Source: an optimization exercise on an open RTL-to-GDS flow (aim: small area). Production flows keep margins and buffers that such runs may drop. Where RTL was checked, it was by simulation tests only, not by an equivalence proof against the original. Some runs may be left out. An edit can pass the tests and still lose a function that they never use. Only the layout flow was run in run 6; the RTL was not checked for function there. Power is estimated from default activity; no workload was simulated.

### Met1 routing, run 1

Drawn at 1 px/um.
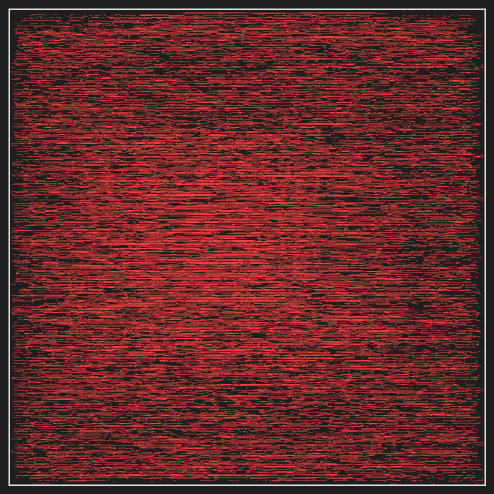
### Metal 2, run 1

Drawn at 1 px/um.
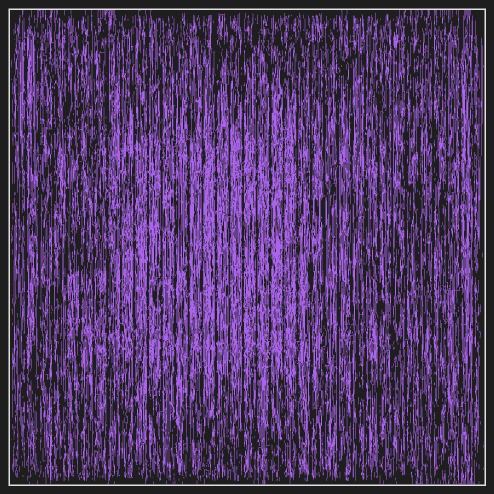
### Met3 routing, run 1

Drawn at 1 px/um.
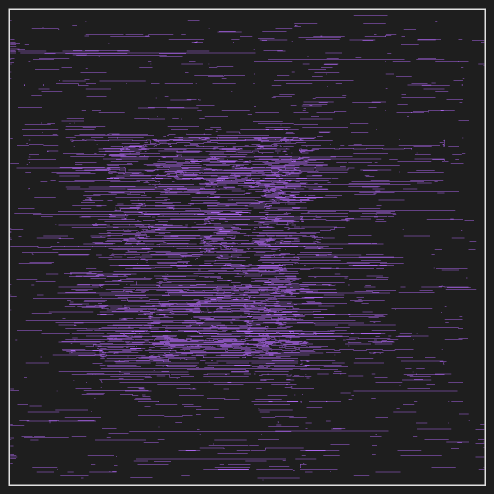
==> flow/design.v <==
module rw_solve_1clk
 #(parameter DATA1_LEN = 20, DATA2_LEN = 20, QUEUE_LEN = 64, LOC_WIDTH = 6, OTHER_INFO = 42)
(
    input clk,
    input rst_n,
    input valid_insert,
    input [DATA1_LEN-1:0] data1,
    input [DATA2_LEN-1:0] data2,
    input [OTHER_INFO-1:0] other_info,
    input valid_delete,
    input [LOC_WIDTH-1:0] del_loc_in,
    output reg valid_out,
    output reg [DATA1_LEN-1:0] data1_out,
    output reg [DATA2_LEN-1:0] data2_out,
    output reg [OTHER_INFO-1:0] other_info_out,
    output reg insert_success,
    output reg [LOC_WIDTH-1:0] insert_loc
);
reg [DATA1_LEN-1:0] key1 [0:QUEUE_LEN-1];
reg [DATA2_LEN-1:0] key2 [0:QUEUE_LEN-1];
reg [QUEUE_LEN-1:0] live;
reg [LOC_WIDTH-1:0] head;
reg [LOC_WIDTH:0]   fresh;
reg [LOC_WIDTH-1:0] lhead;
reg [LOC_WIDTH-1:0] ltail;
reg                 lnonempty;
wire fresh_av = ~fresh[LOC_WIDTH];
wire [QUEUE_LEN-1:0] conflict;
wire [QUEUE_LEN-1:0] sel_head;
wire [QUEUE_LEN-1:0] sel_tail;
wire [QUEUE_LEN-1:0] sel_del;
wire grant = valid_insert & ~|conflict;
wire pop = grant & ~fresh_av;
wire lsingle = (lhead == ltail);
wire link_wr = valid_delete & lnonempty;
wire [LOC_WIDTH-1:0] lnext = key1[lhead][LOC_WIDTH-1:0];
genvar gi;
generate
    for (gi = 0; gi < QUEUE_LEN; gi = gi + 1) begin: slot
        assign sel_head[gi] = (head == gi);
        assign sel_tail[gi] = (ltail == gi);
        assign sel_del[gi]  = valid_delete && (del_loc_in == gi);
        assign conflict[gi] = live[gi] && !sel_del[gi] &&
                              ((key1[gi] == data1) || (key2[gi] == data2));
        always @(posedge clk) begin
            if (sel_head[gi]) begin
                key1[gi] <= data1;
                key2[gi] <= data2;
            end else if (link_wr && sel_tail[gi]) begin
                key1[gi][LOC_WIDTH-1:0] <= del_loc_in;
            end
        end
    end
endgenerate
always @(posedge clk) begin
    if (rst_n == 0) begin
        live <= 0;
        head <= 0;
        fresh <= 1;
        lnonempty <= 0;
    end else begin
        live <= (live & ~sel_del) | (sel_head & {QUEUE_LEN{grant}});
        if (grant) begin
            if (fresh_av) begin
                head <= fresh[LOC_WIDTH-1:0];
                fresh <= fresh + 1'b1;
            end else begin
                head <= lhead;
            end
        end
        if (valid_delete) begin
            ltail <= del_loc_in;
            lnonempty <= 1'b1;
            if (!lnonempty || (pop && lsingle))
                lhead <= del_loc_in;
            else if (pop)
                lhead <= lnext;
        end else if (pop) begin
            if (lsingle)
                lnonempty <= 1'b0;
            else
                lhead <= lnext;
        end
    end
end
always @(posedge clk) begin
    valid_out <= rst_n & valid_insert;
    insert_success <= rst_n & grant;
    data1_out <= data1;
    data2_out <= data2;
    other_info_out <= other_info;
    insert_loc <= head;
end
endmodule
==> flow/run.sh <==
#!/bin/bash
# synth_recipe.tcl (not shown) runs the flow's synth.tcl, then flattens the netlist and writes it again
# the make line also repeats each setting of config.mk as NAME=value (left out here)
make -C /OpenROAD-flow-scripts/flow DESIGN_CONFIG=/design/flow/config.mk WORK_HOME=/design/flow/orfs CLKGATE_MAP_FILE= SYNTH_SCRIPT=/design/flow/synth_recipe.tcl finish
==> flow/config.mk <==
export PLATFORM = sky130hd
export DESIGN_NAME = rw_solve_1clk
export DESIGN_NICKNAME = rw_solve_1clk
export VERILOG_FILES = /design/flow/design.v
export SDC_FILE = /design/flow/constraint.sdc
export NUM_CORES = 4
export LEC_CHECK = 0
export CAP_MARGIN = 20
export CORE_MARGIN = 2
export CORE_UTILIZATION = 55
export CTS_BUF_LIST = sky130_fd_sc_hd__clkbuf_4 sky130_fd_sc_hd__clkbuf_8
export CTS_CLUSTER_DIAMETER = 50
export CTS_CLUSTER_SIZE = 30
export PLACE_DENSITY = 0.65
export SLEW_MARGIN = 20
==> flow/constraint.sdc <==
create_clock -name core_clock -period 10.0 [get_ports {clk}]
set_input_delay 2.0000 -clock core_clock [delete_from_list [all_inputs] [get_ports {clk}]]
set_output_delay 2.0000 -clock core_clock [all_outputs]
set_load 0.01 [all_outputs]
==> results by group, run 1 <==
Clock network
  – Hold Buf Count CTS: 0
  – Max Root-Sink Buffers: 4
  – Clock insertion delay at the later pin of the skew report: 1.10 ns
  – TritonCTS Sinks: 2740
  – Number of CTS-inserted buffers: 285
  – CTS tree: built
  – Clock slew seen by the registers of the worst setup and hold paths: 0.08 ns
  – Setup Buffers After CTS: 0

Logic synthesis
  – Number of instances in the synthesized netlist: 8748
  – Top_reg_cell synth: edfxtp_1
  – Mean instance size in the synthesized netlist: 13.9 sq um
  – Cell variety after synth: 55
  – Synth Register Bits: 2740
  – Post-synthesis async set-or-reset flop share: 0%
  – Net Count, Synth: 8841
  – Most area-hungry cell type in the Yosys netlist: edfxtp_1
  – Basic-gate share of the synthesized area counting and, or, nand and nor cells: 10.1%
  – Fraction of the mapped netlist area in adder cells: 0.0103%

Setup path
  – Worst Setup EP: lhead[2]$_DFFE_PP_
  – WS Path Type: input pin to flip-flop
  – Critical path data arrival time: 7.96 ns
  – Startpoint kind of the worst setup timing path: input pin
  – Reg2reg setup slack: 4.96 ns
  – R2R Path End: lhead[2]$_DFFE_PP_

STA
  – Worst Skew: 0.0816 ns
  – Min setup slack post-route: 2.73 ns
  – Headroom to the max-slew limit: 10.8%
  – Endpoints failing hold: 0
  – RSZ-0062 raised after global routing: no
  – Final Max Slew Viols: 0
  – Transition time at the pin with the least slew margin: 1.34 ns

Final layout
  – Share of post-route cells with drive strength above 1: 11.5%
  – Final cell area excluding filler cells: 134000 sq um

Job
  – Max-cap violation count: 0

GRT
  – Number of global-route vias before repair: 71900
  – First-pass GRT wire length: 572000 um
  – Global-route usage over all layers: 36.4%
  – GRT Residual Overflow: 0

Run status
  – Run status: complete, no violations

Floorplanning
  – Count of pins on the block boundary: 182
  – Row count: 172
  – Die width: 474 um
  – Vertical extent of the die: 474 um
  – Area enclosed by the die boundary: 225000 sq um

Pwr
  – Pwr dens: 168 nW/um^2

Detailed routing
  – DRC violations left: 0

Placement
  – Place WS: 1.64 ns
About 'Met1 routing':
longest straight run: 110 um
main direction: horizontal
share of all routed wire: 41%
wire length on this layer: 171 mm
total wire length: 414000 um
vias: 76500
met1 capacity usage during global routing: 52.1%

About 'Metal 2':
share of all routed wire: 43%
longest straight run: 185 um
met2 GRT Util: 51.9%

About 'Met3 routing':
nets with wire on the layer: 1071
wire length on this layer: 43.7 mm
longest straight run: 235 um
GR met3 Demand/Resource: 9.40%

run 1: flip-flops by register name, indices dropped and copies added, names as in the netlist, 6 cells and up:
register	count
data1_out	20
data2_out	20
fresh	7
head	6
insert_loc	6
key1	1280
key2	1280
lhead	6
live	64
ltail	6
other_info_out	42
run 1: where the power goes:
| group | internal, mW | switching (mW) |
|---|---|---|
| clock | 3.58 | 4.42 |
| sequential | 12.6 | 0.0795 |
| combinational | 0.601 | 1.24 |
run 1: final cells by class:
cell class,count,area [sq um],share of cell area (%)
Clock inverter,177,1970,1.47
Inverter,43,163,0.121
Clock buffer,315,4210,3.14
Tap cell,2958,3700,2.76
Sequential cell,2740,80600,60.1
Multi-Input combinational cell,5444,38800,28.9
Timing Repair Buffer,492,4660,3.48
Antenna cell,16,40.0,0.0298
run 1: critical path: stages:
cell,delay [ns]
clkdlybuf4s50_1,0.46
buf_4,0.32
nand3b_1,0.69
buf_4,0.48
o21ai_0,0.89
or4_1,0.36
o22ai_1,0.13
or4_4,0.54
nor4_4,0.21
and3_4,0.72
nand2_1,0.21
o311ai_1,0.85
run 1: Yosys cell counts, types with 7 or more instances:
master,instances
buf_2,210
edfxtp_1,2572
o21a_1,7
o22ai_1,41
nor2b_1,12
dfxtp_1,168
nand2b_1,12
a21oi_1,79
xor2_1,666
o21ai_0,88
nor3_1,57
or4_1,13
buf_4,94
xnor2_1,1900
clkinv_1,39
a22oi_1,39
o21ai_1,9
a31oi_1,8
and3_1,12
mux2_2,150
mux2i_1,17
clkbuf_1,211
nand4_1,605
nor4_1,247
nand2_1,789
nand3_1,488
nor2_1,133
run 1: layout by cell type, fill, tap and decap left out, types with 135 or more instances in the layout:
cell and n:
edfxtp_1 2572, xnor2_1 1900, nand2_1 789, xor2_1 666, nand4_1 605, nand3_1 487, clkbuf_8 302, buf_4 280
nor4_1 241, dfxtp_1 168, mux2_2 150, clkdlybuf4s50_1 135
run 1: cell families after synthesis:
| family | Yosys count |
|---|---|
| and+or+nand+nor | 2418 |
| adders and majority gates | 1 |
| xor gates and xnor gates | 2566 |
| muxes | 168 |
| DFF | 2740 |
| buffers and inverters | 564 |
| AOI/OAI and AO/OA | 291 |
run 1: per-stage QoR:
stage,hold WS (ns),utilization [%],instances,power [mW]
final,0.510,61.0,12200,22.6
after global routing,0.526,61.0,12200,23.2
after CTS,0.507,61.0,12200,22.6
after detailed placement,0.497,58.2,11700,14.8
after global placement,0.482,58.1,11700,14.8
after floorplan,0.329,-,8748,14.0
run 1: metal layers:
metal	track usage (%)	up-vias	routed length (um)
met5	0.779	-	376
met4	17.0	22	22900
met3	9.40	971	43700
met2	51.9	4233	176000
met1	52.1	39200	171000
li1	-	32100	-
run 1: worst min path at each step:
stage | from | depth (start not counted) | to
final | live[58]$_SDFF_PN0_ | 2 | live[58]$_SDFF_PN0_
after global routing | live[4]$_SDFF_PN0_ | 2 | live[4]$_SDFF_PN0_
after CTS | live[4]$_SDFF_PN0_ | 2 | live[4]$_SDFF_PN0_
after detailed placement | live[4]$_SDFF_PN0_ | 2 | live[4]$_SDFF_PN0_
after global placement | fresh[5]$_SDFFE_PN0P_ | 2 | fresh[5]$_SDFFE_PN0P_
after floorplan | head[4]$_SDFFE_PN0N_ | 0 | insert_loc[4]$_DFF_P_
### Clock tree after CTS, run 1

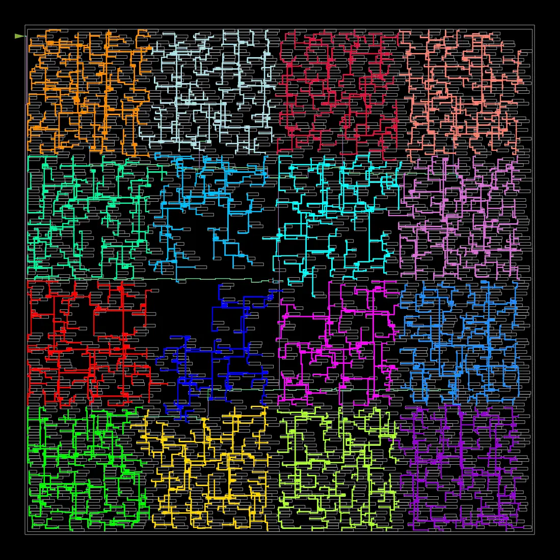

==> run 1 -> run 2 <==
--- a/flow/design.v
+++ b/flow/design.v
@@ -24,16 +24,17 @@
 reg [LOC_WIDTH-1:0] lhead;
 reg [LOC_WIDTH-1:0] ltail;
 reg                 lnonempty;
+reg                 hlinked;
 wire fresh_av = ~fresh[LOC_WIDTH];
 wire [QUEUE_LEN-1:0] conflict;
 wire [QUEUE_LEN-1:0] sel_head;
 wire [QUEUE_LEN-1:0] sel_tail;
 wire [QUEUE_LEN-1:0] sel_del;
+wire [LOC_WIDTH-1:0] link_bits [0:QUEUE_LEN];
 wire grant = valid_insert & ~|conflict;
-wire pop = grant & ~fresh_av;
-wire lsingle = (lhead == ltail);
-wire link_wr = valid_delete & lnonempty;
-wire [LOC_WIDTH-1:0] lnext = key1[lhead][LOC_WIDTH-1:0];
+wire link_wr = valid_delete & (hlinked | lnonempty);
+wire [LOC_WIDTH-1:0] head_link = link_bits[QUEUE_LEN];
+assign link_bits[0] = {LOC_WIDTH{1'b0}};
 genvar gi;
 generate
     for (gi = 0; gi < QUEUE_LEN; gi = gi + 1) begin: slot
@@ -42,13 +43,18 @@
         assign sel_del[gi]  = valid_delete && (del_loc_in == gi);
         assign conflict[gi] = live[gi] && !sel_del[gi] &&
                               ((key1[gi] == data1) || (key2[gi] == data2));
+        assign link_bits[gi+1] = link_bits[gi] |
+                                 (key1[gi][LOC_WIDTH-1:0] & {LOC_WIDTH{sel_head[gi]}});
+        wire wr_link = link_wr && sel_tail[gi];
+        wire wr_key = sel_head[gi] && grant;
         always @(posedge clk) begin
             if (sel_head[gi]) begin
-                key1[gi] <= data1;
+                key1[gi][DATA1_LEN-1:LOC_WIDTH] <= data1[DATA1_LEN-1:LOC_WIDTH];
                 key2[gi] <= data2;
-            end else if (link_wr && sel_tail[gi]) begin
-                key1[gi][LOC_WIDTH-1:0] <= del_loc_in;
             end
+            if (wr_link || wr_key)
+                key1[gi][LOC_WIDTH-1:0] <= (del_loc_in & {LOC_WIDTH{wr_link}}) |
+                                           (data1[LOC_WIDTH-1:0] & {LOC_WIDTH{wr_key}});
         end
     end
 endgenerate
@@ -58,28 +64,26 @@
         head <= 0;
         fresh <= 1;
         lnonempty <= 0;
+        hlinked <= 0;
     end else begin
         live <= (live & ~sel_del) | (sel_head & {QUEUE_LEN{grant}});
         if (grant) begin
             if (fresh_av) begin
                 head <= fresh[LOC_WIDTH-1:0];
                 fresh <= fresh + 1'b1;
+            end else if (!hlinked) begin
+                head <= lhead;
+                hlinked <= 1'b1;
             end else begin
-                head <= lhead;
+                head <= head_link;
             end
         end
         if (valid_delete) begin
             ltail <= del_loc_in;
-            lnonempty <= 1'b1;
-            if (!lnonempty || (pop && lsingle))
+            if (!hlinked && !lnonempty) begin
                 lhead <= del_loc_in;
-            else if (pop)
-                lhead <= lnext;
-        end else if (pop) begin
-            if (lsingle)
-                lnonempty <= 1'b0;
-            else
-                lhead <= lnext;
+                lnonempty <= 1'b1;
+            end
         end
     end
 end
==> flow/config.mk (replaced) <==
export PLATFORM = sky130hd
export DESIGN_NAME = rw_solve_1clk
export DESIGN_NICKNAME = rw_solve_1clk
export VERILOG_FILES = /design/flow/design.v
export SDC_FILE = /design/flow/constraint.sdc
export NUM_CORES = 4
export LEC_CHECK = 0
export CAP_MARGIN = 20
export CORE_MARGIN = 2
export CORE_UTILIZATION = 70
export CTS_BUF_LIST = sky130_fd_sc_hd__clkbuf_16
export CTS_CLUSTER_DIAMETER = 80
export CTS_CLUSTER_SIZE = 30
export PLACE_DENSITY = 0.8
export SLEW_MARGIN = 20
### Clock tree after CTS, run 2

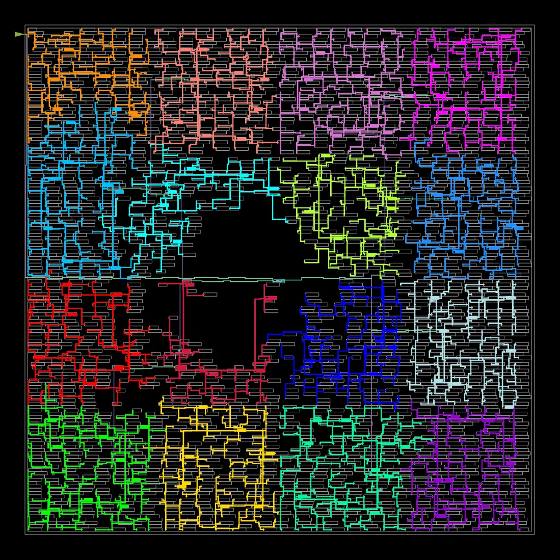
total number of sequential cells: 2741
root buf cell: clkbuf_16
H-tree Lvls: 4
number of CTS-inserted buffers: 130
TritonCTS Sinks: 2741

==> run 2 against run 1 <==
Against the previous run: sequential share of layout area grew 2.1 points; clock-buffer cell count shrank 178; sequential cell count grew 1; still clean; non-clock buffer count shrank 15; setup slack lost 0.66 ns; area after synthesis shrank 1.1%; highest routed layer unchanged; clock power shrank 19%.
==> results by group, run 2 <==
Floorplanning
  – Row count: 152
  – Die width: 419 um
  – Vertical extent of the die: 419 um

Setup path
  – Crit path max-delay cell type: o21ai_0
  – Worst Setup EP: key1[18][2]$_DFFE_PP_
  – Cells traversed along the worst timing path: buf_4 > buf_4 > nand4b_1 > o21ai_0 > or4_1 > o22ai_1 > or4_1 > nor4_2 > nand4_1 > buf_4 > nor2_4 > buf_12 > buf_4 > a32o_1
  – Stage delay of the slowest cell on the critical path: 1.19 ns
  – Most used cell, CP: buf_4

Final layout
  – Final cell area excluding filler cells: 130000 sq um
  – Share of post-route cells with drive strength above 1: 7.68%
  – Total area of sequential cells: 80600 sq um
  – Most frequent standard cell in the layout excluding fill and tap cells: edfxtp_1
  – Area occupied by multi-input gates: 37400 sq um
  – Leading cell types in the layout, fill and taps excluded: edfxtp_1 (2572), xnor2_1 (1832), xor2_1 (728), nand4_1 (510), a32o_1 (384)

STA
  – RSZ-0062 raised after global routing: no
  – Headroom to the max-slew limit: 16.9%
  – Worst hold margin: 0.518 ns
  – Transition time at the pin with the least slew margin: 1.23 ns
  – Worst Skew: 0.0513 ns
  – Min setup slack post-route: 2.08 ns

Logic synthesis
  – Net Count, Synth: 8123
  – Number of instances in the synthesized netlist: 8030
  – Synth Register Bits: 2741
  – Dominant cell by count in the synthesized netlist: edfxtp_1

Clock network
  – Hold Buf Count CTS: 0
  – CTS tree: built

Job
  – Max-cap violation count: 0

Pwr
  – Sequential Power Share: 60.7%
  – Internal power summed over all cells: 15.9 mW
  – Clk pwr share: 31.2%

Run status
  – Run status: complete, no violations
### Met3 routing, run 2

Drawn at 1.5 px/um.
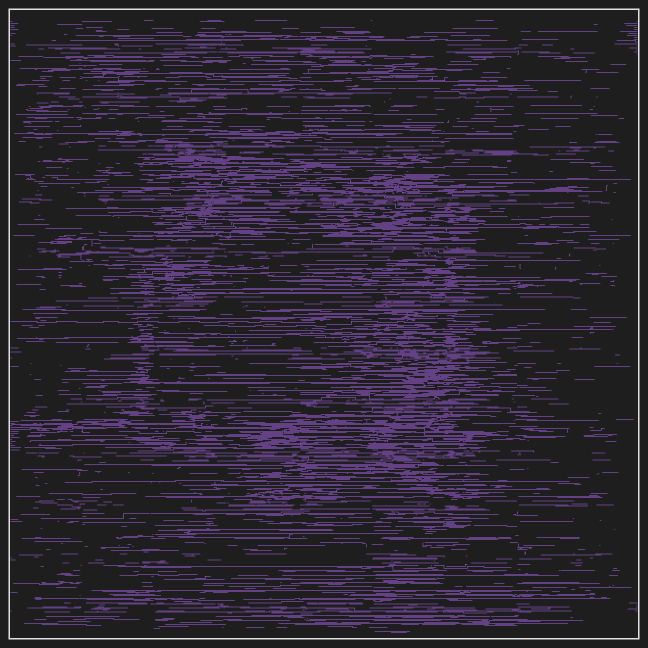
nets with wire on the layer: 1199
longest straight run: 256 um
vias: 75600
GR met3 Demand/Resource: 12.8%
total wire length: 392000 um

-- run 2: stage by stage --
step,power [mW],instances
after floorplan,13.8,8030
after global placement,14.5,10200
final,20.9,10400
after detailed placement,14.5,10200
after CTS,20.8,10400
after global routing,21.2,10400
-- run 2: worst register-to-register path: stages, from the launching register on --
cell and delay, ns:
edfxtp_1 0.42, xnor2_1 0.15, nand4_1 0.29, nor4_1 0.11
a22oi_1 0.91, nand4_1 0.47, nor4_1 0.45, nand4_1 0.43
buf_4 0.36, nor2_4 0.15, buf_12 0.42, buf_4 0.67
a32o_1 0.24
-- run 2: how the worst min path moves through the flow --
stage | startpoint | to | slack (ns) | cells after the start
4_1_cts | live[17]$_SDFF_PN0_ | live[17]$_SDFF_PN0_ | 0.51 | 2
3_3_place_gp | live[25]$_SDFF_PN0_ | live[25]$_SDFF_PN0_ | 0.50 | 2
5_1_grt | live[61]$_SDFF_PN0_ | live[61]$_SDFF_PN0_ | 0.55 | 2
2_1_floorplan | head[2]$_SDFFE_PN0P_ | insert_loc[2]$_DFF_P_ | 0.33 | 0
3_5_place_dp | live[17]$_SDFF_PN0_ | live[17]$_SDFF_PN0_ | 0.50 | 2
6_report | live[17]$_SDFF_PN0_ | live[17]$_SDFF_PN0_ | 0.52 | 2
-- run 2: cell families (layout without fill, tap and decap cells) --
family / Yosys count / after routing / share of synthesized area [%]
and+or+nand+nor: 1291 / 1291 / 6.13
AOI/OAI and AO/OA: 874 / 874 / 5.97
xor gates and xnor gates: 2560 / 2560 / 18.6
adders and majority gates: 1 / 1 / 0.0104
muxes: 3 / 3 / 0.0260
DFF: 2741 / 2741 / 67.0
buffers and inverters: 560 / 712 / 2.29
other: 0 / 10 / 0
-- run 2: area by class of cell --
type,instances,share of cell area [%]
sequential,2741,62.2
tap,2233,2.16
multi-input combinational,4729,28.8
clock inverter,93,0.715
antenna,10,0.0193
clock buffer,137,2.64
timing repair buffer,477,3.46
inverter,5,0.0145
-- run 2: power groups by stage --
| stage | Combinational (mW) | Clock, mW | Sequential [mW] |
|---|---|---|---|
| 2_1_floorplan | 0.906 | 0 | 12.9 |
| 3_3_place_gp | 1.57 | 0 | 12.9 |
| 3_5_place_dp | 1.62 | 0 | 12.9 |
| 4_1_cts | 1.63 | 6.48 | 12.7 |
| 5_1_grt | 1.73 | 6.83 | 12.7 |
| 6_report | 1.68 | 6.51 | 12.7 |
-- run 2: metal layers --
metal,wire length [um],track usage [%],up-vias
met4,26200,24.0,32
met2,172000,65.7,6167
met3,56400,12.8,1141
met1,137000,60.7,38000
met5,207,0,-
li1,-,-,30200
### Metal 2, run 2

Drawn at 1 px/um.
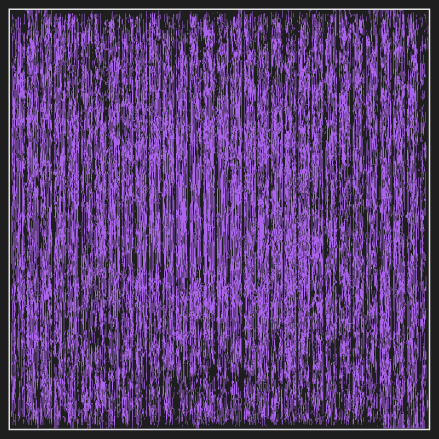

==> run 2 -> run 3 <==
--- a/flow/design.v
+++ b/flow/design.v
@@ -47,14 +47,15 @@
                                  (key1[gi][LOC_WIDTH-1:0] & {LOC_WIDTH{sel_head[gi]}});
         wire wr_link = link_wr && sel_tail[gi];
         wire wr_key = sel_head[gi] && grant;
+        wire keep_low = !(wr_link || wr_key);
         always @(posedge clk) begin
-            if (sel_head[gi]) begin
-                key1[gi][DATA1_LEN-1:LOC_WIDTH] <= data1[DATA1_LEN-1:LOC_WIDTH];
-                key2[gi] <= data2;
-            end
-            if (wr_link || wr_key)
-                key1[gi][LOC_WIDTH-1:0] <= (del_loc_in & {LOC_WIDTH{wr_link}}) |
-                                           (data1[LOC_WIDTH-1:0] & {LOC_WIDTH{wr_key}});
+            key1[gi][DATA1_LEN-1:LOC_WIDTH] <=
+                (data1[DATA1_LEN-1:LOC_WIDTH] & {(DATA1_LEN-LOC_WIDTH){sel_head[gi]}}) |
+                (key1[gi][DATA1_LEN-1:LOC_WIDTH] & {(DATA1_LEN-LOC_WIDTH){live[gi]}});
+            key2[gi] <= (data2 & {DATA2_LEN{sel_head[gi]}}) | (key2[gi] & {DATA2_LEN{live[gi]}});
+            key1[gi][LOC_WIDTH-1:0] <= (del_loc_in & {LOC_WIDTH{wr_link}}) |
+                                       (data1[LOC_WIDTH-1:0] & {LOC_WIDTH{wr_key}}) |
+                                       (key1[gi][LOC_WIDTH-1:0] & {LOC_WIDTH{keep_low}});
         end
     end
 endgenerate
==> flow/flow/run.sh (new file) <==
#!/bin/bash
# The standard layout (standard.sh) with three changes:
# - synthesis maps the logic with an area-oriented ABC script
#   (flow/abc_area.script) in place of ORFS's delay-oriented abc_speed.script;
#   the Yosys passes, register mapping and names are the standard synthesis's;
# - port buffering uses the smallest buffer, sky130_fd_sc_hd__buf_1 (every
#   input and output port still gets its own buffer);
# - CTS inserts no dummy loads.
set -euo pipefail
W="$(pwd)"
rm -rf "$W/scripts_area"
cp -r "$FLOW_HOME/scripts" "$W/scripts_area"
cp "$W/flow/abc_area.script" "$W/scripts_area/abc_speed.script"
bash "$W/standard.sh" SCRIPTS_DIR="$W/scripts_area" synth > "$W/synth.log" 2>&1
bash "$W/standard.sh" \
  "BUFFER_PORTS_ARGS=-buffer_cell sky130_fd_sc_hd__buf_1" \
  "CTS_ARGS=-sink_clustering_enable -repair_clock_nets -dont_use_dummy_load -sink_clustering_size 30 -sink_clustering_max_diameter 80 -buf_list sky130_fd_sc_hd__clkbuf_16" \
  > "$W/layout.log" 2>&1
==> flow/flow/abc_area.script (new file) <==
&get -n
&st
&dch
&nf -a
&st
&syn2
&dch
&nf -a
&st
&dch
&nf -a
&put
==> flow/standard.sh (new file) <==
#!/bin/bash
# synth_recipe.tcl (not shown) runs the flow's synth.tcl, then flattens the netlist and writes it again
# the make line also repeats each setting of config.mk as NAME=value (left out here)
make -C /OpenROAD-flow-scripts/flow DESIGN_CONFIG=/design/flow/config.mk WORK_HOME=/design/flow/orfs CLKGATE_MAP_FILE= SYNTH_SCRIPT=/design/flow/synth_recipe.tcl "${@:-finish}"
--- a/flow/config.mk
+++ b/flow/config.mk
@@ -7,9 +7,9 @@
 export LEC_CHECK = 0
 export CAP_MARGIN = 20
 export CORE_MARGIN = 2
-export CORE_UTILIZATION = 70
+export CORE_UTILIZATION = 50
 export CTS_BUF_LIST = sky130_fd_sc_hd__clkbuf_16
 export CTS_CLUSTER_DIAMETER = 80
 export CTS_CLUSTER_SIZE = 30
-export PLACE_DENSITY = 0.8
+export PLACE_DENSITY = 0.6
 export SLEW_MARGIN = 20
removed: flow/run.sh
### Metal 2, run 3

Drawn at 1 px/um.
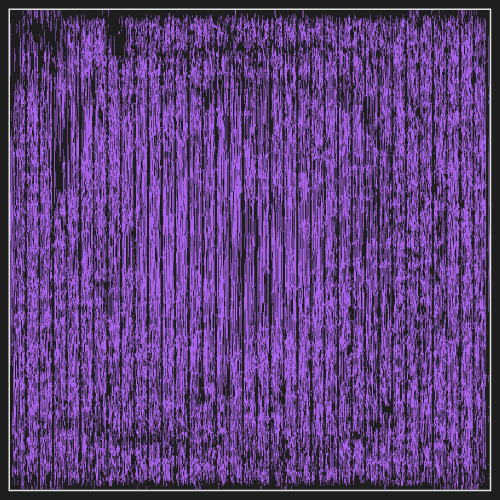
wire length on this layer: 238 mm
share of all routed wire: 41%
main direction: vertical
vias: 110000
met2 GRT Util: 70.3%

### Met3 routing, run 3

Drawn at 1 px/um.
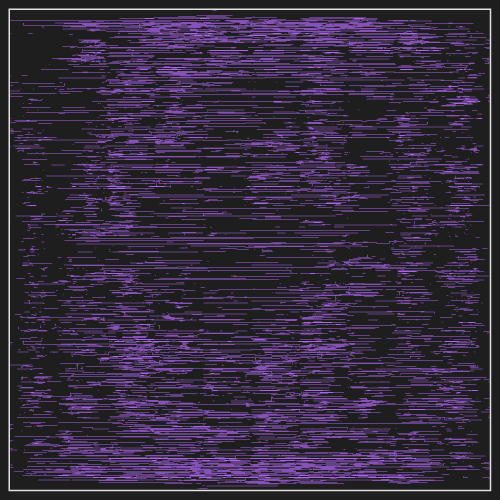
wire length on this layer: 76.2 mm
longest straight run: 325 um
share of all routed wire: 13%
total wire length: 579000 um
GR met3 Demand/Resource: 14.4%

==> run 3 against run 2 <==
Against the previous run: wire length increased by 48%; total power down 1.8%; clock power shrank 6.9%; largest power group unchanged; highest routed layer unchanged.
==> results by group, run 3 <==
Logic synthesis
  – Top_reg_cell synth: dfxtp_1
  – Compound-gate portion of the synthesized area: 18.9%
  – Mean instance size in the synthesized netlist: 8.89 sq um
  – Basic-gate share of the synthesized area counting and, or, nand and nor cells: 15.0%
  – Multiplexer area fraction after synthesis: 0%
  – Fraction of the mapped netlist area in adder cells: 0.0111%
  – Synth Register Bits: 2741

Clock network
  – H-tree Lvls: 4
  – Clock insertion delay at the later pin of the skew report: 0.88 ns
  – CTS tree: built
  – Setup Buffers After CTS: 0

Setup path
  – Startpoint kind of the worst setup timing path: input pin
  – R2R Path End: head[4]$_SDFFE_PN0P_
  – Reg2reg setup slack: 4.38 ns

Pwr
  – Portion of total power attributed to combinational logic: 12.0%
  – Final Power: 20.5 mW
  – Pwr dens: 163 nW/um^2
  – Clk pwr share: 29.6%
  – Internal power summed over all cells: 14.5 mW

STA
  – Worst Skew: 0.131 ns
  – Final Max Slew Viols: 0
  – Endpoints failing hold: 0
  – RSZ-0062 raised after global routing: no

Final layout
  – Leading cell types in the layout, fill and taps excluded: dfxtp_1 (2718), nand2_1 (2668), o21ai_0 (2316), xnor2_1 (1186), xor2_1 (862)
  – Share of the core filled with cells in the final layout: 55.9%

Min path
  – Cell count of the worst hold path: 2
  – Hold wc startpoint: key1[53][13]$_DFF_P_

GRT
  – GRT Residual Overflow: 0
  – Global-route usage over all layers: 48.5%

Floorplanning
  – Row count: 174

Run status
  – Run status: complete, no violations

Job
  – Max-cap violation count: 0
==> run 3: cell types whose count changed in the layout (fill, tap and decap cells not counted), moves of 460 or more <==
cell	previous run	this run
nand2_1	78	2668
edfxtp_1	2572	12
dfxtp_1	169	2718
o21ai_0	91	2316
xnor2_1	1832	1186
clkinv_1	2	470
o221ai_1	0	460
==> run 3: final cells by class <==
| cell class | count | area, sq um | share of cell area [%] |
|---|---|---|---|
| repair buffers | 639 | 4960 | 3.95 |
| flip-flops and latches | 2741 | 55000 | 43.8 |
| clock buffers | 137 | 3430 | 2.73 |
| diodes | 29 | 72.6 | 0.0578 |
| inverters | 511 | 2000 | 1.59 |
| multi-input cells | 9476 | 56400 | 44.9 |
| well taps | 2992 | 3740 | 2.98 |
==> run 3: worst max path at each step <==
| stage | startpoint | to | slack, ns | cells past startpoint |
|---|---|---|---|---|
| floorplan | data2[6] | head[5]$_SDFFE_PN0P_ | 0.20 | 11 |
| global placement | del_loc_in[0] | key1[19][1]$_DFF_P_ | 2.70 | 14 |
| detailed placement | del_loc_in[0] | key1[58][0]$_DFF_P_ | 2.54 | 14 |
| CTS | del_loc_in[0] | key1[58][1]$_DFF_P_ | 3.39 | 14 |
| global route | del_loc_in[2] | key1[19][4]$_DFF_P_ | 3.20 | 13 |
| finish | del_loc_in[2] | key1[58][1]$_DFF_P_ | 2.98 | 13 |
==> run 3: metal layers <==
metal	routed length (um)	GRT usage, %
met1	213000	60.8
met2	238000	70.3
met3	76200	14.4
met4	51900	36.0
met5	377	0.249
==> run 3: critical path: stages <==
cell and delay (ns):
buf_2 0.35, buf_4 0.50, nor2b_1 0.38, nand3_1 0.78, o21ai_0 0.81, a21oi_1 0.31
nor4_1 0.26, nand3_1 0.19, nor4_4 0.40, buf_4 0.49, nand3_1 0.40, o21ai_0 0.45
o221ai_1 0.24
==> run 3: power groups by stage <==
stage / logic [mW] / registers (mW) / clock network (mW)
after CTS: 2.33 / 11.9 / 6.03
final: 2.45 / 12.0 / 6.06
after global routing: 2.48 / 11.9 / 6.39
after detailed placement: 2.31 / 12.2 / 0
after floorplan: 1.07 / 11.7 / 0
after global placement: 2.28 / 12.2 / 0
==> run 3: logic make-up after synthesis <==
| logic type | after synthesis |
|---|---|
| AOI/OAI and AO/OA | 3514 |
| xor gates and xnor gates | 2048 |
| adders and majority gates | 1 |
| buffers and inverters | 511 |
| DFF | 2741 |
| and+or+nand+nor | 3913 |
### Routing view, run 3

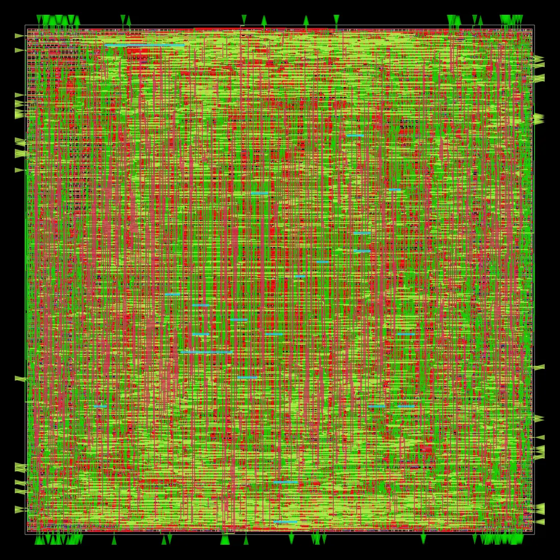

==> run 3 -> run 4 <==
--- a/flow/design.v
+++ b/flow/design.v
@@ -16,7 +16,7 @@
     output reg insert_success,
     output reg [LOC_WIDTH-1:0] insert_loc
 );
-reg [DATA1_LEN-1:0] key1 [0:QUEUE_LEN-1];
+reg [DATA1_LEN-1:0] key1 [0:QUEUE_LEN-1];  
 reg [DATA2_LEN-1:0] key2 [0:QUEUE_LEN-1];
 reg [QUEUE_LEN-1:0] live;
 reg [LOC_WIDTH-1:0] head;
@@ -42,9 +42,10 @@
         assign sel_tail[gi] = (ltail == gi);
         assign sel_del[gi]  = valid_delete && (del_loc_in == gi);
         assign conflict[gi] = live[gi] && !sel_del[gi] &&
-                              ((key1[gi] == data1) || (key2[gi] == data2));
+                              ((key1[gi] == {data1[DATA1_LEN-1:LOC_WIDTH], ~data1[LOC_WIDTH-1:0]}) ||
+                               (key2[gi] == data2));
         assign link_bits[gi+1] = link_bits[gi] |
-                                 (key1[gi][LOC_WIDTH-1:0] & {LOC_WIDTH{sel_head[gi]}});
+                                 (~key1[gi][LOC_WIDTH-1:0] & {LOC_WIDTH{sel_head[gi]}});
         wire wr_link = link_wr && sel_tail[gi];
         wire wr_key = sel_head[gi] && grant;
         wire keep_low = !(wr_link || wr_key);
@@ -53,8 +54,8 @@
                 (data1[DATA1_LEN-1:LOC_WIDTH] & {(DATA1_LEN-LOC_WIDTH){sel_head[gi]}}) |
                 (key1[gi][DATA1_LEN-1:LOC_WIDTH] & {(DATA1_LEN-LOC_WIDTH){live[gi]}});
             key2[gi] <= (data2 & {DATA2_LEN{sel_head[gi]}}) | (key2[gi] & {DATA2_LEN{live[gi]}});
-            key1[gi][LOC_WIDTH-1:0] <= (del_loc_in & {LOC_WIDTH{wr_link}}) |
-                                       (data1[LOC_WIDTH-1:0] & {LOC_WIDTH{wr_key}}) |
+            key1[gi][LOC_WIDTH-1:0] <= (~del_loc_in & {LOC_WIDTH{wr_link}}) |
+                                       (~data1[LOC_WIDTH-1:0] & {LOC_WIDTH{wr_key}}) |
                                        (key1[gi][LOC_WIDTH-1:0] & {LOC_WIDTH{keep_low}});
         end
     end
--- a/flow/config.mk
+++ b/flow/config.mk
@@ -7,9 +7,9 @@
 export LEC_CHECK = 0
 export CAP_MARGIN = 20
 export CORE_MARGIN = 2
-export CORE_UTILIZATION = 50
+export CORE_UTILIZATION = 60
 export CTS_BUF_LIST = sky130_fd_sc_hd__clkbuf_16
 export CTS_CLUSTER_DIAMETER = 80
 export CTS_CLUSTER_SIZE = 30
-export PLACE_DENSITY = 0.6
+export PLACE_DENSITY = 0.7
 export SLEW_MARGIN = 20
### Routing view, run 4

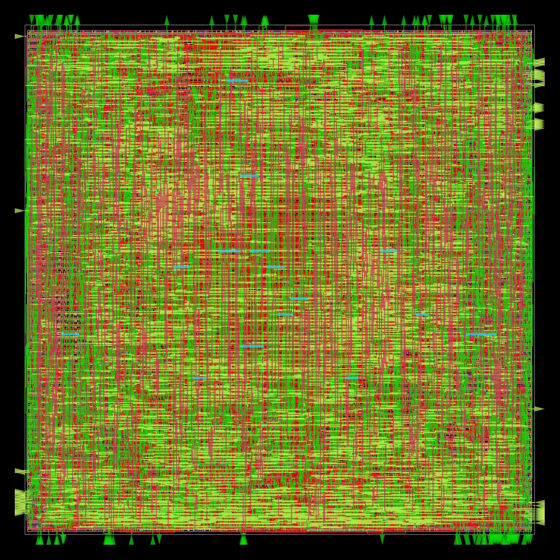
global-route usage over all layers: 50.9%
routed length on met2: 206000 um
met3 WL: 73700 um

==> run 4 against run 3 <==
Against the previous run: total power is 4.7% lower; fmax is 12% lower; clock skew is 0.025 ns lower; highest routed layer unchanged; via count is 0.94% lower; setup slack worse by 0.91 ns; clock-buffer cell count is 5 lower; first-iteration DRC count is 0.24% lower; sequential cell count stayed put; largest cell class unchanged; sequential share of layout area is 0.81 points higher; area after synthesis is 0.53% lower; combinational power is 15% lower; die area is 17% lower.
==> results by group, run 4 <==
STA
  – Worst Skew: 0.106 ns
  – Final Max Slew Viols: 0
  – Endpoints failing hold: 0
  – Headroom to the max-slew limit: 5.62%
  – Transition time at the pin with the least slew margin: 1.42 ns
  – Min setup slack post-route: 2.07 ns
  – RSZ-0062 raised after global routing: no

GRT
  – First-pass GRT wire length: 717000 um
  – Number of global-route vias before repair: 103000
  – GRT Residual Overflow: 0

Floorplanning
  – Die width: 437 um
  – Count of pins on the block boundary: 182
  – Row count: 158
  – Area enclosed by the die boundary: 191000 sq um

Logic synthesis
  – Mean instance size in the synthesized netlist: 9.16 sq um
  – Top_reg_cell synth: dfxtp_1
  – Most area-hungry cell type in the Yosys netlist: dfxtp_1
  – Synth cell count leaders: dfxtp_1 (2729), nand2_1 (2374), o21ai_0 (2265), xnor2_1 (1131), xor2_1 (896)
  – Dominant cell by count in the synthesized netlist: dfxtp_1
  – Net Count, Synth: 12400
  – Synth Register Bits: 2741
  – Post-synthesis async set-or-reset flop share: 0%

Setup path
  – Cells traversed along the worst timing path: clkbuf_4 > nor2b_1 > nand3_1 > o21ai_0 > a21oi_1 > nor4_1 > o2111ai_1 > or4_1 > or2_4 > buf_12 > o211ai_1 > o221ai_1
  – Reg2reg setup slack: 4.38 ns
  – Stage delay of the slowest cell on the critical path: 1.02 ns
  – Startpoint kind of the worst setup timing path: input pin
  – Crit path max-delay cell type: o21ai_0
  – Largest delay contributor family on the critical path: simple AND/OR/NAND/NOR gates
  – Total buffers and inverters traversed by the critical path: 2
  – Critical path data arrival time: 8.59 ns

Clock network
  – CTS tree: built
  – Max Root-Sink Buffers: 3
  – TritonCTS Sinks: 2741
  – Number of CTS-inserted buffers: 132
  – H-tree Lvls: 4
  – Clock slew seen by the registers of the worst setup and hold paths: 0.09 ns
  – Root buf cell: clkbuf_16
  – Hold Buf Count CTS: 0

Pwr
  – Final Power: 19.5 mW
  – Pwr dens: 158 nW/um^2

Final layout
  – Most frequent standard cell in the layout excluding fill and tap cells: dfxtp_1
  – Share of the core filled with cells in the final layout: 66.4%
  – Registers with the highest flip-flop counts: key1: 1280 flops, key2: 1280 flops, live: 64 flops
  – Final instance count without filler cells: 15500
  – Share of post-route cells with drive strength above 1: 4.92%

Detailed routing
  – DRC violations left: 0

Run status
  – Run status: complete, no violations

Placement
  – Number of instances in the placed design: 15300
  – Place WS: 2.05 ns
### Metal 2, run 4

Drawn at 1 px/um.
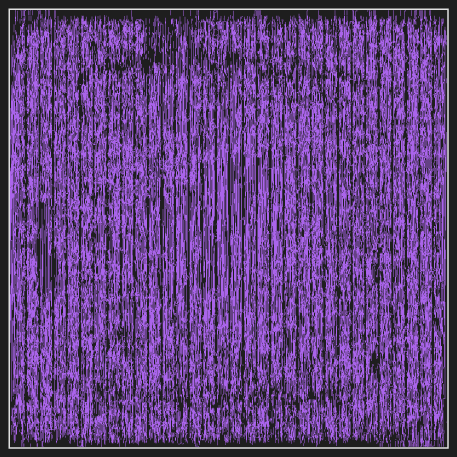
wire length on this layer: 206 mm
share of all routed wire: 41%
longest straight run: 232 um
total wire length: 506000 um
met2 GRT Util: 73.1%
vias: 109000

run 4: report_power, final:
group | total, mW | internal, mW | switching [mW]
sequential | 11.6 | 11.1 | 0.410
combinational | 2.08 | 0.639 | 1.44
clock | 5.89 | 2.37 | 3.52
run 4: cell families (layout without fill, tap and decap cells):
| group | count (synthesis) | in the layout | share of synthesized area, % |
|---|---|---|---|
| other cells | 0 | 16 | 0 |
| simple gates | 3516 | 3516 | 13.8 |
| flops | 2741 | 2741 | 48.9 |
| fa+ha+maj | 1 | 1 | 0.0111 |
| compound gates | 3870 | 3870 | 21.1 |
| xor+xnor | 2027 | 2027 | 15.8 |
| buf+inv | 128 | 819 | 0.427 |
run 4: layout make-up:
cell class | count | area (sq um)
well taps | 2480 | 3100
inverters | 128 | 552
multi-input cells | 9414 | 57300
repair buffers | 559 | 4100
diodes | 16 | 40.0
flip-flops and latches | 2741 | 55000
fillers | 14900 | 62500
clock buffers | 132 | 3300
run 4: metrics by stage:
| step | area, sq um | hold WS [ns] |
|---|---|---|
| after detailed placement | 120000 | 0.452 |
| after CTS | 123000 | 0.474 |
| after floorplan | 113000 | 0.380 |
| after global placement | 120000 | 0.446 |
| final | 123000 | 0.474 |
| after global routing | 123000 | 0.497 |
run 4: path summary, 6_finish.rpt:
path,startpoint,endpoint,cells past startpoint
worst min-delay path,key1[47][16]$_DFF_P_,key1[47][16]$_DFF_P_,2
worst max-delay path,del_loc_in[2],key1[20][1]$_DFF_P_,12
worst min register to register,key1[47][16]$_DFF_P_,key1[47][16]$_DFF_P_,2
worst max register to register,live[21]$_SDFF_PN0_,key1[20][1]$_DFF_P_,10
run 4: worst reg2reg max path, stage by stage (launching register included):
cell	delay, ns
dfxtp_2	0.83
o21ai_0	0.55
a21oi_1	1.22
nor4_1	0.15
buf_4	0.20
nand4_1	0.18
or4_1	0.30
or2_4	0.95
buf_12	0.61
o211ai_1	0.41
o221ai_1	0.10
run 4: routing by layer:
metal	global-route usage [%]	vias up	share of wire (%)
li1	-	46100	-
met1	63.8	52300	35
met2	73.1	8571	41
met3	15.8	2355	15
met4	38.8	30	9.4
met5	0	-	0.040
### Clock tree after CTS, run 4

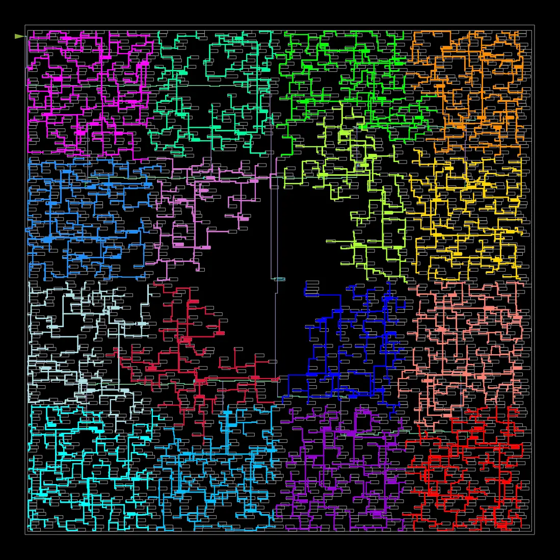

==> run 4 -> run 5 <==
--- a/flow/config.mk
+++ b/flow/config.mk
@@ -7,9 +7,9 @@
 export LEC_CHECK = 0
 export CAP_MARGIN = 20
 export CORE_MARGIN = 2
-export CORE_UTILIZATION = 60
+export CORE_UTILIZATION = 66
 export CTS_BUF_LIST = sky130_fd_sc_hd__clkbuf_16
 export CTS_CLUSTER_DIAMETER = 80
 export CTS_CLUSTER_SIZE = 30
-export PLACE_DENSITY = 0.7
+export PLACE_DENSITY = 0.76
 export SLEW_MARGIN = 20
### Clock tree after CTS, run 5

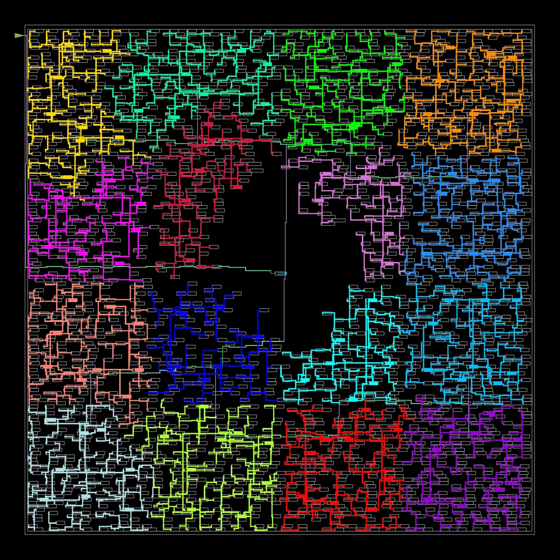
number of CTS-inserted buffers: 132

### Metal 2, run 5

Drawn at 1 px/um.
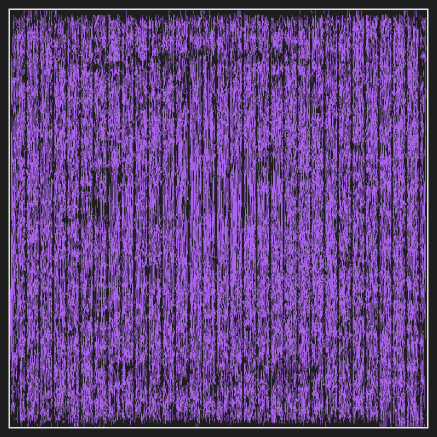
nets with wire on the layer: 10834
main direction: vertical
longest straight run: 143 um
share of all routed wire: 40%
wire length on this layer: 194 mm
met2 GRT Util: 76.7%
total wire length: 490000 um
vias: 111000

==> run 5 against run 4 <==
Against the previous run: combinational power is essentially flat; critical path type unchanged; synthesized cell count unchanged; global-route usage is 3.4 points higher; setup slack improved by 0.17 ns; non-clock buffer count fell by 11.
==> results by group, run 5 <==
Setup path
  – Critical path data arrival time: 8.45 ns
  – Cells traversed along the worst timing path: clkbuf_4 > clkinv_2 > buf_4 > o22ai_1 > nor4_1 > nand4_1 > o21ai_0 > a2111oi_0 > buf_4 > nand4_1 > or4_1 > or2_4 > buf_12 > o211ai_1 > o221ai_1
  – Register-to-Register Path Depth: 13
  – Worst R2R Start: key1[5][9]$_DFF_P_
  – Largest delay contributor family on the critical path: buffers and inverters
  – Crit path max-delay cell type: a2111oi_0

Min path
  – Worst Hold End: key2[5][18]$_DFF_P_
  – Cell count of the worst hold path: 2

Clock network
  – Clock slew seen by the registers of the worst setup and hold paths: 0.10 ns
  – Hold Buf Count CTS: 0
  – H-tree Lvls: 4
  – Max Root-Sink Buffers: 3
  – Setup Buffers After CTS: 0
  – Clock insertion delay at the later pin of the skew report: 0.88 ns
  – Root buf cell: clkbuf_16

Logic synthesis
  – Cell variety after synth: 51
  – Net Count, Synth: 12400
  – Synth cell count leaders: dfxtp_1 (2729), nand2_1 (2374), o21ai_0 (2265), xnor2_1 (1131), xor2_1 (896)
  – Most area-hungry cell type in the Yosys netlist: dfxtp_1
  – Synth Register Bits: 2741
  – Number of instances in the synthesized netlist: 12300

STA
  – Headroom to the max-slew limit: 6.47%
  – Worst hold margin: 0.474 ns
  – RSZ-0062 raised after global routing: no
  – Final Max Slew Viols: 0
  – Worst Skew: 0.0923 ns

GRT
  – First-pass GRT wire length: 700000 um
  – Number of global-route vias before repair: 104000

Floorplanning
  – Vertical extent of the die: 417 um
  – Die width: 417 um
  – Area enclosed by the die boundary: 174000 sq um

Final layout
  – Most frequent standard cell in the layout excluding fill and tap cells: dfxtp_1
  – Final instance count without filler cells: 15200
  – Filler instances: 12400
  – Share of the core filled with cells in the final layout: 72.6%

Run status
  – Run status: complete, no violations

Job
  – Max-cap violation count: 0

Pwr
  – Final Power: 19.5 mW
-- run 5: cell counts after synthesis --
Identical to the previous run, type by type.
-- run 5: how the worst max path moves through the flow --
stage          depth (start not counted)                    to          start  slack, ns
2_1_floorplan                         11  head[0]$_SDFFE_PN0P_       data2[8]       0.87
3_3_place_gp                          13   key1[43][3]$_DFF_P_  del_loc_in[4]       1.55
3_5_place_dp                          15   key1[61][2]$_DFF_P_      data1[13]       2.18
4_1_cts                               15   key1[52][0]$_DFF_P_      data1[13]       3.01
5_1_grt                               15   key1[23][1]$_DFF_P_      data1[13]       2.59
6_report                              15   key1[23][1]$_DFF_P_      data1[13]       2.24
-- run 5: metrics by stage --
step / setup slack, ns / area, sq um
detailed placement: 2.18 / 120000
CTS: 3.01 / 123000
finish: 2.24 / 123000
global route: 2.59 / 123000
floorplan: 0.873 / 113000
global placement: 1.55 / 120000
-- run 5: power breakdown --
part | internal [mW] | switching (mW) | total (mW)
combinational | 0.640 | 1.44 | 2.08
sequential | 11.1 | 0.407 | 11.5
clock | 2.37 | 3.47 | 5.85
total | 14.2 | 5.32 | 19.5
-- run 5: cells by family after synthesis --
logic type / share of synthesized area (%)
flip-flops: 48.9
buffers and inverters: 0.427
adder cells (fa/ha/maj): 0.0111
AO/OA/AOI/OAI: 21.1
XOR/XNOR: 15.8
AND/OR/NAND/NOR: 13.8
-- run 5: final cells by class --
class / count / area, sq um / area share, %
clock buffers: 132 / 3300 / 2.69
repair buffers: 548 / 4030 / 3.27
well taps: 2218 / 2780 / 2.26
inverters: 128 / 547 / 0.445
diodes: 30 / 75.1 / 0.0611
multi-input cells: 9414 / 57200 / 46.5
flip-flops and latches: 2741 / 55000 / 44.7
-- run 5: tightest hold or removal path, cell delays in order (launching register included) --
cell	delay [ns]
dfxtp_1	0.34
nand2_1	0.05
o21ai_0	0.05
-- run 5: routing by layer --
layer	up-vias	GRT usage, %	part of all wire [%]
li1	46100	-	-
met1	52500	66.0	34
met2	9514	76.7	40
met3	2966	19.4	16
met4	44	45.6	11
met5	-	0	0.060
### Met3 routing, run 5

Drawn at 1.5 px/um.
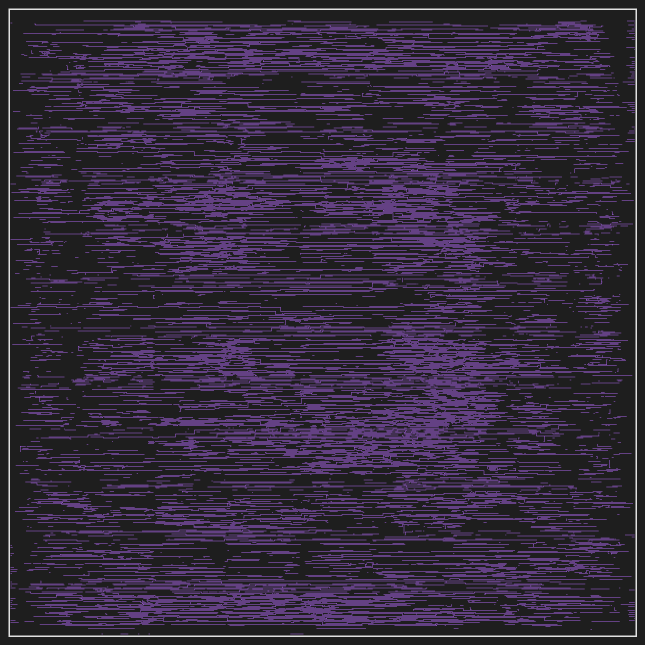

==> run 5 -> run 6 <==
==> flow/design.v (replaced) <==
module rw_solve_1clk
 #(parameter DATA1_LEN = 20, DATA2_LEN = 20, QUEUE_LEN = 64, LOC_WIDTH = 6, OTHER_INFO = 42)
(
    input clk,
    input rst_n,
    input valid_insert,
    input [DATA1_LEN-1:0] data1,
    input [DATA2_LEN-1:0] data2,
    input [OTHER_INFO-1:0] other_info,
    input valid_delete,
    input [LOC_WIDTH-1:0] del_loc_in,
    output reg valid_out,
    output reg [DATA1_LEN-1:0] data1_out,
    output reg [DATA2_LEN-1:0] data2_out,
    output reg [OTHER_INFO-1:0] other_info_out,
    output reg insert_success,
    output reg [LOC_WIDTH-1:0] insert_loc
);
reg [LOC_WIDTH-1:0] empty_loc_queue[QUEUE_LEN-1:0];
reg [LOC_WIDTH-1:0] start_idx;
reg [LOC_WIDTH-1:0] end_idx;
reg [DATA1_LEN-1:0] data1_array[QUEUE_LEN-1:0];
reg [DATA2_LEN-1:0] data2_array[QUEUE_LEN-1:0]; 
reg [1:0] tag_array[QUEUE_LEN-1:0]; 
reg [LOC_WIDTH-1:0] last_loc;
reg [QUEUE_LEN-1:0] match_signal; 
localparam TAG_UNVALID = 2'b00;
localparam TAG_READY = 2'b01;
localparam TAG_VALID = 2'b11;
integer i;
genvar gen_i;
generate
    for (gen_i = 0; gen_i < QUEUE_LEN; gen_i = gen_i + 1) begin: match_module
        always @(*) begin
            match_signal[gen_i] = ( (data1_array[gen_i] == data1) || (data2_array[gen_i] == data2) ) && ( (tag_array[gen_i] == TAG_READY) || (tag_array[gen_i] == TAG_VALID) ) && ( gen_i != last_loc ) && ~(gen_i == del_loc_in && valid_delete) ;  
        end
    end
endgenerate
always @(posedge clk) begin
    if (rst_n == 0) begin
        for (i=0; i < QUEUE_LEN; i = i+1) begin
            empty_loc_queue[i] <= i;
        end
        start_idx <= 0;
        end_idx <= QUEUE_LEN-1;
        last_loc <= 0;
        for (i=0; i < QUEUE_LEN; i = i+1) begin
            data1_array[i] <= 0;
            data2_array[i] <= 0;
            tag_array[i] <= TAG_UNVALID;
        end
        valid_out <= 0; data1_out <= 0; data2_out <= 0; other_info_out <= 0;
        insert_success <= 0; insert_loc <= 0;
    end else begin
        if (valid_insert) begin
            valid_out <= 1;
            data1_out <= data1;
            data2_out <= data2;
            other_info_out <= other_info;
        end else begin
            valid_out <= 0; data1_out <= 0; data2_out <= 0; other_info_out <= 0;
        end
        if (valid_insert && (match_signal == 0) ) begin
            data1_array[last_loc] <= data1;
            data2_array[last_loc] <= data2;
            tag_array[last_loc] <= TAG_VALID;
            insert_success <= 1;
            insert_loc <= last_loc;
            start_idx <= start_idx + 1;
            last_loc <= empty_loc_queue[start_idx + 1'b1];
        end else begin
            insert_success <= 0;
            insert_loc <= 0;
            tag_array[last_loc] <= TAG_UNVALID;
        end
        if (valid_delete) begin
            data1_array[del_loc_in] <= 0;
            data2_array[del_loc_in] <= 0;
            tag_array[del_loc_in] <= TAG_UNVALID;
            end_idx <= end_idx + 1;
            empty_loc_queue[end_idx + 1'b1] <= del_loc_in;
        end
    end
end
endmodule
==> flow/run.sh (new file) <==
#!/bin/bash
# synth_recipe.tcl (not shown) runs the flow's synth.tcl, then flattens the netlist and writes it again
# the make line also repeats each setting of config.mk as NAME=value (left out here)
make -C /OpenROAD-flow-scripts/flow DESIGN_CONFIG=/design/flow/config.mk WORK_HOME=/design/flow/orfs CLKGATE_MAP_FILE= SYNTH_SCRIPT=/design/flow/synth_recipe.tcl finish
==> flow/config.mk (replaced) <==
export PLATFORM = sky130hd
export DESIGN_NAME = rw_solve_1clk
export DESIGN_NICKNAME = rw_solve_1clk
export VERILOG_FILES = /design/flow/design.v
export SDC_FILE = /design/flow/constraint.sdc
export NUM_CORES = 4
export LEC_CHECK = 0
export CAP_MARGIN = 20
export CORE_MARGIN = 2
export CORE_UTILIZATION = 30
export PLACE_DENSITY = 0.5
export SLEW_MARGIN = 20
removed: flow/flow/run.sh
removed: flow/flow/abc_area.script
removed: flow/standard.sh
### Met3 routing, run 6

Drawn at 1 px/um.
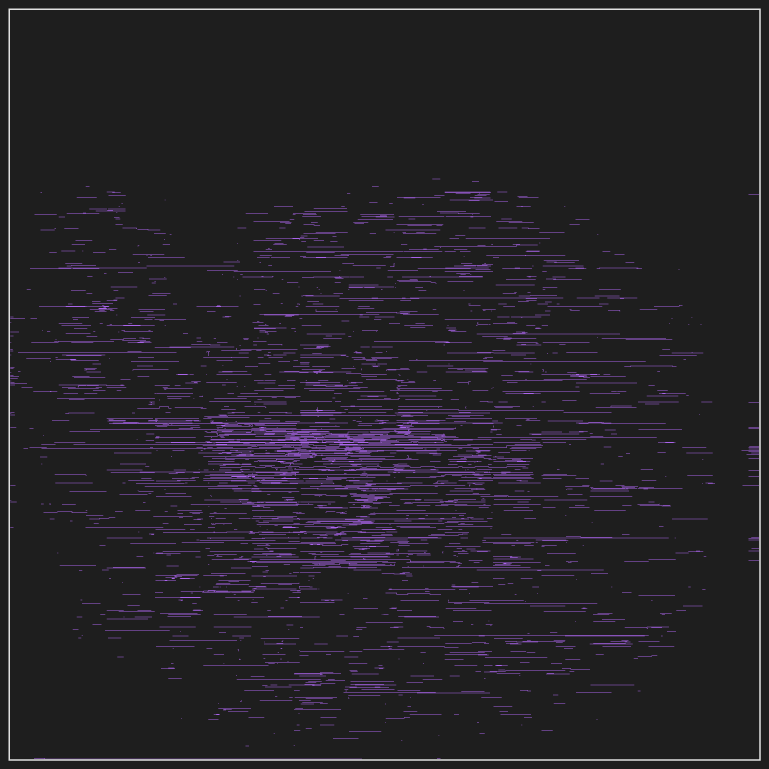
longest straight run: 317 um
nets with wire on the layer: 986
GR met3 Demand/Resource: 3.18%
vias: 136000
total wire length: 609000 um

==> run 6 against run 5 <==
Against the previous run: still clean; core utilization shrank 39 points; clock power up 130%; clock skew decreased by 0.0058 ns; setup slack got worse by 0.18 ns; sequential share of layout area shrank 8.8 points; final cell count rose by 65%; global-route usage fell by 34 points; synthesized cell count increased by 51%; via count up 22%; critical endpoint is now insert_loc[0]$_SDFF_PP0_.
==> results by group, run 6 <==
Run status
  – Run status: complete, no violations

Setup path
  – Largest delay contributor family on the critical path: simple AND/OR/NAND/NOR gates
  – WS Path Type: input pin to flip-flop
  – Most used cell, CP: buf_4
  – Stage delay of the slowest cell on the critical path: 1.35 ns
  – Crit path max-delay cell type: o221ai_1
  – Cells traversed along the worst timing path: clkdlybuf4s50_1 > buf_4 > nand4bb_1 > o221ai_1 > nor3_1 > nand4_1 > o21ai_1 > nor4_4 > buf_4 > nand3_4 > buf_12 > nor3_2 > and2_1
  – Critical path data arrival time: 8.81 ns
  – Startpoint kind of the worst setup timing path: input pin

GRT
  – First-pass GRT wire length: 888000 um
  – Global-route usage over all layers: 20.6%
  – GRT Residual Overflow: 0

Clock network
  – Hold Buf Count CTS: 0
  – H-tree Lvls: 5
  – Number of CTS-inserted buffers: 353
  – CTS tree: built
  – Setup Buffers After CTS: 0
  – TritonCTS Sinks: 3116
  – Max Root-Sink Buffers: 4

Final layout
  – Registers with the highest flip-flop counts: data1_array: 1280 flops, data2_array: 1280 flops, empty_loc_queue: 384 flops
  – Most frequent standard cell in the layout excluding fill and tap cells: dfxtp_1
  – Leading cell types in the layout, fill and taps excluded: dfxtp_1 (2731), nand3_1 (2595), xnor2_1 (2358), nand2_1 (2027), mux2i_1 (1842)

Logic synthesis
  – Most area-hungry cell type in the Yosys netlist: dfxtp_1
  – Net Count, Synth: 18600
  – Mean instance size in the synthesized netlist: 8.99 sq um
  – Post-synthesis async set-or-reset flop share: 0%

Floorplanning
  – Die width: 749 um

STA
  – Final Max Slew Viols: 0
  – Worst Skew: 0.0865 ns
  – Endpoints failing hold: 0

Pwr
  – Internal power summed over all cells: 21.4 mW
  – Portion of total power attributed to combinational logic: 9.7%

Job
  – Max-cap violation count: 0
### M4 wires, run 6

Drawn at 1 px/um.
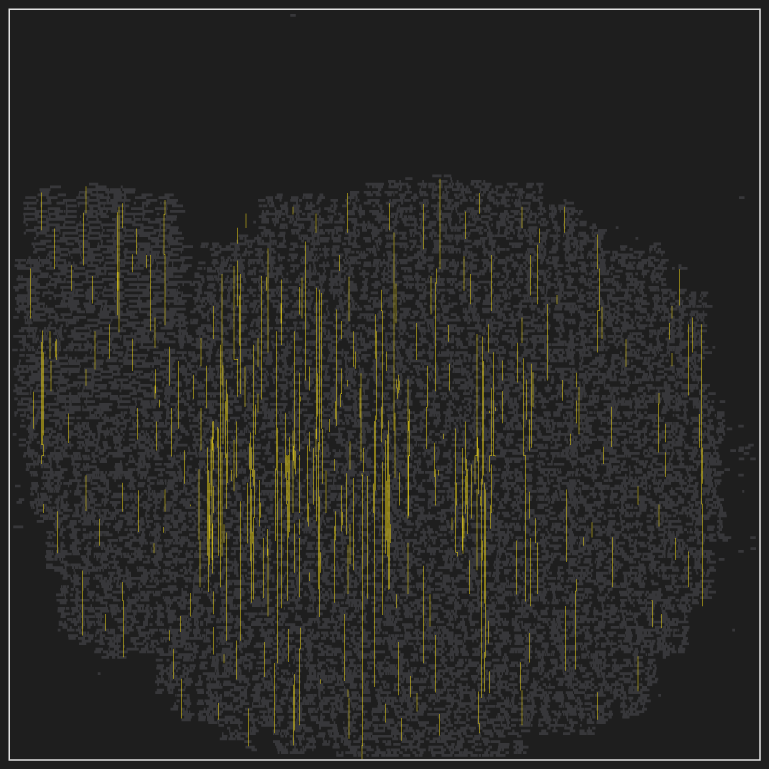
main direction: vertical
wire length on this layer: 19000 um

run 6: cell count changes in the layout (fill, tap and decap cells not counted), moves of 337 or more:
cell and change:
o21ai_0 -1916, o221ai_1 -444, nand2_1 -346, mux2i_1 +1842
a21oi_1 +622, and2_1 +337, nand4_1 +621, xnor2_1 +1227
xor2_1 -686, nand3_1 +2418, edfxtp_1 +372
run 6: area by class of cell:
class / instances / area [sq um]
Inverter: 7 / 31.3
Antenna cell: 9 / 22.5
Fill cell: 56300 / 368000
Timing Repair Buffer: 783 / 7670
Multi-Input combinational cell: 13300 / 89800
Tap cell: 7287 / 9120
Sequential cell: 3116 / 66200
Clock buffer: 520 / 10300
Clock inverter: 103 / 1340
run 6: kinds of logic (layout without fill, tap and decap cells):
kind of cell / count (synthesis) / count (layout) / share of synthesized area [%]
XOR/XNOR: 2571 / 2571 / 13.5
other: 0 / 9 / 0
adder cells (fa/ha/maj): 2 / 2 / 0.0150
multiplexers: 1968 / 1968 / 12.8
flip-flops: 3116 / 3116 / 39.7
AO/OA/AOI/OAI: 1773 / 1773 / 6.34
buffers and inverters: 2134 / 1413 / 6.54
AND/OR/NAND/NOR: 6969 / 6969 / 21.1
run 6: power by group through the flow:
stage                     combinational [mW]  sequential [mW]  clock (mW)
final                                   2.82             12.8        13.5
after global routing                    2.97             12.8        14.2
after CTS                               2.79             12.8        13.7
after detailed placement                2.79             13.1           0
after global placement                  2.78             13.1           0
after floorplan                         1.75             13.1           0
run 6: worst reg2reg max path, delay by kind of cell, from the launching register on:
family | cells | cell delay [ns]
flops | 1 | 0.56
simple gates | 7 | 3.66
buf+inv | 2 | 0.62
compound gates | 2 | 1.72
run 6: path summary, 6_finish.rpt:
kind | startpoint | endpoint | slack, ns | cells after the start
worst max register to register | last_loc[4]$_SDFFE_PN0P_ | insert_loc[0]$_SDFF_PP0_ | 3.30 | 11
worst min register to register | tag_array[17][0]$_SDFFE_PP0P_ | tag_array[17][0]$_SDFFE_PP0P_ | 0.47 | 2
worst max-delay path | del_loc_in[1] | insert_loc[0]$_SDFF_PP0_ | 2.05 | 13
worst min-delay path | tag_array[17][0]$_SDFFE_PP0P_ | tag_array[17][0]$_SDFFE_PP0P_ | 0.47 | 2
run 6: layer usage:
layer | wire length, um | vias to the layer above | track usage, % | share of wire, %
li1 | - | 62700 | - | -
met3 | 42900 | 836 | 3.18 | 7.0
met5 | 46 | - | 0 | 0.0075
met1 | 284000 | 67700 | 30.0 | 47
met4 | 19000 | 8 | 5.81 | 3.1
met2 | 263000 | 4324 | 31.4 | 43
run 6: metrics by stage:
stage               utilization (%)  cells  worst slack, ns  area, sq um
detailed placement             31.2  24500             1.48       173000
CTS                            33.4  25100             2.56       184000
global route                   33.4  25100             2.31       185000
global placement               31.2  24500             1.08       173000
floorplan                         -  18500             5.02       167000
finish                         33.4  25100             2.05       185000

## Gallery

Routing view.
(a)
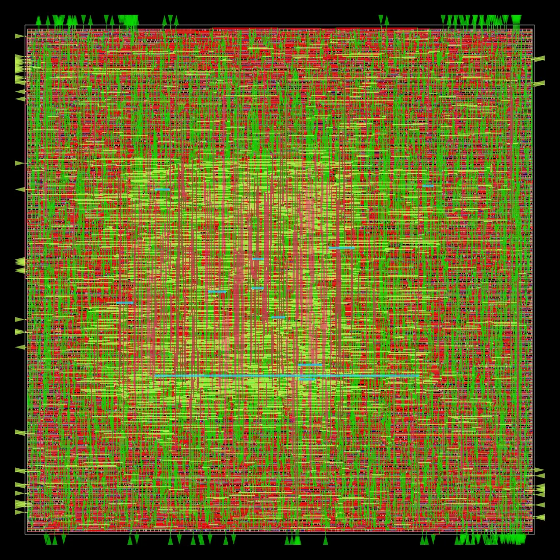
(b)
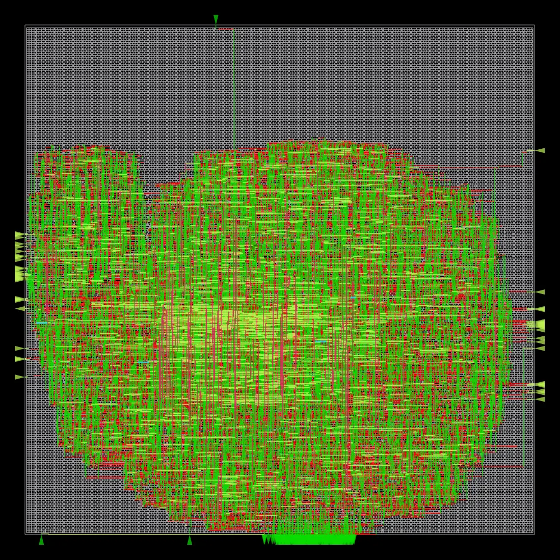
(c)
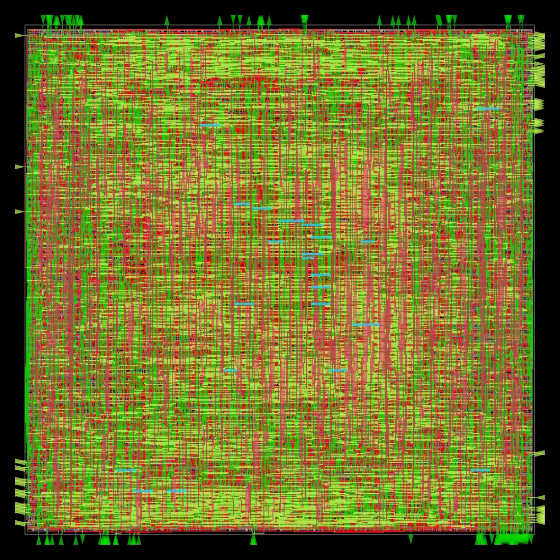
(d)
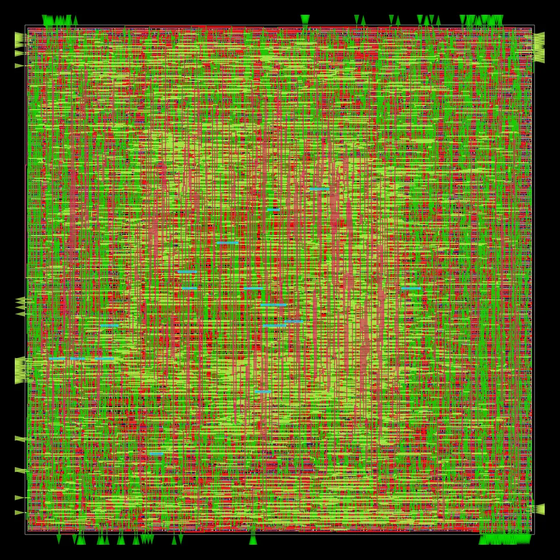
| picture | from |
|---|---|
| (a) | run 1 |
| (d) | run 2 |
| (c) | run 5 |
| (b) | run 6 |


==> gallery <==
M4 wires.
Plate I
Drawn at 1.5 px/um.
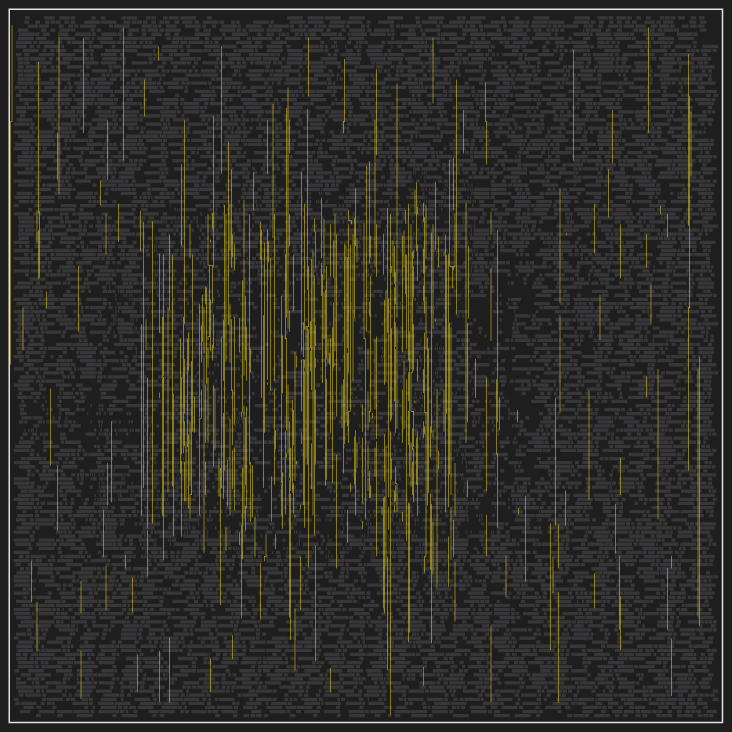
Plate II
Drawn at 2 px/um.
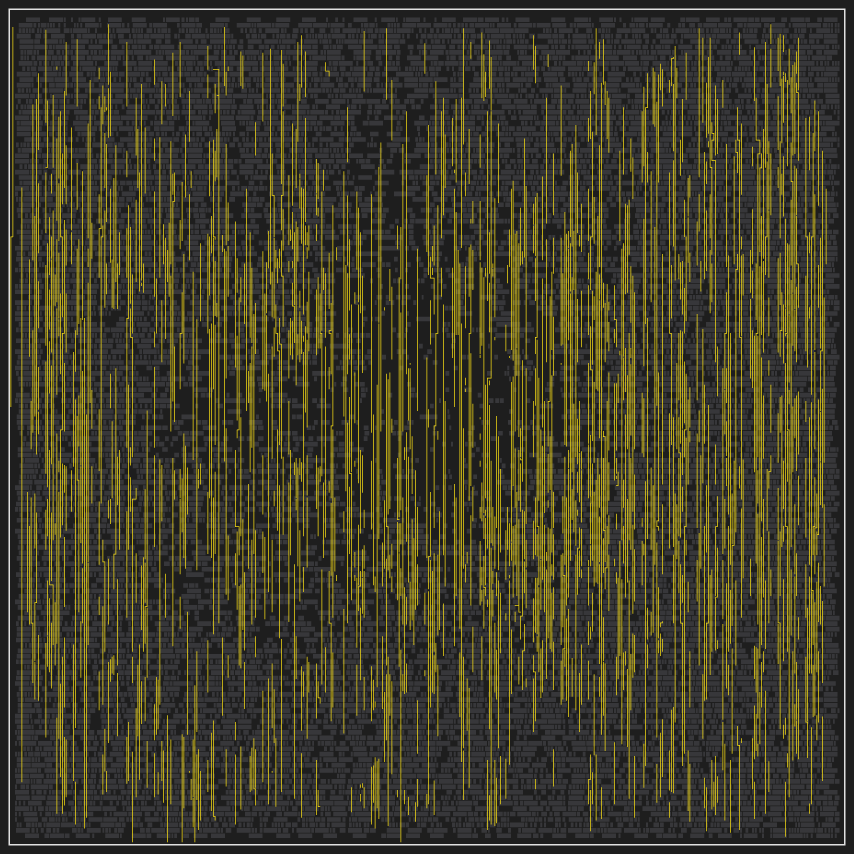
Plate III
Drawn at 1.5 px/um.
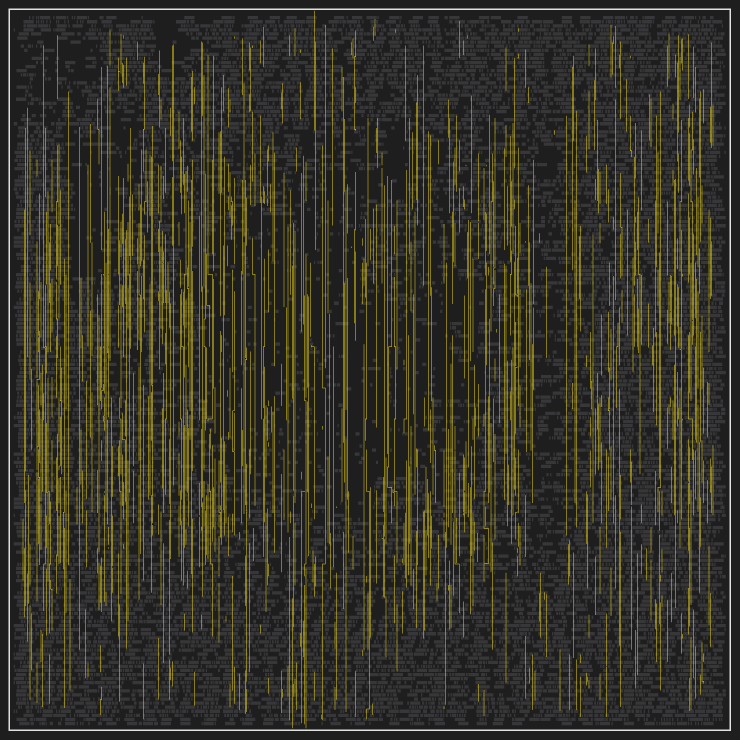
Plate IV
Drawn at 2 px/um.
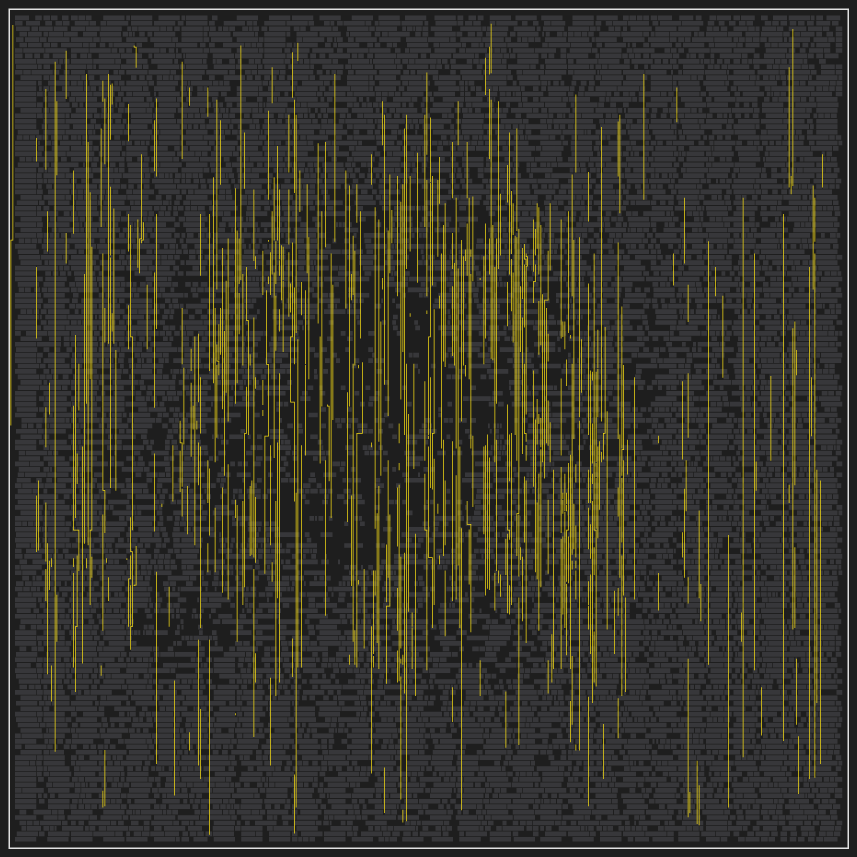
Plate V
Drawn at 2 px/um.
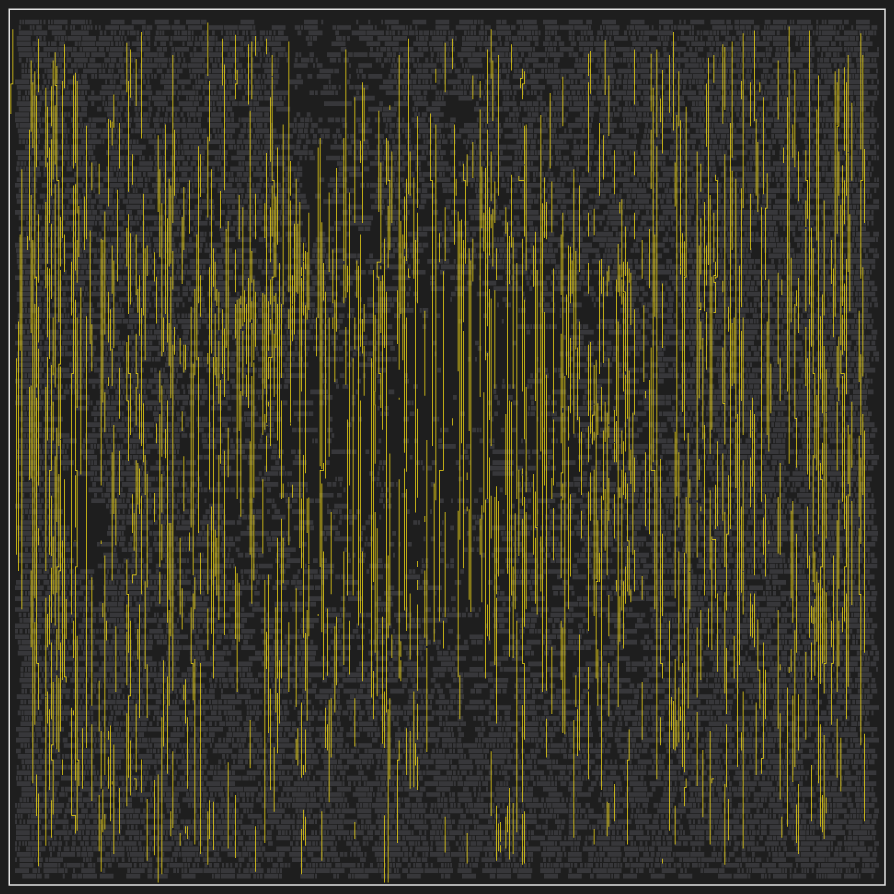
For run 3, see Plate III.
For run 4, see Plate V.
For run 1, see Plate I.
For run 5, see Plate II.
For run 2, see Plate IV.

static timing again, ports no longer ideal:
How much do the figures lean on ideal ports? The routed layouts below were timed once more, with nothing changed but the port constraints.
Step 1 (the two cells are an assumption about what drives the block):
set clk [get_ports {clk}]
set_driving_cell -lib_cell sky130_fd_sc_hd__clkbuf_16 $clk
set_driving_cell -lib_cell sky130_fd_sc_hd__buf_2 [delete_from_list [all_inputs] $clk]
Step 2 times the ports against the registers' clock, not the clock port: input delays grow and output delays shrink by t, the midpoint of the rising clock arrivals with the driver on.
Three values: ideal, step 1, step 2; two values: the first two.
| run | t (ns) | setup slack, ns | worst hold slack (ns) | worst setup path at the end | worst register clock-pin slew, ns |
|---|---|---|---|---|---|
| run 1 | 1.158 | 2.734 / 2.749 / 1.591 | 0.510 / 0.510 / 0.510 | input to register | 0.12 / 0.12 |
| run 2 | 0.928 | 2.079 / 2.050 / 1.121 | 0.518 / 0.518 / 0.518 | input to register | 0.12 / 0.12 |
| run 3 | 0.919 | 2.985 / 3.069 / 2.150 | 0.474 / 0.474 / 0.474 | input to register | 0.12 / 0.12 |
| run 4 | 0.915 | 2.071 / 2.139 / 1.223 | 0.474 / 0.474 / 0.474 | input to register | 0.12 / 0.12 |
| run 5 | 0.925 | 2.239 / 2.309 / 1.383 | 0.474 / 0.474 / 0.474 | input to register | 0.12 / 0.12 |
| run 6 | 1.094 | 2.055 / 2.131 / 1.037 | 0.469 / 0.469 / 0.469 | input to register | 0.07 / 0.07 |
After both steps setup and hold are still met in every run listed. The setup slack of run 1, which loses most, moves by +0.015 ns with the drivers and by -1.143 ns with both steps.
